This is an optimization exercise on Yosys and OpenROAD, whose aim is small area, not a production implementation.
The RTL was checked by simulation tests, not by an equivalence proof against the original design.
Not every run is shown, and edits may drop behaviour that the tests do not exercise.
Power is estimated from default activity; no workload was simulated.

File: flow/run.sh
#!/bin/bash
# The standard layout (standard.sh), with these changes:
#  - the standard synthesis runs unchanged; then the logic is mapped again
#    for area, several ways: ABC on the standard netlist's combinational
#    logic (flow/reopt.tcl), and a fresh Yosys synthesis of the design
#    (flow/own_synth.tcl) whose registers are then given the standard
#    synthesis's instance names (flow/rename_regs.py); each from several ABC
#    seeds (flow/abc_area.script). The smallest netlist is kept; every
#    register keeps the standard synthesis's name and cell type;
#  - the ports are buffered with the smallest buffer;
#  - the clock tree uses clkbuf_8 and no dummy loads.
# Logs: make_synth.log, cand_*.log, pick.log, make_finish.log here, and each
# ORFS step's own log under orfs/logs/.
set -euo pipefail
R="$PWD/orfs/results/$FLOW_PLATFORM/clock_century/base"
LIB="$FLOW_HOME/platforms/$FLOW_PLATFORM/lib/sky130_fd_sc_hd__tt_025C_1v80.lib"
bash standard.sh synth > make_synth.log 2>&1
cp "$R/1_2_yosys.v" "$R/1_2_yosys_standard.v"
mkdir -p cand
run_cand() {   # kind seed
  local k=$1 s=$2
  sed "s/SEED/$s/g" flow/abc_area.script > "cand/abc_$k$s.script"
  if [[ $k == own ]]; then
    OWN_LIB="$LIB" OWN_DESIGN="$FLOW_DESIGN" OWN_ABC="$PWD/cand/abc_$k$s.script" \
    OWN_STAT="$PWD/cand/stat_$k$s.txt" OWN_OUT="$PWD/cand/raw_$k$s.v" \
        yosys -c flow/own_synth.tcl > "cand_$k$s.log" 2>&1 &&
    python3 flow/rename_regs.py "$R/1_2_yosys_standard.v" "cand/raw_$k$s.v" "cand/net_$k$s.v" \
        >> "cand_$k$s.log" 2>&1 || rm -f "cand/stat_$k$s.txt"
  else
    REOPT_LIB="$LIB" REOPT_IN="$R/1_2_yosys_standard.v" REOPT_OUT="$PWD/cand/net_$k$s.v" \
    REOPT_ABC="$PWD/cand/abc_$k$s.script" REOPT_STAT="$PWD/cand/stat_$k$s.txt" \
        yosys -c flow/reopt.tcl > "cand_$k$s.log" 2>&1 || rm -f "cand/stat_$k$s.txt"
  fi
}
for wave in "own 1;own 2;own 3;own 4" "own 5;own 6;own 7;own 8" "re 1;re 2;re 3;re 4"; do
  IFS=';' read -ra jobs <<< "$wave"
  for j in "${jobs[@]}"; do run_cand $j & done
  wait || true
done
python3 flow/pick.py cand/stat_*.txt > pick.log || true
best=$(head -1 pick.log | awk '{print $2}' | sed 's|cand/stat_\(.*\)\.txt|\1|')
if [[ -n "$best" && -f "cand/net_$best.v" ]]; then
  echo "kept $best" >> pick.log
  cp "cand/net_$best.v" "$R/1_2_yosys.v"
else
  echo "kept the standard synthesis" >> pick.log
fi
rm -f "$R/1_synth.odb" "$R/1_synth.sdc"
bash standard.sh \
    "BUFFER_PORTS_ARGS=-buffer_cell sky130_fd_sc_hd__buf_1" \
    "CTS_ARGS=-sink_clustering_enable -repair_clock_nets -dont_use_dummy_load -root_buf sky130_fd_sc_hd__clkbuf_8 -buf_list sky130_fd_sc_hd__clkbuf_8 -sink_clustering_size 50 -sink_clustering_max_diameter 500" \
    finish > make_finish.log 2>&1
File: flow/abc_area.script
strash
dc2
&get -n
&deepsyn -T 60 -S SEED
&put
dch -f
amap
topo
strash
&get -n
&deepsyn -T 30 -S SEED
&put
dch -f
amap
topo
strash
&get -n
&deepsyn -T 30 -S SEED
&put
dch -f
amap
topo
File: flow/own_synth.tcl
# Synthesizes the design again for area: Yosys's generic synthesis (without
# the fsm and share passes, flattened, as the standard synthesis), the same
# flip-flop mapping, then ABC with an area script (abc_area.script). Register
# instances are renamed to the standard synthesis's names afterwards
# (rename_regs.py).
yosys -import
set lib $::env(OWN_LIB)
read_verilog -sv $::env(OWN_DESIGN)
hierarchy -check -top $::env(FLOW_TOP)
synth -nofsm -noshare -flatten -top $::env(FLOW_TOP)
dfflibmap -liberty $lib -dont_use *lpflow* -dont_use *probe*
opt
abc -script $::env(OWN_ABC) -liberty $lib -dont_use *lpflow* -dont_use *probe*
opt_clean -purge
hilomap -singleton -hicell sky130_fd_sc_hd__conb_1 HI -locell sky130_fd_sc_hd__conb_1 LO
splitnets
opt_clean -purge
insbuf -buf sky130_fd_sc_hd__buf_4 A X
# left out here: hide names made inside functions, clean up
tee -o $::env(OWN_STAT) stat -liberty $lib
write_verilog -noattr -nohex -nodec $::env(OWN_OUT)
File: flow/pick.py
#!/usr/bin/env python3
"""pick.py STAT... : prints the stat files ordered by cell area, leaving out
the buf_4 cells that insbuf adds (placement removes them before it buffers
the ports), smallest first. Missing or unreadable files are skipped."""
import re, sys
rows = []
for f in sys.argv[1:]:
    try:
        t = open(f).read()
    except OSError:
        continue
    m = re.search(r'Chip area for module .*: ([0-9.]+)', t)
    if not m:
        continue
    b = re.search(r'^\s*(\d+)\s+([0-9.]+)\s+sky130_fd_sc_hd__buf_4\s*$', t, re.M)
    rows.append((float(m.group(1)) - (float(b.group(2)) if b else 0.0), f))
for a, f in sorted(rows):
    print(f"{a:.3f} {f}")
File: flow/rename_regs.py
#!/usr/bin/env python3
"""rename_regs.py STANDARD.v OWN.v OUT.v
Gives each flip-flop of OWN.v the instance name of the standard synthesis's
flip-flop that drives the same register net (its Q net), after prefixing
OWN.v's automatic _N_ names so that no name can clash. Fails unless both
netlists hold the same registers in the same cell types."""
import re, sys
INST = re.compile(r'^\s*(sky130_fd_sc_hd__\w+)\s+(\\\S+|[A-Za-z_][\w$]*)\s*\((.*?)\);', re.S | re.M)
def flops(text):
    out = {}
    for m in INST.finditer(text):
        cell, name, body = m.groups()
        if not cell.startswith('sky130_fd_sc_hd__df'):
            continue
        q = re.search(r'\.Q\((.*?)\)', body, re.S).group(1).strip()
        out[q] = (cell, name)
    return out
std = open(sys.argv[1]).read()
own = open(sys.argv[2]).read()
own = re.sub(r'(?<![\w\\$])_(\d+)_(?![\w$])', r'n_\1_', own)
fs, fo = flops(std), flops(own)
if set(fs) != set(fo):
    sys.exit(f"register nets differ: {sorted(set(fs) ^ set(fo))}")
ren = {}
for q, (cell, name) in fs.items():
    ocell, oname = fo[q]
    if ocell != cell:
        sys.exit(f"register on {q}: {ocell} here, {cell} in the standard synthesis")
    ren[oname] = name
def sub(m):
    cell, name, body = m.groups()
    if name in ren:
        return m.group(0).replace(name, ren[name] + ' ', 1) if name.startswith('\\') else \
               re.sub(r'^(\s*' + re.escape(cell) + r'\s+)' + re.escape(name), lambda k: k.group(1) + ren[name] + ' ', m.group(0), count=1)
    return m.group(0)
out = INST.sub(sub, own)
chk = flops(out)
for q, (cell, name) in fs.items():
    if chk[q] != (cell, name):
        sys.exit(f"renaming failed for {q}: {chk[q]} vs {(cell, name)}")
open(sys.argv[3], 'w').write(out)
print(f"renamed {len(ren)} registers")
File: flow/reopt.tcl
# Re-maps the combinational logic of the standard synthesis's netlist with
# ABC (script abc_area.script beside this file), keeping every flip-flop and
# tie-cell instance, and so every register's name and cell type, unchanged.
yosys -import
set lib $::env(REOPT_LIB)
read_liberty -overwrite -ignore_miss_func -ignore_miss_dir $lib
read_verilog -overwrite $::env(REOPT_IN)
hierarchy -top $::env(FLOW_TOP)
blackbox {sky130_fd_sc_hd__df*} {sky130_fd_sc_hd__conb*}
flatten
opt_clean -purge
abc -script $::env(REOPT_ABC) -liberty $lib -dont_use *lpflow* -dont_use *probe*
opt_clean -purge
hilomap -singleton -hicell sky130_fd_sc_hd__conb_1 HI -locell sky130_fd_sc_hd__conb_1 LO
splitnets
opt_clean -purge
insbuf -buf sky130_fd_sc_hd__buf_4 A X
yosys rename -hide w:*.*
opt_clean -purge
tee -o $::env(REOPT_STAT) stat -liberty $lib
write_verilog -noattr -nohex -nodec $::env(REOPT_OUT)
File: standard.sh
#!/bin/bash
# synth_recipe.tcl (not shown) runs the flow's synth.tcl, then flattens the netlist and writes it again
# the make line also repeats each setting of config.mk as NAME=value (left out here)
make -C /OpenROAD-flow-scripts/flow DESIGN_CONFIG=/design/flow/config.mk WORK_HOME=/design/flow/orfs CLKGATE_MAP_FILE= SYNTH_SCRIPT=/design/flow/synth_recipe.tcl "${@:-finish}"
File: config.mk
export PLATFORM = sky130hd
export DESIGN_NAME = clock_century
export DESIGN_NICKNAME = clock_century
export VERILOG_FILES = /design/flow/design.v
export SDC_FILE = /design/flow/constraint.sdc
export NUM_CORES = 4
export LEC_CHECK = 0
export CAP_MARGIN = 20
export CORE_MARGIN = 2
export CORE_UTILIZATION = 40
export PLACE_DENSITY = 0.6
export SLEW_MARGIN = 20
File: constraint.sdc
create_clock -name core_clock -period 10.0 [get_ports {clk}]
set_input_delay 2.0000 -clock core_clock [delete_from_list [all_inputs] [get_ports {clk}]]
set_output_delay 2.0000 -clock core_clock [all_outputs]
set_load 0.01 [all_outputs]
File: design.v
module clock_century(
    input           clk,
    input           reset_n,
    input  [1:0]    mode,
    input  [5:0]    select,
    input           button_inc,
    input           button_dec,
    input           am_pm,
    input  [5:0]    alarm_min,
    input  [4:0]    alarm_hour,
    input           alarm_i,
    output reg      alarm_o,
    output [13:0]   led_day,
    output [13:0]   led_month,
    output [13:0]   led_year,
    output [13:0]   led_hour,
    output [13:0]   led_min,
    output [13:0]   led_sec
);
reg [6:0] sec;
reg [6:0] mnt;
reg [4:0] hr;
reg [4:0] dy;
reg [3:0] mon;
reg [7:0] yr;
reg alarm_en;
wire leap;
assign leap = (~yr[4] & ~yr[1] & ~yr[0]) | (yr[4] & yr[1] & ~yr[0]);
wire [1:0] dcls;
assign dcls[0] = (~mon[3] & mon[0]) | (mon[3] & ~mon[0]) | (leap & ~mon[2] & ~mon[0]);
assign dcls[1] = (mon[0]) | (mon[2]) | (mon[3]);
wire run_fwd = ~mode[1] & ~mode[0];
wire set_up  = ~mode[1] &  mode[0];
wire set_dn  =  mode[1] & ~mode[0];
wire run_bwd =  mode[1] &  mode[0];
wire [5:0] up, dn;
wire dir = mode[1];                        
wire run = ~(mode[1] ^ mode[0]);           
wire btn = mode[1] ? button_dec : button_inc;
wire [5:0] step;
wire sec_max;
assign sec_max = (sec[6] & sec[4] & sec[3] & sec[0]);
wire sec_min;
assign sec_min = (~sec[6] & ~sec[5] & ~sec[4] & ~sec[3] & ~sec[2] & ~sec[1] & ~sec[0]);
wire sec_wrap;
assign sec_wrap = (dir & ~sec[6] & ~sec[5] & ~sec[4] & ~sec[3] & ~sec[2] & ~sec[1] & ~sec[0]) | (~dir & sec[6] & sec[4] & sec[3] & sec[0]);
wire [6:0] sec_inc;
assign sec_inc[0] = (~sec[0]);
assign sec_inc[1] = (~sec[3] & ~sec[1] & sec[0]) | (sec[1] & ~sec[0]);
assign sec_inc[2] = (~sec[2] & sec[1] & sec[0]) | (sec[2] & ~sec[1]) | (sec[2] & ~sec[0]);
assign sec_inc[3] = (sec[2] & sec[1] & sec[0]) | (sec[3] & ~sec[0]);
assign sec_inc[4] = (~sec[4] & sec[3] & sec[0]) | (sec[4] & ~sec[3]) | (sec[4] & ~sec[0]);
assign sec_inc[5] = (~sec[6] & ~sec[5] & sec[4] & sec[3] & sec[0]) | (sec[5] & ~sec[4]) | (sec[5] & ~sec[3]) | (sec[5] & ~sec[0]);
assign sec_inc[6] = (sec[6] & ~sec[4]) | (sec[6] & ~sec[3]) | (sec[6] & ~sec[0]) | (sec[5] & sec[4] & sec[3] & sec[0]);
wire [6:0] sec_dec;
assign sec_dec[0] = (~sec[0]);
assign sec_dec[1] = (sec[1] & sec[0]) | (sec[2] & ~sec[1] & ~sec[0]) | (sec[3] & ~sec[0]);
assign sec_dec[2] = (sec[2] & sec[0]) | (sec[2] & sec[1]) | (sec[3] & ~sec[0]);
assign sec_dec[3] = (~sec[3] & ~sec[2] & ~sec[1] & ~sec[0]) | (sec[3] & sec[0]);
assign sec_dec[4] = (~sec[4] & ~sec[3] & ~sec[2] & ~sec[1] & ~sec[0]) | (sec[4] & sec[0]) | (sec[4] & sec[1]) | (sec[4] & sec[2]) | (sec[4] & sec[3]);
assign sec_dec[5] = (sec[6] & ~sec[4] & ~sec[3] & ~sec[2] & ~sec[1] & ~sec[0]) | (sec[5] & sec[0]) | (sec[5] & sec[1]) | (sec[5] & sec[2]) | (sec[5] & sec[3]) | (sec[5] & sec[4]);
assign sec_dec[6] = (~sec[6] & ~sec[5] & ~sec[4] & ~sec[3] & ~sec[2] & ~sec[1] & ~sec[0]) | (sec[6] & sec[0]) | (sec[6] & sec[1]) | (sec[6] & sec[2]) | (sec[6] & sec[3]) | (sec[6] & sec[4]);
always @(posedge clk or negedge reset_n)
    if (!reset_n) sec <= 7'd0;
    else if (step[0]) sec <= dir ? sec_dec : sec_inc;
wire mnt_max;
assign mnt_max = (mnt[6] & mnt[4] & mnt[3] & mnt[0]);
wire mnt_min;
assign mnt_min = (~mnt[6] & ~mnt[5] & ~mnt[4] & ~mnt[3] & ~mnt[2] & ~mnt[1] & ~mnt[0]);
wire mnt_wrap;
assign mnt_wrap = (dir & ~mnt[6] & ~mnt[5] & ~mnt[4] & ~mnt[3] & ~mnt[2] & ~mnt[1] & ~mnt[0]) | (~dir & mnt[6] & mnt[4] & mnt[3] & mnt[0]);
wire [6:0] mnt_inc;
assign mnt_inc[0] = (~mnt[0]);
assign mnt_inc[1] = (~mnt[3] & ~mnt[1] & mnt[0]) | (mnt[1] & ~mnt[0]);
assign mnt_inc[2] = (~mnt[2] & mnt[1] & mnt[0]) | (mnt[2] & ~mnt[1]) | (mnt[2] & ~mnt[0]);
assign mnt_inc[3] = (mnt[2] & mnt[1] & mnt[0]) | (mnt[3] & ~mnt[0]);
assign mnt_inc[4] = (~mnt[4] & mnt[3] & mnt[0]) | (mnt[4] & ~mnt[3]) | (mnt[4] & ~mnt[0]);
assign mnt_inc[5] = (~mnt[6] & ~mnt[5] & mnt[4] & mnt[3] & mnt[0]) | (mnt[5] & ~mnt[4]) | (mnt[5] & ~mnt[3]) | (mnt[5] & ~mnt[0]);
assign mnt_inc[6] = (mnt[6] & ~mnt[4]) | (mnt[6] & ~mnt[3]) | (mnt[6] & ~mnt[0]) | (mnt[5] & mnt[4] & mnt[3] & mnt[0]);
wire [6:0] mnt_dec;
assign mnt_dec[0] = (~mnt[0]);
assign mnt_dec[1] = (mnt[1] & mnt[0]) | (mnt[2] & ~mnt[1] & ~mnt[0]) | (mnt[3] & ~mnt[0]);
assign mnt_dec[2] = (mnt[2] & mnt[0]) | (mnt[2] & mnt[1]) | (mnt[3] & ~mnt[0]);
assign mnt_dec[3] = (~mnt[3] & ~mnt[2] & ~mnt[1] & ~mnt[0]) | (mnt[3] & mnt[0]);
assign mnt_dec[4] = (~mnt[4] & ~mnt[3] & ~mnt[2] & ~mnt[1] & ~mnt[0]) | (mnt[4] & mnt[0]) | (mnt[4] & mnt[1]) | (mnt[4] & mnt[2]) | (mnt[4] & mnt[3]);
assign mnt_dec[5] = (mnt[6] & ~mnt[4] & ~mnt[3] & ~mnt[2] & ~mnt[1] & ~mnt[0]) | (mnt[5] & mnt[0]) | (mnt[5] & mnt[1]) | (mnt[5] & mnt[2]) | (mnt[5] & mnt[3]) | (mnt[5] & mnt[4]);
assign mnt_dec[6] = (~mnt[6] & ~mnt[5] & ~mnt[4] & ~mnt[3] & ~mnt[2] & ~mnt[1] & ~mnt[0]) | (mnt[6] & mnt[0]) | (mnt[6] & mnt[1]) | (mnt[6] & mnt[2]) | (mnt[6] & mnt[3]) | (mnt[6] & mnt[4]);
always @(posedge clk or negedge reset_n)
    if (!reset_n) mnt <= 7'd0;
    else if (step[1]) mnt <= dir ? mnt_dec : mnt_inc;
wire hr_max;
assign hr_max = (~am_pm & hr[4] & hr[3]) | (am_pm & hr[3] & hr[2] & ~hr[1] & ~hr[0]);
wire hr_min;
assign hr_min = (~hr[4] & ~hr[3] & ~hr[2] & ~hr[1] & ~hr[0]);
wire hr_wrap;
assign hr_wrap = (dir & ~hr[4] & ~hr[3] & ~hr[2] & ~hr[1] & ~hr[0]) | (~dir & ~am_pm & hr[4] & hr[3]) | (~dir & am_pm & hr[3] & hr[2] & ~hr[1] & ~hr[0]);
wire [4:0] hr_inc;
assign hr_inc[0] = (~am_pm & ~hr[3] & ~hr[0]) | (~hr[4] & ~hr[3] & ~hr[0]) | (~hr[4] & ~hr[2] & ~hr[0]) | (~am_pm & hr[2] & ~hr[0]);
assign hr_inc[1] = (~am_pm & ~hr[1] & hr[0]) | (~am_pm & hr[1] & ~hr[0]) | (~hr[4] & ~hr[3] & ~hr[1] & hr[0]) | (~hr[4] & ~hr[3] & hr[1] & ~hr[0]) | (hr[3] & ~hr[2] & ~hr[1] & hr[0]) | (hr[3] & ~hr[2] & hr[1] & ~hr[0]);
assign hr_inc[2] = (~am_pm & hr[2] & ~hr[1]) | (~am_pm & hr[2] & ~hr[0]) | (~am_pm & ~hr[2] & hr[1] & hr[0]) | (~hr[4] & ~hr[2] & hr[1] & hr[0]) | (~hr[4] & ~hr[3] & hr[2] & ~hr[1]) | (~hr[4] & ~hr[3] & hr[2] & ~hr[0]);
assign hr_inc[3] = (~hr[4] & ~hr[3] & hr[2] & hr[1] & hr[0]) | (~hr[4] & hr[3] & ~hr[2]) | (~am_pm & hr[3] & hr[2] & ~hr[1]) | (~am_pm & hr[3] & hr[1] & ~hr[0]) | (~am_pm & ~hr[3] & hr[2] & hr[1] & hr[0]);
assign hr_inc[4] = (~am_pm & hr[3] & hr[2] & hr[1] & hr[0]) | (~am_pm & hr[4] & ~hr[3]);
wire [4:0] hr_dec;
assign hr_dec[0] = (hr[1] & ~hr[0]) | (hr[2] & ~hr[0]) | (hr[3] & ~hr[0]) | (hr[4] & ~hr[0]) | (am_pm & hr[3] & hr[2]) | (am_pm & hr[4]);
assign hr_dec[1] = (hr[1] & hr[0]) | (hr[2] & ~hr[1] & ~hr[0]) | (hr[3] & ~hr[1] & ~hr[0]) | (hr[4] & ~hr[1] & ~hr[0]) | (am_pm & hr[3] & hr[2]) | (am_pm & hr[4]);
assign hr_dec[2] = (~am_pm & hr[2] & hr[0]) | (~am_pm & hr[2] & hr[1]) | (~am_pm & hr[4] & ~hr[2] & ~hr[1] & ~hr[0]) | (am_pm & ~hr[4] & ~hr[2] & ~hr[1] & ~hr[0]) | (~hr[4] & ~hr[3] & hr[2] & hr[0]) | (~hr[4] & ~hr[3] & hr[2] & hr[1]) | (~am_pm & hr[3] & ~hr[2] & ~hr[1] & ~hr[0]);
assign hr_dec[3] = (~hr[3] & ~hr[2] & ~hr[1] & ~hr[0]) | (hr[3] & hr[0]) | (hr[3] & hr[1]) | (hr[3] & hr[2]) | (am_pm & hr[4]);
assign hr_dec[4] = (~am_pm & ~hr[4] & ~hr[3] & ~hr[2] & ~hr[1] & ~hr[0]) | (~am_pm & hr[4] & hr[0]) | (~am_pm & hr[4] & hr[1]) | (~am_pm & hr[4] & hr[2]) | (~am_pm & hr[4] & hr[3]);
always @(posedge clk or negedge reset_n)
    if (!reset_n) hr <= 5'd0;
    else if (step[2]) hr <= dir ? hr_dec : hr_inc;
wire dy_max;
assign dy_max = (~dcls[1] & ~dcls[0] & dy[4] & dy[3] & dy[2] & ~dy[1] & ~dy[0]) | (~dcls[1] & dcls[0] & dy[4] & dy[3] & dy[2] & ~dy[1] & dy[0]) | (dcls[1] & ~dcls[0] & dy[4] & dy[3] & dy[2] & dy[1] & ~dy[0]) | (dcls[1] & dcls[0] & dy[4] & dy[3] & dy[2] & dy[1] & dy[0]);
wire dy_min;
assign dy_min = (~dy[4] & ~dy[3] & ~dy[2] & ~dy[1]);
wire dy_wrap;
assign dy_wrap = (dir & ~dy[4] & ~dy[3] & ~dy[2] & ~dy[1]) | (~dir & ~dcls[1] & ~dcls[0] & dy[4] & dy[3] & dy[2] & ~dy[1] & ~dy[0]) | (~dir & ~dcls[1] & dcls[0] & dy[4] & dy[3] & dy[2] & ~dy[1] & dy[0]) | (~dir & dcls[1] & ~dcls[0] & dy[4] & dy[3] & dy[2] & dy[1] & ~dy[0]) | (~dir & dcls[1] & dcls[0] & dy[4] & dy[3] & dy[2] & dy[1] & dy[0]);
wire [4:0] dy_inc;
assign dy_inc[0] = (~dy[0]) | (~dcls[1] & dy[4] & dy[3] & dy[2]) | (dy[4] & dy[3] & dy[2] & dy[1]);
assign dy_inc[1] = (~dy[4] & ~dy[1] & dy[0]) | (~dy[4] & dy[1] & ~dy[0]) | (~dy[3] & ~dy[1] & dy[0]) | (~dy[3] & dy[1] & ~dy[0]) | (~dy[2] & ~dy[1] & dy[0]) | (~dy[2] & dy[1] & ~dy[0]) | (dcls[1] & ~dy[1] & dy[0]) | (dcls[1] & dcls[0] & dy[1] & ~dy[0]);
assign dy_inc[2] = (~dy[2] & dy[1] & dy[0]) | (~dy[4] & dy[2] & ~dy[1]) | (~dy[4] & dy[2] & ~dy[0]) | (~dy[3] & dy[2] & ~dy[1]) | (~dy[3] & dy[2] & ~dy[0]) | (dcls[0] & dy[2] & ~dy[1] & ~dy[0]) | (dcls[1] & dy[2] & ~dy[1]) | (dcls[1] & dcls[0] & dy[2] & ~dy[0]);
assign dy_inc[3] = (~dy[3] & dy[2] & dy[1] & dy[0]) | (dy[3] & ~dy[2]) | (~dy[4] & dy[3] & ~dy[1]) | (~dy[4] & dy[3] & ~dy[0]) | (dcls[0] & dy[3] & ~dy[1] & ~dy[0]) | (dcls[1] & dy[3] & ~dy[1]) | (dcls[1] & dcls[0] & dy[3] & ~dy[0]);
assign dy_inc[4] = (~dy[4] & dy[3] & dy[2] & dy[1] & dy[0]) | (dy[4] & ~dy[3]) | (dy[4] & ~dy[2]) | (dcls[0] & dy[4] & ~dy[1] & ~dy[0]) | (dcls[1] & dy[4] & ~dy[1]) | (dcls[1] & dcls[0] & dy[4] & ~dy[0]);
wire [4:0] dy_dec;
assign dy_dec[0] = (~dcls[1] & ~dcls[0] & dy[4] & dy[3] & dy[2]) | (dcls[0] & ~dy[4] & ~dy[3] & ~dy[2] & ~dy[1]) | (~dy[4] & ~dy[0]) | (~dy[3] & ~dy[0]) | (~dy[2] & ~dy[0]) | (~dy[1] & ~dy[0]) | (~dcls[0] & dy[4] & dy[3] & dy[2] & dy[1]) | (dcls[1] & ~dy[0]);
assign dy_dec[1] = (~dy[1] & ~dy[0]) | (~dcls[1] & ~dcls[0] & dy[4] & dy[3] & dy[2]) | (~dy[4] & dy[1] & dy[0]) | (~dy[3] & dy[1] & dy[0]) | (~dy[2] & dy[1] & dy[0]) | (dcls[1] & dcls[0] & dy[1] & dy[0]) | (dcls[1] & ~dy[4] & ~dy[3] & ~dy[2] & ~dy[1]);
assign dy_dec[2] = (~dy[2] & ~dy[1] & ~dy[0]) | (~dy[4] & dy[2] & dy[0]) | (~dy[4] & dy[2] & dy[1]) | (~dy[3] & dy[2] & dy[0]) | (~dy[3] & dy[2] & dy[1]) | (dcls[0] & dy[2] & dy[0]) | (dcls[0] & dy[2] & dy[1]) | (dcls[1] & dy[2] & dy[0]) | (dcls[1] & dy[2] & dy[1]) | (~dy[4] & ~dy[3] & ~dy[2] & ~dy[1]);
assign dy_dec[3] = (dy[3] & dy[1]) | (dy[3] & dy[2]) | (~dy[3] & ~dy[2] & ~dy[1] & ~dy[0]) | (dy[3] & dy[0]) | (~dy[4] & ~dy[3] & ~dy[2] & ~dy[1]);
assign dy_dec[4] = (dy[4] & dy[1]) | (dy[4] & dy[2]) | (dy[4] & dy[3]) | (~dy[3] & ~dy[2] & ~dy[1] & dy[0]);
always @(posedge clk or negedge reset_n)
    if (!reset_n) dy <= 5'd1;
    else if (step[3]) dy <= dir ? dy_dec : dy_inc;
wire mon_max;
assign mon_max = (mon[3] & mon[2]);
wire mon_min;
assign mon_min = (~mon[3] & ~mon[2] & ~mon[1]);
wire mon_wrap;
assign mon_wrap = (dir & ~mon[3] & ~mon[2] & ~mon[1]) | (~dir & mon[3] & mon[2]);
wire [3:0] mon_inc;
assign mon_inc[0] = (~mon[0]);
assign mon_inc[1] = (~mon[1] & mon[0]) | (mon[1] & ~mon[0]);
assign mon_inc[2] = (~mon[2] & mon[1] & mon[0]) | (~mon[3] & mon[2] & ~mon[0]) | (mon[2] & ~mon[1] & mon[0]);
assign mon_inc[3] = (mon[2] & mon[1] & mon[0]) | (mon[3] & ~mon[2]);
wire [3:0] mon_dec;
assign mon_dec[0] = (~mon[0]);
assign mon_dec[1] = (mon[1] & mon[0]) | (~mon[1] & ~mon[0]);
assign mon_dec[2] = (mon[2] & mon[1]) | (~mon[2] & ~mon[1] & ~mon[0]) | (~mon[3] & ~mon[1] & mon[0]);
assign mon_dec[3] = (mon[3] & mon[1]) | (mon[3] & mon[2]) | (~mon[2] & ~mon[1] & mon[0]);
always @(posedge clk or negedge reset_n)
    if (!reset_n) mon <= 4'd1;
    else if (step[4]) mon <= dir ? mon_dec : mon_inc;
wire yr_max;
assign yr_max = (yr[7] & yr[5]);
wire yr_min;
assign yr_min = (~yr[7] & ~yr[6] & ~yr[5] & ~yr[4] & ~yr[3] & ~yr[2] & ~yr[1] & ~yr[0]);
wire yr_wrap;
assign yr_wrap = (dir & ~yr[7] & ~yr[6] & ~yr[5] & ~yr[4] & ~yr[3] & ~yr[2] & ~yr[1] & ~yr[0]) | (~dir & yr[7] & yr[5]);
wire [7:0] yr_inc;
assign yr_inc[0] = (~yr[5] & ~yr[0]) | (~yr[7] & ~yr[0]);
assign yr_inc[1] = (~yr[3] & ~yr[1] & yr[0]) | (yr[1] & ~yr[0]);
assign yr_inc[2] = (~yr[2] & yr[1] & yr[0]) | (yr[2] & ~yr[1]) | (yr[2] & ~yr[0]);
assign yr_inc[3] = (yr[2] & yr[1] & yr[0]) | (yr[3] & ~yr[0]);
assign yr_inc[4] = (~yr[4] & yr[3] & yr[0]) | (yr[4] & ~yr[3]) | (yr[4] & ~yr[0]);
assign yr_inc[5] = (~yr[5] & yr[4] & yr[3] & yr[0]) | (~yr[7] & yr[5] & ~yr[3]) | (~yr[7] & yr[5] & ~yr[4]) | (~yr[7] & yr[5] & ~yr[0]);
assign yr_inc[6] = (~yr[6] & yr[5] & yr[4] & yr[3] & yr[0]) | (yr[6] & ~yr[5]) | (yr[6] & ~yr[4]) | (yr[6] & ~yr[3]) | (yr[6] & ~yr[0]);
assign yr_inc[7] = (yr[7] & ~yr[5]) | (yr[6] & yr[5] & yr[4] & yr[3] & yr[0]);
wire [7:0] yr_dec;
assign yr_dec[0] = (yr[7] & ~yr[0]) | (yr[1] & ~yr[0]) | (yr[2] & ~yr[0]) | (yr[3] & ~yr[0]) | (yr[4] & ~yr[0]) | (yr[5] & ~yr[0]) | (yr[6] & ~yr[0]);
assign yr_dec[1] = (yr[1] & yr[0]) | (yr[2] & ~yr[1] & ~yr[0]) | (yr[3] & ~yr[0]);
assign yr_dec[2] = (yr[2] & yr[0]) | (yr[2] & yr[1]) | (yr[3] & ~yr[0]);
assign yr_dec[3] = (yr[7] & ~yr[3] & ~yr[2] & ~yr[1] & ~yr[0]) | (yr[6] & ~yr[3] & ~yr[2] & ~yr[1] & ~yr[0]) | (yr[3] & yr[0]) | (yr[4] & ~yr[3] & ~yr[2] & ~yr[1] & ~yr[0]) | (yr[5] & ~yr[3] & ~yr[2] & ~yr[1] & ~yr[0]);
assign yr_dec[4] = (yr[7] & ~yr[4] & ~yr[3] & ~yr[2] & ~yr[1] & ~yr[0]) | (yr[4] & yr[0]) | (yr[4] & yr[1]) | (yr[4] & yr[2]) | (yr[4] & yr[3]) | (yr[5] & ~yr[4] & ~yr[3] & ~yr[2] & ~yr[1] & ~yr[0]) | (yr[6] & ~yr[4] & ~yr[3] & ~yr[2] & ~yr[1] & ~yr[0]);
assign yr_dec[5] = (~yr[5] & ~yr[4] & ~yr[3] & ~yr[2] & ~yr[1] & ~yr[0]) | (yr[5] & yr[0]) | (yr[5] & yr[1]) | (yr[5] & yr[2]) | (yr[5] & yr[3]) | (yr[5] & yr[4]);
assign yr_dec[6] = (yr[7] & ~yr[5] & ~yr[4] & ~yr[3] & ~yr[2] & ~yr[1] & ~yr[0]) | (yr[6] & yr[0]) | (yr[6] & yr[1]) | (yr[6] & yr[2]) | (yr[6] & yr[3]) | (yr[6] & yr[4]) | (yr[6] & yr[5]);
assign yr_dec[7] = (~yr[7] & ~yr[6] & ~yr[5] & ~yr[4] & ~yr[3] & ~yr[2] & ~yr[1] & ~yr[0]) | (yr[7] & yr[0]) | (yr[7] & yr[1]) | (yr[7] & yr[2]) | (yr[7] & yr[3]) | (yr[7] & yr[4]) | (yr[7] & yr[5]);
always @(posedge clk or negedge reset_n)
    if (!reset_n) yr <= 8'd0;
    else if (step[5]) yr <= dir ? yr_dec : yr_inc;
assign step[0] = run | (select[0] & btn);
assign step[1] = run ? (sec_wrap) : (select[1] & btn);
assign step[2] = run ? (sec_wrap & mnt_wrap) : (select[2] & btn);
assign step[3] = run ? (sec_wrap & mnt_wrap & hr_wrap) : (select[3] & btn);
assign step[4] = run ? (sec_wrap & mnt_wrap & hr_wrap & dy_wrap) : (select[4] & btn);
assign step[5] = run ? (sec_wrap & mnt_wrap & hr_wrap & dy_wrap & mon_wrap) : (select[5] & btn);
assign led_sec[0] = (~sec[3] & ~sec[2] & ~sec[1] & sec[0]) | (sec[2] & ~sec[1] & ~sec[0]);
assign led_sec[1] = (sec[2] & ~sec[1] & sec[0]) | (sec[2] & sec[1] & ~sec[0]);
assign led_sec[2] = (~sec[2] & sec[1] & ~sec[0]);
assign led_sec[3] = (~sec[3] & ~sec[2] & ~sec[1] & sec[0]) | (sec[2] & ~sec[1] & ~sec[0]) | (sec[2] & sec[1] & sec[0]);
assign led_sec[4] = (sec[0]) | (sec[2] & ~sec[1]);
assign led_sec[5] = (~sec[3] & ~sec[2] & sec[0]) | (~sec[2] & sec[1]) | (sec[1] & sec[0]);
assign led_sec[6] = (~sec[3] & ~sec[2] & ~sec[1]) | (sec[2] & sec[1] & sec[0]);
assign led_sec[7] = (sec[6] & ~sec[4]) | (~sec[6] & ~sec[5] & sec[4]);
assign led_sec[8] = (sec[6] & sec[4]);
assign led_sec[9] = (sec[5] & ~sec[4]);
assign led_sec[10] = (sec[6] & ~sec[4]) | (~sec[6] & ~sec[5] & sec[4]);
assign led_sec[11] = (sec[4]) | (sec[6]);
assign led_sec[12] = (~sec[6] & sec[4]) | (sec[5]);
assign led_sec[13] = (~sec[6] & ~sec[5]);
assign led_min[0] = (~mnt[3] & ~mnt[2] & ~mnt[1] & mnt[0]) | (mnt[2] & ~mnt[1] & ~mnt[0]);
assign led_min[1] = (mnt[2] & ~mnt[1] & mnt[0]) | (mnt[2] & mnt[1] & ~mnt[0]);
assign led_min[2] = (~mnt[2] & mnt[1] & ~mnt[0]);
assign led_min[3] = (~mnt[3] & ~mnt[2] & ~mnt[1] & mnt[0]) | (mnt[2] & ~mnt[1] & ~mnt[0]) | (mnt[2] & mnt[1] & mnt[0]);
assign led_min[4] = (mnt[0]) | (mnt[2] & ~mnt[1]);
assign led_min[5] = (~mnt[3] & ~mnt[2] & mnt[0]) | (~mnt[2] & mnt[1]) | (mnt[1] & mnt[0]);
assign led_min[6] = (~mnt[3] & ~mnt[2] & ~mnt[1]) | (mnt[2] & mnt[1] & mnt[0]);
assign led_min[7] = (mnt[6] & ~mnt[4]) | (~mnt[6] & ~mnt[5] & mnt[4]);
assign led_min[8] = (mnt[6] & mnt[4]);
assign led_min[9] = (mnt[5] & ~mnt[4]);
assign led_min[10] = (mnt[6] & ~mnt[4]) | (~mnt[6] & ~mnt[5] & mnt[4]);
assign led_min[11] = (mnt[4]) | (mnt[6]);
assign led_min[12] = (~mnt[6] & mnt[4]) | (mnt[5]);
assign led_min[13] = (~mnt[6] & ~mnt[5]);
assign led_hour[0] = (~hr[4] & ~hr[3] & ~hr[2] & ~hr[1] & hr[0]) | (~hr[4] & ~hr[3] & hr[2] & ~hr[1] & ~hr[0]) | (hr[4] & hr[2] & ~hr[1] & hr[0]) | (hr[4] & hr[3]) | (hr[3] & ~hr[2] & hr[1] & hr[0]) | (hr[3] & hr[2] & hr[1] & ~hr[0]);
assign led_hour[1] = (hr[4] & ~hr[3] & ~hr[2] & ~hr[1] & ~hr[0]) | (~hr[4] & ~hr[3] & hr[2] & ~hr[1] & hr[0]) | (~hr[4] & ~hr[3] & hr[2] & hr[1] & ~hr[0]) | (hr[3] & hr[2] & hr[1] & hr[0]);
assign led_hour[2] = (~hr[4] & ~hr[3] & ~hr[2] & hr[1] & ~hr[0]) | (hr[3] & hr[2] & ~hr[1] & ~hr[0]) | (hr[4] & hr[2] & hr[1] & ~hr[0]);
assign led_hour[3] = (~hr[3] & ~hr[2] & ~hr[1] & hr[0]) | (~hr[4] & ~hr[3] & hr[2] & ~hr[1] & ~hr[0]) | (~hr[4] & ~hr[3] & hr[2] & hr[1] & hr[0]) | (hr[3] & ~hr[2] & hr[1] & hr[0]) | (hr[3] & hr[2] & hr[1] & ~hr[0]) | (hr[4] & ~hr[1] & hr[0]) | (hr[4] & hr[3]);
assign led_hour[4] = (hr[0]) | (~hr[4] & ~hr[3] & hr[2] & ~hr[1]) | (hr[3] & hr[2] & hr[1]) | (hr[4] & hr[3]);
assign led_hour[5] = (~hr[4] & ~hr[3] & ~hr[2] & hr[1]) | (hr[3] & hr[2] & ~hr[1]) | (hr[4] & hr[2] & hr[1]) | (hr[4] & ~hr[1] & hr[0]) | (~hr[4] & ~hr[2] & hr[1] & hr[0]) | (~hr[4] & ~hr[3] & ~hr[2] & hr[0]) | (~hr[4] & ~hr[3] & hr[1] & hr[0]);
assign led_hour[6] = (~hr[4] & ~hr[3] & ~hr[2] & ~hr[1]) | (~hr[4] & ~hr[3] & hr[2] & hr[1] & hr[0]) | (hr[3] & ~hr[2] & hr[1]) | (hr[4] & hr[2] & ~hr[1]) | (hr[4] & ~hr[1] & hr[0]);
assign led_hour[7] = (hr[3] & hr[1]) | (hr[3] & hr[2]) | (hr[4] & ~hr[3] & ~hr[2]);
assign led_hour[8] = 1'b0;
assign led_hour[9] = (hr[4] & hr[2]) | (hr[4] & hr[3]);
assign led_hour[10] = (hr[3] & hr[1]) | (hr[3] & hr[2]) | (hr[4] & ~hr[3] & ~hr[2]);
assign led_hour[11] = (hr[3] & hr[1]) | (hr[3] & hr[2]) | (hr[4] & ~hr[3] & ~hr[2]);
assign led_hour[12] = (hr[3] & hr[1]) | (hr[3] & hr[2]) | (hr[4]);
assign led_hour[13] = (~hr[4]) | (~hr[3] & ~hr[2]);
assign led_day[0] = (~dy[4] & ~dy[3] & ~dy[2] & ~dy[1]) | (~dy[4] & ~dy[3] & ~dy[1] & ~dy[0]) | (dy[4] & ~dy[3] & dy[2] & ~dy[1] & dy[0]) | (dy[4] & dy[3] & ~dy[2] & ~dy[1] & ~dy[0]) | (~dy[4] & dy[3] & ~dy[2] & dy[1] & dy[0]) | (~dy[4] & dy[3] & dy[2] & dy[1] & ~dy[0]) | (dy[4] & dy[3] & dy[2] & dy[1] & dy[0]);
assign led_day[1] = (~dy[3] & ~dy[2] & ~dy[1] & ~dy[0]) | (~dy[4] & ~dy[3] & dy[2] & ~dy[1] & dy[0]) | (~dy[4] & ~dy[3] & dy[2] & dy[1] & ~dy[0]) | (dy[4] & dy[3] & ~dy[2] & ~dy[1] & dy[0]) | (dy[4] & dy[3] & ~dy[2] & dy[1] & ~dy[0]) | (~dy[4] & dy[3] & dy[2] & dy[1] & dy[0]);
assign led_day[2] = (~dy[4] & ~dy[3] & ~dy[2] & ~dy[0]) | (~dy[4] & dy[3] & dy[2] & ~dy[1] & ~dy[0]) | (dy[4] & ~dy[3] & dy[2] & dy[1] & ~dy[0]);
assign led_day[3] = (~dy[4] & ~dy[3] & ~dy[1] & ~dy[0]) | (~dy[4] & ~dy[3] & dy[2] & dy[1] & dy[0]) | (dy[3] & ~dy[2] & dy[1] & dy[0]) | (~dy[4] & dy[3] & dy[2] & dy[1] & ~dy[0]) | (dy[4] & ~dy[3] & ~dy[1] & dy[0]) | (dy[4] & dy[3] & ~dy[2] & ~dy[1] & ~dy[0]) | (dy[4] & dy[3] & dy[1] & dy[0]) | (~dy[4] & ~dy[3] & ~dy[2] & ~dy[1]);
assign led_day[4] = (dy[0]) | (~dy[4] & ~dy[3] & ~dy[1]) | (~dy[4] & dy[3] & dy[2] & dy[1]) | (dy[4] & dy[3] & ~dy[2] & ~dy[1]);
assign led_day[5] = (~dy[4] & ~dy[3] & ~dy[2]) | (~dy[4] & dy[3] & dy[2] & ~dy[1]) | (dy[4] & ~dy[3] & dy[2] & dy[1]) | (dy[3] & ~dy[2] & dy[1] & dy[0]) | (dy[4] & ~dy[3] & ~dy[1] & dy[0]) | (~dy[4] & ~dy[3] & dy[1] & dy[0]) | (dy[4] & dy[3] & dy[1] & dy[0]);
assign led_day[6] = (~dy[4] & ~dy[3] & dy[2] & dy[1] & dy[0]) | (~dy[4] & dy[3] & ~dy[2] & dy[1]) | (dy[4] & ~dy[3] & dy[2] & ~dy[1]) | (dy[4] & dy[3] & dy[2] & dy[1]) | (~dy[3] & ~dy[2] & ~dy[1] & dy[0]) | (dy[3] & ~dy[2] & dy[1] & dy[0]);
assign led_day[7] = (~dy[4] & dy[3] & dy[1]) | (~dy[4] & dy[3] & dy[2]) | (dy[4] & ~dy[3] & ~dy[2]);
assign led_day[8] = 1'b0;
assign led_day[9] = (dy[4] & ~dy[3] & dy[2]) | (dy[4] & dy[3] & ~dy[2]) | (dy[4] & dy[2] & ~dy[1]);
assign led_day[10] = (~dy[4] & dy[3] & dy[1]) | (~dy[4] & dy[3] & dy[2]) | (dy[4] & ~dy[3] & ~dy[2]);
assign led_day[11] = (~dy[4] & dy[3] & dy[1]) | (~dy[4] & dy[3] & dy[2]) | (dy[4] & ~dy[3] & ~dy[2]) | (dy[3] & dy[2] & dy[1]);
assign led_day[12] = (dy[3] & dy[1]) | (dy[3] & dy[2]) | (dy[4]);
assign led_day[13] = (~dy[4]) | (~dy[3] & ~dy[2]);
assign led_year[0] = (~yr[3] & ~yr[2] & ~yr[1] & yr[0]) | (yr[2] & ~yr[1] & ~yr[0]);
assign led_year[1] = (yr[2] & ~yr[1] & yr[0]) | (yr[2] & yr[1] & ~yr[0]);
assign led_year[2] = (~yr[2] & yr[1] & ~yr[0]);
assign led_year[3] = (~yr[3] & ~yr[2] & ~yr[1] & yr[0]) | (yr[2] & ~yr[1] & ~yr[0]) | (yr[2] & yr[1] & yr[0]);
assign led_year[4] = (yr[0]) | (yr[2] & ~yr[1]);
assign led_year[5] = (~yr[3] & ~yr[2] & yr[0]) | (~yr[2] & yr[1]) | (yr[1] & yr[0]);
assign led_year[6] = (~yr[3] & ~yr[2] & ~yr[1]) | (yr[2] & yr[1] & yr[0]);
assign led_year[7] = (yr[6] & ~yr[5] & ~yr[4]) | (~yr[7] & ~yr[6] & ~yr[5] & yr[4]);
assign led_year[8] = (yr[6] & ~yr[5] & yr[4]) | (yr[6] & yr[5] & ~yr[4]);
assign led_year[9] = (~yr[7] & ~yr[6] & yr[5] & ~yr[4]);
assign led_year[10] = (yr[6] & ~yr[5] & ~yr[4]) | (~yr[7] & ~yr[6] & ~yr[5] & yr[4]) | (yr[6] & yr[5] & yr[4]);
assign led_year[11] = (yr[4]) | (yr[6] & ~yr[5]);
assign led_year[12] = (~yr[7] & ~yr[6] & yr[4]) | (~yr[7] & ~yr[6] & yr[5]) | (yr[5] & yr[4]);
assign led_year[13] = (~yr[7] & ~yr[6] & ~yr[5]) | (yr[7] & yr[5]) | (yr[6] & yr[5] & yr[4]);
assign led_month[0] = (~mon[3] & ~mon[2] & ~mon[1]) | (mon[3] & mon[1] & mon[0]) | (~mon[3] & ~mon[1] & ~mon[0]);
assign led_month[1] = (mon[2] & ~mon[1] & mon[0]) | (mon[2] & mon[1] & ~mon[0]);
assign led_month[2] = (~mon[3] & ~mon[2] & ~mon[0]) | (mon[3] & mon[2]);
assign led_month[3] = (~mon[3] & ~mon[2] & ~mon[1]) | (mon[3] & mon[1] & mon[0]) | (~mon[3] & ~mon[1] & ~mon[0]) | (mon[2] & mon[1] & mon[0]);
assign led_month[4] = (mon[0]) | (~mon[3] & ~mon[1]);
assign led_month[5] = (~mon[3] & ~mon[2]) | (mon[1] & mon[0]) | (mon[3] & mon[2]);
assign led_month[6] = (~mon[3] & ~mon[2] & ~mon[1]) | (mon[3] & mon[1]) | (mon[2] & mon[1] & mon[0]);
assign led_month[7] = (mon[3] & mon[1]) | (mon[3] & mon[2]);
assign led_month[8] = 1'b0;
assign led_month[9] = 1'b0;
assign led_month[10] = (mon[3] & mon[1]) | (mon[3] & mon[2]);
assign led_month[11] = (mon[3] & mon[1]) | (mon[3] & mon[2]);
assign led_month[12] = (mon[3] & mon[1]) | (mon[3] & mon[2]);
assign led_month[13] = 1'b1;
wire [5:0] mnt_bin;
assign mnt_bin[0] = (mnt[0]);
assign mnt_bin[1] = (~mnt[4] & mnt[1]) | (mnt[4] & ~mnt[1]);
assign mnt_bin[2] = (~mnt[5] & ~mnt[4] & mnt[2]) | (~mnt[5] & mnt[4] & ~mnt[2] & mnt[1]) | (~mnt[5] & mnt[2] & ~mnt[1]) | (mnt[5] & ~mnt[4] & ~mnt[2]) | (mnt[5] & ~mnt[2] & ~mnt[1]) | (mnt[5] & mnt[4] & mnt[2] & mnt[1]);
assign mnt_bin[3] = (mnt[6] & ~mnt[4] & ~mnt[3]) | (~mnt[6] & ~mnt[4] & mnt[3]) | (mnt[6] & mnt[2] & mnt[1]) | (mnt[6] & mnt[4] & mnt[3]) | (mnt[5] & ~mnt[4] & mnt[2]) | (~mnt[6] & ~mnt[5] & mnt[4] & ~mnt[3] & ~mnt[2]) | (mnt[5] & mnt[4] & ~mnt[3] & ~mnt[2] & ~mnt[1]) | (~mnt[6] & ~mnt[5] & mnt[4] & ~mnt[3] & ~mnt[1]);
assign mnt_bin[4] = (mnt[6] & mnt[3]) | (mnt[6] & mnt[4]) | (~mnt[5] & mnt[4] & mnt[2] & mnt[1]) | (~mnt[5] & mnt[4] & mnt[3]) | (mnt[5] & ~mnt[4]) | (mnt[5] & ~mnt[3] & ~mnt[2] & ~mnt[1]);
assign mnt_bin[5] = (mnt[6]) | (mnt[5] & mnt[4] & mnt[1]) | (mnt[5] & mnt[4] & mnt[2]) | (mnt[5] & mnt[4] & mnt[3]);
wire [4:0] hr_bin;
assign hr_bin[0] = (hr[0]);
assign hr_bin[1] = (hr[1]);
assign hr_bin[2] = (hr[2]);
assign hr_bin[3] = (hr[3]);
assign hr_bin[4] = (hr[4]);
wire alarm_hit = (alarm_min == mnt_bin) & (alarm_hour == hr_bin);
always @(posedge clk or negedge reset_n)
    if (!reset_n) alarm_en <= 1'b0;
    else if (alarm_i) alarm_en <= ~alarm_en;
always @(posedge clk or negedge reset_n)
    if (!reset_n) alarm_o <= 1'b0;
    else if (!alarm_en) alarm_o <= 1'b0;
    else if (alarm_hit) alarm_o <= 1'b1;
endmodule
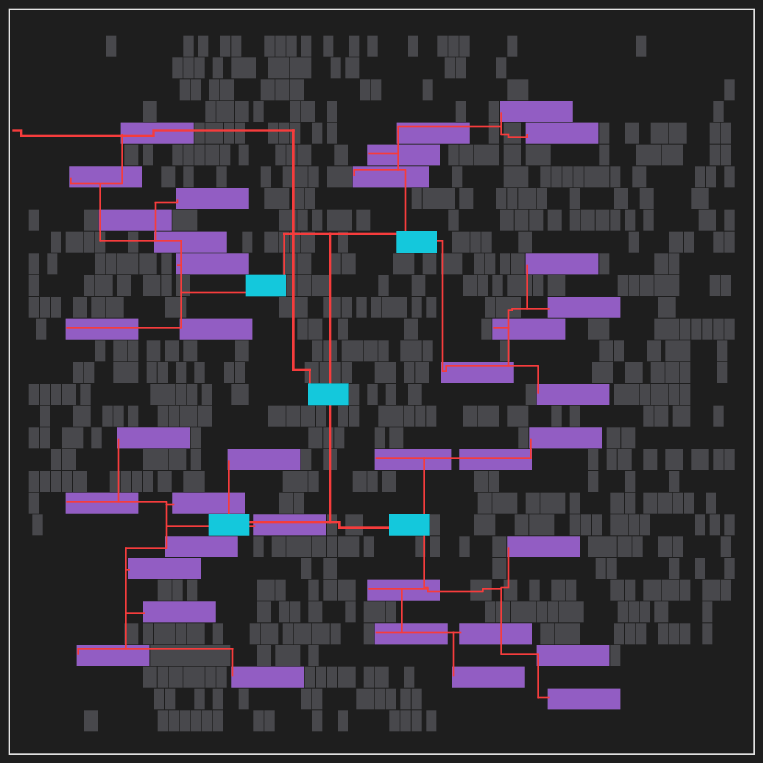
Run 1: clock wires, drivers and flops
(8 px per µm)
- cyan: clock drivers (count 5)
- red: clock wires (length 529 µm)
- purple: flip-flops (count 38)
- routed clock nets: 6
Worst-Skew Late Latency: 0.29 ns
Clk network pwr share: 7.1%
Worst Skew: 0.009497 ns
total clock network power: 0.0000946 W

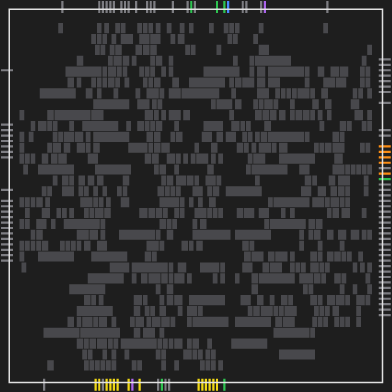
Run 1: I/O pins on the die edge
(4 px per µm) Pins as bars across the die edge, other pins in grey.
- yellow: `led_sec` (pins 14; direction output; edge bottom)
- purple: `mode` (pins 2; direction input; edge 1 bottom, 1 top)
- orange: `alarm_hour` (pins 5; direction input; edge right)
- blue: `am_pm` (pins 1; direction input; edge top)
- green: `select` (pins 6; direction input; edge 3 top, 2 bottom, 1 right)
Die Height: 92.93 µm
port bufs: 104
DIE WIDTH: 92.93 µm

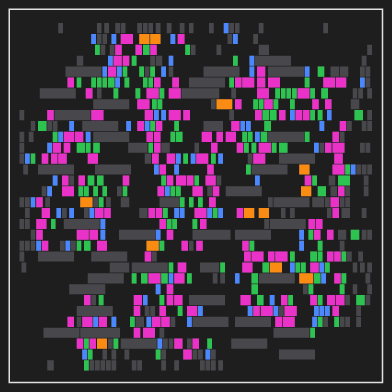
Run 1: selected gate families
(4 px per µm)
- orange: AND-OR and OR-AND gates (cells 12; most used o21a_1)
- green: NOR gates (cells 131; most used nor2_1)
- blue: inverters (cells 78; most used clkinv_1; where spread over the die)
- magenta: inverting AOI/OAI gates (cells 153; most used o21ai_0; where spread over the die)
commonest non-fill, non-tap cell in the layout: buf_1
Non-Filler Instances: 688
multi-input combinational area share: 49.68%

[run 1: layout by cell type, fill, tap and decap left out, drive strengths merged, types with 10 or more instances in the layout]
cell type and count:
clkinv 78, dfrtp 36, o21ai 52, nor2 102
a31oi 10, a21oi 33, o22ai 17, nand2 43
nor3 21, buf 105
[run 1: final cells by class]
cell class / instances / share of cell area [%]
clock buffer: 5 / 1.852
inverter: 78 / 7.881
multi-input combinational: 359 / 49.68
sequential: 38 / 25.67
tap: 102 / 3.435
timing repair buffer: 106 / 11.49
[run 1: worst paths after layout]
kind,endpoint,depth (start not counted)
min in group asynchronous,sec[5],1
worst min-delay path,alarm_en,1
worst min register to register,alarm_en,1
worst max-delay path,yr[4],21
worst max register to register,yr[4],21
max in group asynchronous,mon[0],2
[run 1: routing by layer]
layer	GRT usage, %	share of wire [%]	vias up
li1	-	-	1897
met2	32.55	44	151
met4	4.167	0.83	0
met1	30.15	48	1693
met5	0	0	-
met3	3.011	6.9	7
[run 1: power breakdown]
part | leakage, nW | internal (W) | switching (W) | total [W]
Clock | 0.0359 | 0.0000449 | 0.0000497 | 0.0000946
Combinational | 0.846 | 0.000308 | 0.000597 | 0.000905
Sequential | 0.453 | 0.000225 | 0.000112 | 0.000337
Total | 1.34 | 0.000578 | 0.000759 | 0.00134
[run 1: through the flow]
stage / cells / util (%) / instance area (µm²) / worst slack, ns / hold slack [ns]
global placement: 682 / 47.07 / 3618 / 4.226 / 0.4521
detailed placement: 682 / 47.07 / 3618 / 4.033 / 0.4673
CTS: 687 / 47.97 / 3687 / 4.284 / 0.4786
finish: 688 / 48.32 / 3715 / 4.261 / 0.4759
global route: 688 / 48.32 / 3715 / 3.732 / 0.5127
floorplan: 486 / - / 3174 / 5.166 / 0.4401
[run 1: worst register-to-register path, cell delays in order, from the launching register on]
cell      delay [ns]
dfrtp_1         0.49
clkinv_1        0.26
nor2_1          0.36
o21ai_0         0.19
nor4_1          0.43
clkinv_1        0.18
nor2_1          0.11
o21ai_0         0.11
nor2_1          0.12
a21oi_1         0.07
or2_0           0.25
nor2_1          0.19
clkinv_1        0.18
nor2_1          0.16
a21oi_1         0.12
nor2b_1         0.22
clkinv_1        0.15
nor3_1          0.25
nor2_1          0.09
nor2_1          0.13
nand2_1         0.06
o21ai_0         0.08
==> summary.md, run 1 <==
| Metric | Value |
|---|---|
| Outcome | `no timing/DRC/antenna violations` |
| Number of global-route vias before repair | `3235` |
| # setup viols final | `0` |
| Max stage delay on crit path | `0.65 ns` |
| Post-CTS Setup Bufs | `0` |
| WL final | `8.835 mm` |
| CP Capture Type | `flop` |
| Rows | `32` |
| Final #Nets | `613` |
| Worst vdd ir | `151.9 µV` |
| CP max stage cell | `nor4_1` |
| DRC viols | `0` |
| CP most frequent cell | `nor2_1` |
| Setup CP Type | `primary input to flop` |
| GP Congestion | `0.8900` |
| CP startpoint | `mode[1]` |
| Register area | `953.4 µm²` |
| CP bufs+invs | `6` |
| Num ports | `110` |
| Period minus WS final | `5.739 ns` |
| H-tree depth | `2` |
| DR vias | `3748` |
| Iter 0 DRT Violations | `192` |
| Die area | `8635 µm²` |
| Tightest Hold Check Type | `flop to flop` |
| Inserted Clock Buffers | `5` |
| Core Area | `7687 µm²` |
| Initial Util | `41.15%` |
| Final Total Pwr | `0.001337 W` |
| Clock transition at path regs | `0.07 ns` |
| CTS tree | `done` |
| Initial antenna violation count | `0` |
| Largest net degree at the start of global routing | `39` |
| Layout cells sized above 1 | `1.706%` |
| Synthesized area per cell | `6.549 µm²` |
| Gr usage total | `20.66%` |
| CP top delay family | `simple AND/OR/NAND/NOR gates` |
| Reg-to-reg slack, setup | `5.72 ns` |
| DRT antenna net count | `0` |
| Largest fanout on the critical path | `20` |
| Post-cts hold buffer count | `0` |
| HPWL after DPL | `6.770 mm` |
| Fillers | `842` |
| DR vias/cell | `5.448` |
| Gr ovfl total | `0` |
| Top achievable clock speed | `174.3 MHz` |
| Worst-Margin Slew | `0.6251 ns` |
| Post-route clock period utilization | `57.39%` |
| CTS Sinks | `38` |
| N_diodes | `0` |
| Crit path required time | `10.20 ns` |
| Leakage | `1.335 nW` |
| Post-CTS resize count | `0` |
| R2r startpoint | `hr[1]` |
| Worst EP arrival | `5.94 ns` |
| Worst setup SP type | `primary input` |
| Routed wire length per instance | `12.84 µm` |
| Drt pass-1 iters | `5` |
| MaxCap Viol Count | `0` |
| Pwr dens | `359.9 nW/µm²` |
| CTS root buffer | `clkbuf_8` |
| Clock buffer depth | `2` |
| Max_slew headroom | `58.01%` |
| Mapped Area | `3163 µm²` |
| Multi-input gate area | `1846 µm²` |
| Final Hold Violating Endpoints | `0` |
==> run 2: changes to the inputs <==
--- a/config.mk
+++ b/config.mk
@@ -5,8 +5,8 @@
 export SDC_FILE = /design/flow/constraint.sdc
 export NUM_CORES = 4
 export LEC_CHECK = 0
-export CAP_MARGIN = 20
+export CAP_MARGIN = 5
 export CORE_MARGIN = 2
 export CORE_UTILIZATION = 40
 export PLACE_DENSITY = 0.6
-export SLEW_MARGIN = 20
+export SLEW_MARGIN = 5
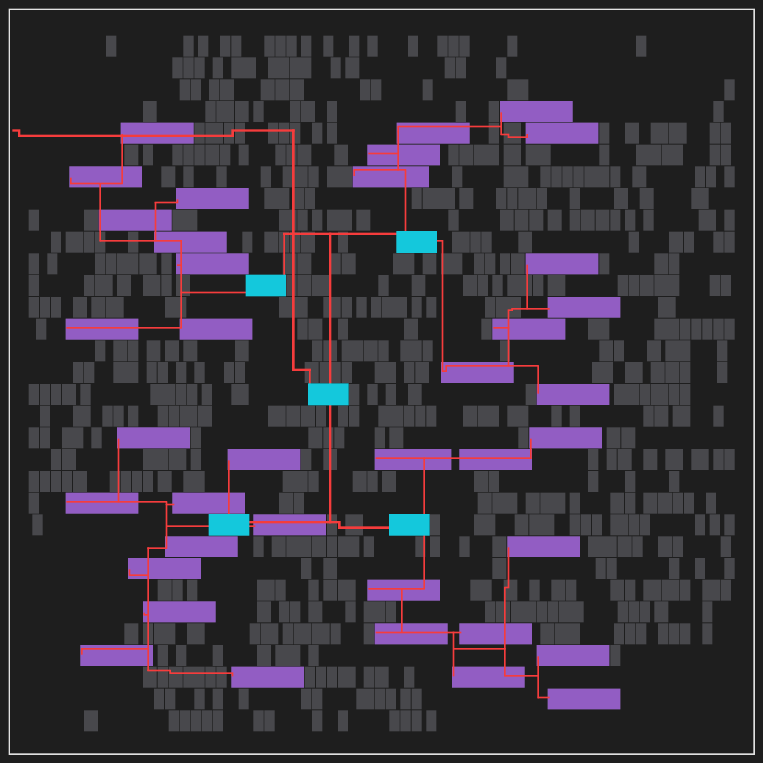
Run 2: clock wires, drivers and flops
(8 px per µm)
- red: clock wires (length 524 µm)
- purple: flip-flops (count 38)
- cyan: clock drivers (count 5)
- routed clock nets: 6
Worst Skew: 0.009907 ns
total clock network power: 0.0000947 W

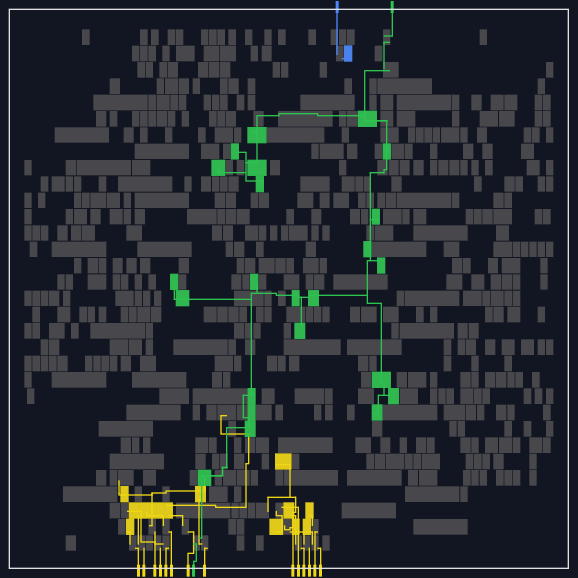
Run 2: nets reached from selected ports
(6 px per µm)
- blue: `am_pm` (bits 1; direction input; edge top; end cells 1; wire 7.60 µm)
- green: `mode` (bits 2; direction input; edge 1 bottom, 1 top; end cells 23; wire 232 µm)
- yellow: `led_sec` (bits 14; direction output; edge bottom; end cells 13; wire 207 µm)
num ports: 110

==> run 2 against run 1 <==
  * Still clean
  * Register-to-register slack about the same
  * Hold slack about the same
  * Sequential share of layout area increased by 0.19 points
  * Die area unchanged
  * Critical endpoint unchanged
  * Largest cell class unchanged
  * Largest power group unchanged
==> summary.md, run 2 <==
| Metric | Value |
|---|---|
| Leakage | `1.322 nW (was 1.335 nW)` |
| Number of global-route vias before repair | `3235 (unchanged)` |
| Tightest Hold Check Type | `flop to flop (unchanged)` |
| Outcome | `no timing/DRC/antenna violations (unchanged)` |
| HPWL after DPL | `6.770 mm (unchanged)` |
| DR vias | `3736 (was 3748)` |
| DIE WIDTH | `92.93 µm (unchanged)` |
| WL final | `8.833 mm (was 8.835 mm)` |
| Fin worst setup slack | `4.241 ns (was 4.261 ns)` |
| DRT antenna net count | `0 (unchanged)` |
| CP Capture Type | `flop (unchanged)` |
| Mapped Cells | `483 (unchanged)` |
| Clock buffer depth | `2 (unchanged)` |
| DRC viols | `0 (unchanged)` |
| Post-cts hold buffer count | `0 (unchanged)` |
| Port bufs | `104 (unchanged)` |
| Max_slew headroom | `34.76% (was 58.01%)` |
| Worst setup SP type | `primary input (unchanged)` |
| Routed wire length per instance | `12.86 µm (was 12.84 µm)` |
| Inserted Clock Buffers | `5 (unchanged)` |
| Max stage delay on crit path | `0.64 ns (was 0.65 ns)` |
| CP most frequent cell | `nor2_1 (unchanged)` |
| N_diodes | `0 (unchanged)` |
| Period minus WS final | `5.759 ns (was 5.739 ns)` |
| H-tree depth | `2 (unchanged)` |
| Post-route clock period utilization | `57.59% (was 57.39%)` |
| Synthesized area per cell | `6.549 µm² (unchanged)` |
| MaxCap Viol Count | `0 (unchanged)` |
| Worst-Margin Slew | `0.9786 ns (was 0.6251 ns)` |
| # setup viols final | `0 (unchanged)` |
| Layout cells sized above 1 | `1.538% (was 1.706%)` |
| Mapped Area | `3163 µm² (unchanged)` |
| Final Hold Violating Endpoints | `0 (unchanged)` |
| Final #Nets | `612 (was 613)` |
| Place WS | `4.033 ns (unchanged)` |
| Commonest non-fill, non-tap cell in the layout | `buf_1 (unchanged)` |
| Final Core Density | `47.97% (was 48.32%)` |
| Most frequent cells in the layout | `103 x buf_1, 102 x nor2_1, 78 x clkinv_1 (unchanged)` |
| Clock transition at path regs | `0.07 ns (about the same)` |
| Rows | `32 (unchanged)` |
| Iter 0 DRT Violations | `162 (was 192)` |
| Worst-Skew Late Latency | `0.29 ns (about the same)` |
| DR vias/cell | `5.438 (was 5.448)` |
| Initial Util | `41.15% (unchanged)` |
| Largest net degree at the start of global routing | `39 (unchanged)` |
| Gr ovfl total | `0 (unchanged)` |
| Gr usage total | `20.66% (unchanged)` |
| Worst EP arrival | `5.96 ns (was 5.94 ns)` |
| Drt pass-1 iters | `4 (was 5)` |
| Core Area | `7687 µm² (unchanged)` |
| GP Congestion | `0.8900 (unchanged)` |
| Largest fanout on the critical path | `20 (unchanged)` |
| Top achievable clock speed | `173.6 MHz (was 174.3 MHz)` |
| Crit path required time | `10.20 ns (about the same)` |
| Pwr dens | `362.1 nW/µm² (was 359.9 nW/µm²)` |
| CP max stage cell | `nor4_1 (unchanged)` |
| Post-CTS resize count | `0 (unchanged)` |
| Final Total Pwr | `0.001335 W (was 0.001337 W)` |
| Setup CP Type | `primary input to flop (unchanged)` |
| Worst vdd ir | `151.9 µV (about the same)` |
| CTS tree | `done (unchanged)` |
-- run 2: cell count changes in the layout (fill, tap and decap cells not counted), sizes merged --
cell  delta
buf      -1
-- run 2: worst max-delay path, delay by kind of cell --
| family | cells | cell delay, ns |
|---|---|---|
| AO/OA/AOI/OAI | 4 | 0.39 |
| AND/OR/NAND/NOR | 11 | 2.22 |
| buffers and inverters | 6 | 1.34 |
-- run 2: final timing paths --
path | start | depth (start not counted) | endpoint | slack (ns)
worst max-delay path | mode[1] | 21 | yr[4] | 4.24
worst min-delay path | alarm_en | 1 | alarm_en | 0.48
worst max register to register | hr[1] | 21 | yr[4] | 5.73
worst min register to register | alarm_en | 1 | alarm_en | 0.48
max in group asynchronous | reset_n | 1 | dy[4] | 7.53
min in group asynchronous | reset_n | 1 | sec[5] | 1.86
-- run 2: area by class of cell --
type | instances | area [µm²]
repair buffers | 105 | 399.1
clock buffers | 5 | 68.82
fillers | 850 | 4000
flip-flops and latches | 38 | 953.4
well taps | 102 | 127.6
multi-input cells | 359 | 1846
inverters | 78 | 292.8
-- run 2: through the flow --
stage / hold slack (ns) / cell area (µm²) / std cells
6_report: 0.4760 / 3687 / 687
5_1_grt: 0.5127 / 3687 / 687
3_3_place_gp: 0.4521 / 3618 / 682
3_5_place_dp: 0.4673 / 3618 / 682
2_1_floorplan: 0.4401 / 3174 / 486
4_1_cts: 0.4786 / 3687 / 687
-- run 2: power by group --
| group | switching (W) | internal, W |
|---|---|---|
| Sequential | 0.000112 | 0.000225 |
| Combinational | 0.000597 | 0.000307 |
| Clock | 0.0000498 | 0.0000449 |
| Total | 0.000758 | 0.000577 |
-- run 2: layer usage --
layer	share of wire [%]	vias up	global-route usage, %	wire (µm)
met4	0.83	0	4.167	73
met2	45	139	32.55	3937
met3	6.7	7	3.011	588
met1	48	1693	30.15	4234
met5	0	-	0	0
li1	-	1897	-	-
==> run 3: changes to the inputs <==
--- a/config.mk
+++ b/config.mk
@@ -7,6 +7,6 @@
 export LEC_CHECK = 0
 export CAP_MARGIN = 5
 export CORE_MARGIN = 2
-export CORE_UTILIZATION = 40
-export PLACE_DENSITY = 0.6
+export CORE_UTILIZATION = 65
+export PLACE_DENSITY = 0.8
 export SLEW_MARGIN = 5
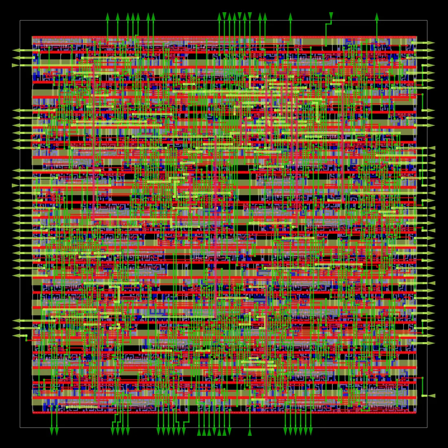
Run 3: signal routing as the flow saved it
routed wire length per instance: 13.27 µm
met3 wire len: 766 µm
WL final: 8.652 mm
DR vias: 3849
top layer in use: met4

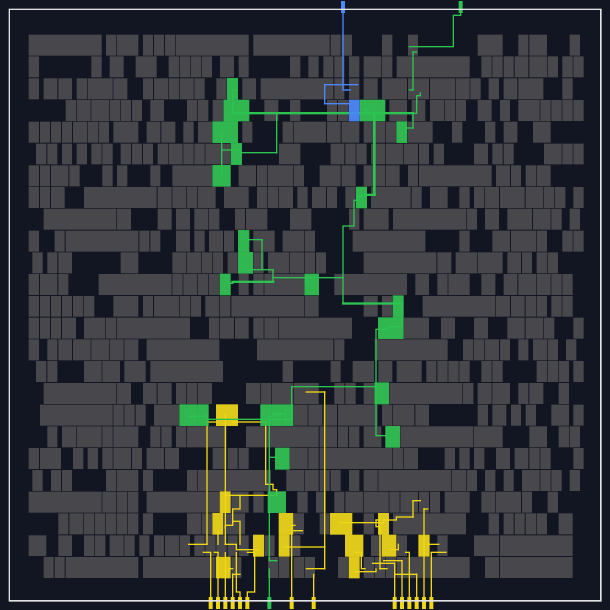
Run 3: nets reached from selected ports
(8 px per µm)
- yellow: `led_sec` (bits 14; direction output; edge bottom; end cells 13; wire 229 µm)
- green: `mode` (bits 2; direction input; edge 1 bottom, 1 top; end cells 23; wire 204 µm)
- blue: `am_pm` (bits 1; direction input; edge top; end cells 1; wire 20.4 µm)

==> run 3 against run 2 <==
  * Clock skew grew 0.0059 ns
  * Count of clock-buffer cells in the layout is the same
  * Sequential share of layout area grew 0.31 points
  * Cell area shrank 1.2%
  * Hold slack lost 0.014 ns
  * Global-route usage grew 11 points
  * Maximum frequency shrank 2.0%
  * Combinational power grew 0.7%
  * Critical path depth is the same
  * Final cell count shrank 5.1%
  * Register-to-register slack lost 0.11 ns
  * Wire length shrank 2.0%
==> summary.md, run 3 <==
| Metric | Value |
|---|---|
| Outcome | `no timing/DRC/antenna violations (unchanged)` |
| Placed Cells | `647 (was 682)` |
| CP most frequent cell | `nor2_1 (unchanged)` |
| Fin worst setup slack | `4.126 ns (was 4.241 ns)` |
| Worst-Margin Slew | `0.9590 ns (was 0.9786 ns)` |
| Place WS | `4.056 ns (was 4.033 ns)` |
| GP Congestion | `0.9126 (was 0.8900)` |
| DRC viols | `0 (unchanged)` |
| Worst-Skew Late Latency | `0.30 ns (was 0.29 ns)` |
| Worst setup SP type | `primary input (unchanged)` |
| Rows | `25 (was 32)` |
| Commonest non-fill, non-tap cell in the layout | `buf_1 (unchanged)` |
| CP max stage cell | `nor4_1 (unchanged)` |
| Worst Skew | `0.01585 ns (was 0.009907 ns)` |
| Post-route clock period utilization | `58.74% (was 57.59%)` |
| Core Area | `4723 µm² (was 7687 µm²)` |
| Post-CTS Setup Bufs | `0 (unchanged)` |
| Area Overhead vs Synth | `15.19% (was 16.57%)` |
| Initial antenna violation count | `0 (unchanged)` |
| DRT antenna net count | `0 (unchanged)` |
| DR vias/cell | `5.903 (was 5.438)` |
| CTS tree | `done (unchanged)` |
| R2r startpoint | `hr[1] (unchanged)` |
| Number of global-route vias before repair | `3230 (was 3235)` |
| Die area | `5441 µm² (was 8635 µm²)` |
| CP top delay family | `simple AND/OR/NAND/NOR gates (unchanged)` |
| Clock buffer depth | `2 (unchanged)` |
| Post-CTS resize count | `0 (unchanged)` |
| Final #Nets | `612 (unchanged)` |
| RSZ-0062 raised after global routing | `no (unchanged)` |
| Gr usage total | `31.76% (was 20.66%)` |
| Die Height | `73.76 µm (was 92.93 µm)` |
| N_diodes | `0 (unchanged)` |
| Max_slew headroom | `36.07% (was 34.76%)` |
| Final Hold Violating Endpoints | `0 (unchanged)` |
| Max Slew Vio Count | `0 (unchanged)` |
| Beginning of the worst hold path | `alarm_en (unchanged)` |
| Mapped Cells | `483 (unchanged)` |
| Syn. warnings | `1 (unchanged)` |
| Largest net degree at the start of global routing | `39 (unchanged)` |
| Drt pass-1 iters | `5 (was 4)` |
| Design area | `3643 µm² (was 3687 µm²)` |
| Largest fanout on the critical path | `20 (unchanged)` |
| Iter 0 DRT Violations | `374 (was 162)` |
| H-tree depth | `2 (unchanged)` |
| CP Capture Type | `flop (unchanged)` |
| Worst EP arrival | `6.09 ns (was 5.96 ns)` |
| Post-cts hold buffer count | `0 (unchanged)` |
| Crit path required time | `10.22 ns (was 10.20 ns)` |
| CP bufs+invs | `6 (unchanged)` |
| Non-Filler Instances | `652 (was 687)` |
| CTS root buffer | `clkbuf_8 (unchanged)` |
| First-pass GRT wire length | `13.81 mm (was 14.94 mm)` |
| Post-Route Setup TNS | `0 ns (unchanged)` |
| Final Core Density | `77.14% (was 47.97%)` |
| Setup CP Type | `primary input to flop (unchanged)` |
| DIE WIDTH | `73.76 µm (was 92.93 µm)` |
| Gr ovfl total | `0 (unchanged)` |
| Num ports | `110 (unchanged)` |
| Initial Util | `66.97% (was 41.15%)` |
| CP startpoint | `mode[1] (unchanged)` |
| Worst vdd ir | `210.4 µV (was 151.9 µV)` |
| Synthesized area per cell | `6.549 µm² (unchanged)` |
| Leakage | `1.322 nW (unchanged)` |
| Top achievable clock speed | `170.2 MHz (was 173.6 MHz)` |
| HPWL after DPL | `6.513 mm (was 6.770 mm)` |
| Clock transition at path regs | `0.08 ns (was 0.07 ns)` |
| Fillers | `359 (was 850)` |
| # setup viols final | `0 (unchanged)` |
| Dpl cell area | `3575 µm² (was 3618 µm²)` |
| Pwr dens | `368.4 nW/µm² (was 362.1 nW/µm²)` |
| Inserted Clock Buffers | `5 (unchanged)` |
| Mapped Area | `3163 µm² (unchanged)` |
| Port bufs | `104 (unchanged)` |
| MaxCap Viol Count | `0 (unchanged)` |
| Most frequent cells in the layout | `103 x buf_1, 102 x nor2_1, 78 x clkinv_1 (unchanged)` |
| Tightest Hold Check Type | `flop to flop (unchanged)` |
| Period minus WS final | `5.874 ns (was 5.759 ns)` |
| Layout cells sized above 1 | `1.538% (unchanged)` |
| Critical-path cell list | `buf_1 -> buf_4 -> clkinv_1 -> nor4_1 -> clkinv_1 -> nor2_1 -> o21ai_0 -> nor2_1 -> a21oi_1 -> or2_0 -> nor2_1 -> clkinv_1 -> nor2_1 -> a21oi_1 -> nor2b_1 -> clkinv_1 -> nor3_1 -> nor2_1 -> nor2_1 -> nand2_1 -> o21ai_0 (unchanged)` |
| CTS Sinks | `38 (unchanged)` |
| Max stage delay on crit path | `0.65 ns (was 0.64 ns)` |
run 3: power breakdown:
group	internal [W]	switching, W
clock	0.0000450	0.0000513
sequential	0.000225	0.000113
combinational	0.000307	0.000601
total	0.000577	0.000765
run 3: final timing paths:
path | endpoint | slack [ns] | cells past startpoint
max in group asynchronous | hr[3] | 7.55 | 1
hold reg to reg | alarm_en | 0.46 | 1
min in group asynchronous | mnt[2] | 1.85 | 1
hold / removal | alarm_en | 0.46 | 1
setup reg to reg | yr[4] | 5.62 | 21
setup / recovery | yr[4] | 4.13 | 21
run 3: final cells by class:
| class | count | area, µm² | share of cell area, % |
|---|---|---|---|
| inverter | 78 | 292.8 | 8.036 |
| timing repair buffer | 105 | 399.1 | 10.95 |
| clock buffer | 5 | 68.82 | 1.889 |
| tap | 67 | 83.83 | 2.301 |
| sequential | 38 | 953.4 | 26.17 |
| multi-input combinational | 359 | 1846 | 50.65 |
run 3: per-stage QoR:
step	power (W)	hold slack (ns)
after detailed placement	0.001230	0.4603
after global routing	0.001477	0.5133
after floorplan	0.0009754	0.4401
after CTS	0.001333	0.4671
after global placement	0.001208	0.4509
final	0.001342	0.4618
run 3: metal layers:
layer | vias up | GRT usage [%] | share of wire (%)
met5 | - | 0 | 0
met4 | 0 | 11.92 | 2.4
met3 | 33 | 5.898 | 8.9
met2 | 222 | 53.08 | 47
met1 | 1703 | 40.67 | 42
li1 | 1891 | - | -
run 3: worst reg2reg max path, cell delays in order (launching register included):
cell      delay (ns)
dfrtp_1         0.47
clkinv_1        0.25
nor2_1          0.35
o21ai_0         0.20
nor4_1          0.43
clkinv_1        0.22
nor2_1          0.12
o21ai_0         0.13
nor2_1          0.15
a21oi_1         0.07
or2_0           0.24
nor2_1          0.18
clkinv_1        0.18
nor2_1          0.18
a21oi_1         0.13
nor2b_1         0.23
clkinv_1        0.14
nor3_1          0.25
nor2_1          0.10
nor2_1          0.14
nand2_1         0.07
o21ai_0         0.08
==> run 4: changes to the inputs <==
--- a/flow/run.sh
+++ b/flow/run.sh
@@ -32,7 +32,7 @@
         yosys -c flow/reopt.tcl > "cand_$k$s.log" 2>&1 || rm -f "cand/stat_$k$s.txt"
   fi
 }
-for wave in "own 1;own 2;own 3;own 4" "own 5;own 6;own 7;own 8" "re 1;re 2;re 3;re 4"; do
+for wave in "own 1;own 2;own 3;own 4" "own 5;own 6;own 7;own 8" "own 9;own 10;own 11;own 12" "own 13;own 14;own 15;own 16" "re 1;re 2;re 3;re 4"; do
   IFS=';' read -ra jobs <<< "$wave"
   for j in "${jobs[@]}"; do run_cand $j & done
   wait || true
--- a/config.mk
+++ b/config.mk
@@ -7,6 +7,6 @@
 export LEC_CHECK = 0
 export CAP_MARGIN = 5
 export CORE_MARGIN = 2
-export CORE_UTILIZATION = 65
-export PLACE_DENSITY = 0.8
+export CORE_UTILIZATION = 40
+export PLACE_DENSITY = 0.6
 export SLEW_MARGIN = 5
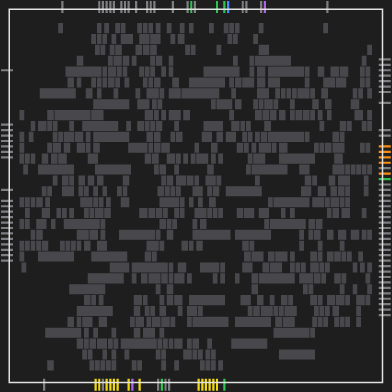
Run 4: I/O pins on the die edge
(4 px per µm) Pins as bars across the die edge, other pins in grey.
- purple: `mode` (pins 2; direction input; edge 1 bottom, 1 top)
- blue: `am_pm` (pins 1; direction input; edge top)
- orange: `alarm_hour` (pins 5; direction input; edge right)
- yellow: `led_sec` (pins 14; direction output; edge bottom)
- green: `select` (pins 6; direction input; edge 3 top, 2 bottom, 1 right)
- all pins by edge: 42 right, 25 top, 22 bottom, 21 left

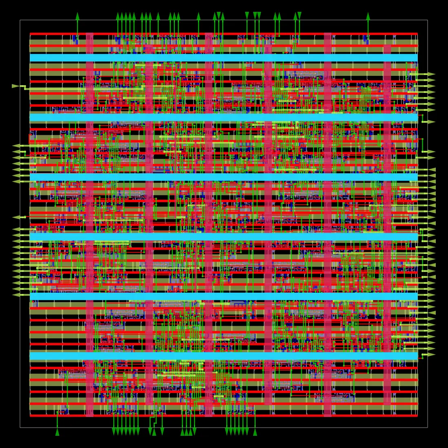
Run 4: finished layout with every layer on
WL final: 8.833 mm
Final Core Density: 47.97%

==> run 4 against run 3 <==
  * Register-to-register slack gained 0.11 ns
  * Worst setup slack gained 0.11 ns
  * Core utilization shrank 29 points
  * Global-route usage shrank 11 points
  * Wire length grew 2.1%
  * Area after synthesis is the same
  * Via count shrank 2.9%
  * Combinational power shrank 0.7%
  * Sequential power is essentially flat
  * Critical endpoint unchanged
  * Largest power group unchanged
==> summary.md, run 4 <==
| Metric | Value |
|---|---|
| Outcome | `no timing/DRC/antenna violations (unchanged)` |
| # setup viols final | `0 (unchanged)` |
| Met3 wire len | `588 µm (was 766 µm)` |
| Post-CTS resize count | `0 (unchanged)` |
| CP most frequent cell | `nor2_1 (unchanged)` |
| Layout cells sized above 1 | `1.538% (unchanged)` |
| Most frequent cells in the layout | `103 x buf_1, 102 x nor2_1, 78 x clkinv_1 (unchanged)` |
| Clock buffer depth | `2 (unchanged)` |
| Max Slew Vio Count | `0 (unchanged)` |
| Gr usage total | `20.66% (was 31.76%)` |
| DR vias | `3736 (was 3849)` |
| Crit path required time | `10.20 ns (was 10.22 ns)` |
| CTS Sinks | `38 (unchanged)` |
| Sw Pwr | `0.0007585 W (was 0.0007654 W)` |
| Largest net degree at the start of global routing | `39 (unchanged)` |
| Worst-Skew Late Latency | `0.29 ns (was 0.30 ns)` |
| MaxCap Viol Count | `0 (unchanged)` |
| Num ports | `110 (unchanged)` |
| Int Power | `0.0005768 W (was 0.0005770 W)` |
| Worst EP arrival | `5.96 ns (was 6.09 ns)` |
| Worst setup SP type | `primary input (unchanged)` |
| Die area | `8635 µm² (was 5441 µm²)` |
| DR vias/cell | `5.438 (was 5.903)` |
| Flop pwr share | `25.2% (was 25.1%)` |
| Max stage delay on crit path | `0.64 ns (was 0.65 ns)` |
| Tightest Hold Check Type | `flop to flop (unchanged)` |
| Pwr dens | `362.1 nW/µm² (was 368.4 nW/µm²)` |
| Setup CP Type | `primary input to flop (unchanged)` |
| Worst-Margin Slew | `0.9786 ns (was 0.9590 ns)` |
| Post-Route Setup TNS | `0 ns (unchanged)` |
| DIE WIDTH | `92.93 µm (was 73.76 µm)` |
| DRT antenna net count | `0 (unchanged)` |
| CP Capture Type | `flop (unchanged)` |
| Inserted Clock Buffers | `5 (unchanged)` |
| H-tree depth | `2 (unchanged)` |
| Worst hold margin | `0.4760 ns (was 0.4618 ns)` |
| Worst vdd ir | `151.9 µV (was 210.4 µV)` |
| Reg-to-reg slack, setup | `5.73 ns (was 5.62 ns)` |
| Core Area | `7687 µm² (was 4723 µm²)` |
| Gr ovfl total | `0 (unchanged)` |
| Number of global-route vias before repair | `3235 (was 3230)` |
| RSZ-0062 raised after global routing | `no (unchanged)` |
| Post-cts hold buffer count | `0 (unchanged)` |
| CP startpoint | `mode[1] (unchanged)` |
| Mapped Cells | `483 (unchanged)` |
| Post-CTS Setup Bufs | `0 (unchanged)` |
| Top layer in use | `met4 (unchanged)` |
| DR WL met2 | `3.937 mm (was 4.047 mm)` |
| First-pass GRT wire length | `14.94 mm (was 13.81 mm)` |
| Wl on met1 | `4.234 mm (was 3.628 mm)` |
| Initial Util | `41.15% (was 66.97%)` |
| HPWL after DPL | `6.770 mm (was 6.513 mm)` |
| Switching portion of total power | `56.80% (was 57.02%)` |
| Mapped Area | `3163 µm² (unchanged)` |
| Routed wire length per instance | `12.86 µm (was 13.27 µm)` |
| Top achievable clock speed | `173.6 MHz (was 170.2 MHz)` |
| Port bufs | `104 (unchanged)` |
| Clock transition at path regs | `0.07 ns (was 0.08 ns)` |
| CTS tree | `done (unchanged)` |
| Beginning of the worst hold path | `alarm_en (unchanged)` |
| Max_slew headroom | `34.76% (was 36.07%)` |
| Final Total Pwr | `0.001335 W (was 0.001342 W)` |
| Worst Skew | `0.009907 ns (was 0.01585 ns)` |
| Final Hold Violating Endpoints | `0 (unchanged)` |
| CP max stage cell | `nor4_1 (unchanged)` |
| GP Congestion | `0.8900 (was 0.9126)` |
| CTS root buffer | `clkbuf_8 (unchanged)` |
| DRC viols | `0 (unchanged)` |
| N_diodes | `0 (unchanged)` |
| Drt pass-1 iters | `4 (was 5)` |
| Commonest non-fill, non-tap cell in the layout | `buf_1 (unchanged)` |
| Final #Nets | `612 (unchanged)` |
| R2r startpoint | `hr[1] (unchanged)` |
| Combinational share of power | `67.7% (about the same)` |
| Area Overhead vs Synth | `16.57% (was 15.19%)` |
| Synthesized area per cell | `6.549 µm² (unchanged)` |
| Rows | `32 (was 25)` |
| Syn. warnings | `1 (unchanged)` |
| Leakage | `1.322 nW (unchanged)` |
| Post-route clock period utilization | `57.59% (was 58.74%)` |
| Initial antenna violation count | `0 (unchanged)` |
| Die Height | `92.93 µm (was 73.76 µm)` |
| Clk network pwr share | `7.1% (was 7.2%)` |
| Critical-path cell list | `buf_1 -> buf_4 -> clkinv_1 -> nor4_1 -> clkinv_1 -> nor2_1 -> o21ai_0 -> nor2_1 -> a21oi_1 -> or2_0 -> nor2_1 -> clkinv_1 -> nor2_1 -> a21oi_1 -> nor2b_1 -> clkinv_1 -> nor3_1 -> nor2_1 -> nor2_1 -> nand2_1 -> o21ai_0 (unchanged)` |
| Largest fanout on the critical path | `20 (unchanged)` |
| Iter 0 DRT Violations | `162 (was 374)` |
| Period minus WS final | `5.759 ns (was 5.874 ns)` |
==> run 4: power groups by stage <==
stage	logic (W)	registers [W]	clock network (W)
finish	0.000903	0.000337	0.0000947
global placement	0.000893	0.000339	0
global route	0.00103	0.000354	0.000104
detailed placement	0.000898	0.000337	0
floorplan	0.000667	0.000308	0
CTS	0.000903	0.000335	0.0000989
==> run 4: path summary, 6_finish.rpt <==
path                            endpoint  cells after the start
worst max register to register     yr[4]                     21
min in group asynchronous         sec[5]                      1
max in group asynchronous          dy[4]                      1
worst max-delay path               yr[4]                     21
worst min register to register  alarm_en                      1
worst min-delay path            alarm_en                      1
==> run 4: worst max-delay path: cells and delay by family <==
kind                   cells  cell delay, ns
AOI/OAI and AO/OA          4            0.39
and+or+nand+nor           11            2.22
buffers and inverters      6            1.34
==> run 4: metrics by stage <==
| step | setup WS (ns) | std cells | cell area, µm² | utilization [%] |
|---|---|---|---|---|
| 2_1_floorplan | 5.166 | 486 | 3174 | - |
| 3_3_place_gp | 4.226 | 682 | 3618 | 47.07 |
| 3_5_place_dp | 4.033 | 682 | 3618 | 47.07 |
| 4_1_cts | 4.284 | 687 | 3687 | 47.97 |
| 5_1_grt | 3.732 | 687 | 3687 | 47.97 |
| 6_report | 4.241 | 687 | 3687 | 47.97 |
==> run 4: routing by layer <==
metal,vias up,GRT usage [%]
met2,139,32.55
li1,1897,-
met3,7,3.011
met4,0,4.167
met1,1693,30.15
met5,-,0
==> run 4: layout make-up <==
| class | count | area, µm² |
|---|---|---|
| fillers | 850 | 4000 |
| well taps | 102 | 127.6 |
| repair buffers | 105 | 399.1 |
| clock buffers | 5 | 68.82 |
| flip-flops and latches | 38 | 953.4 |
| multi-input cells | 359 | 1846 |
| inverters | 78 | 292.8 |

[what the ideal ports hide]
Ports are ideal in the flow. The routed layouts listed here were re-timed in OpenROAD.
Step 1 assumes that a clkbuf_16 drives the clock port and a buf_2 every other input.
Step 2 also shifts input and output timing later by t, the mid clock arrival at the registers, as if the neighbouring blocks saw the same clock.
a / b / c = ideal / step 1 / step 2; a / b = the first two.
run | shift t [ns] | setup WS [ns] | worst register clock-pin slew, ns
run 1 | 0.314 | 4.261 / 4.268 / 3.955 | 0.07 / 0.07
run 2 | 0.314 | 4.241 / 4.249 / 3.935 | 0.07 / 0.07
run 3 | 0.317 | 4.126 / 4.128 / 3.812 | 0.08 / 0.08
run 4 | 0.314 | 4.241 / 4.249 / 3.935 | 0.07 / 0.07
After both steps every run listed still meets setup and hold. For run 3, which loses most, drivers alone change the setup slack by +0.002 ns; drivers and shift together by -0.314 ns.
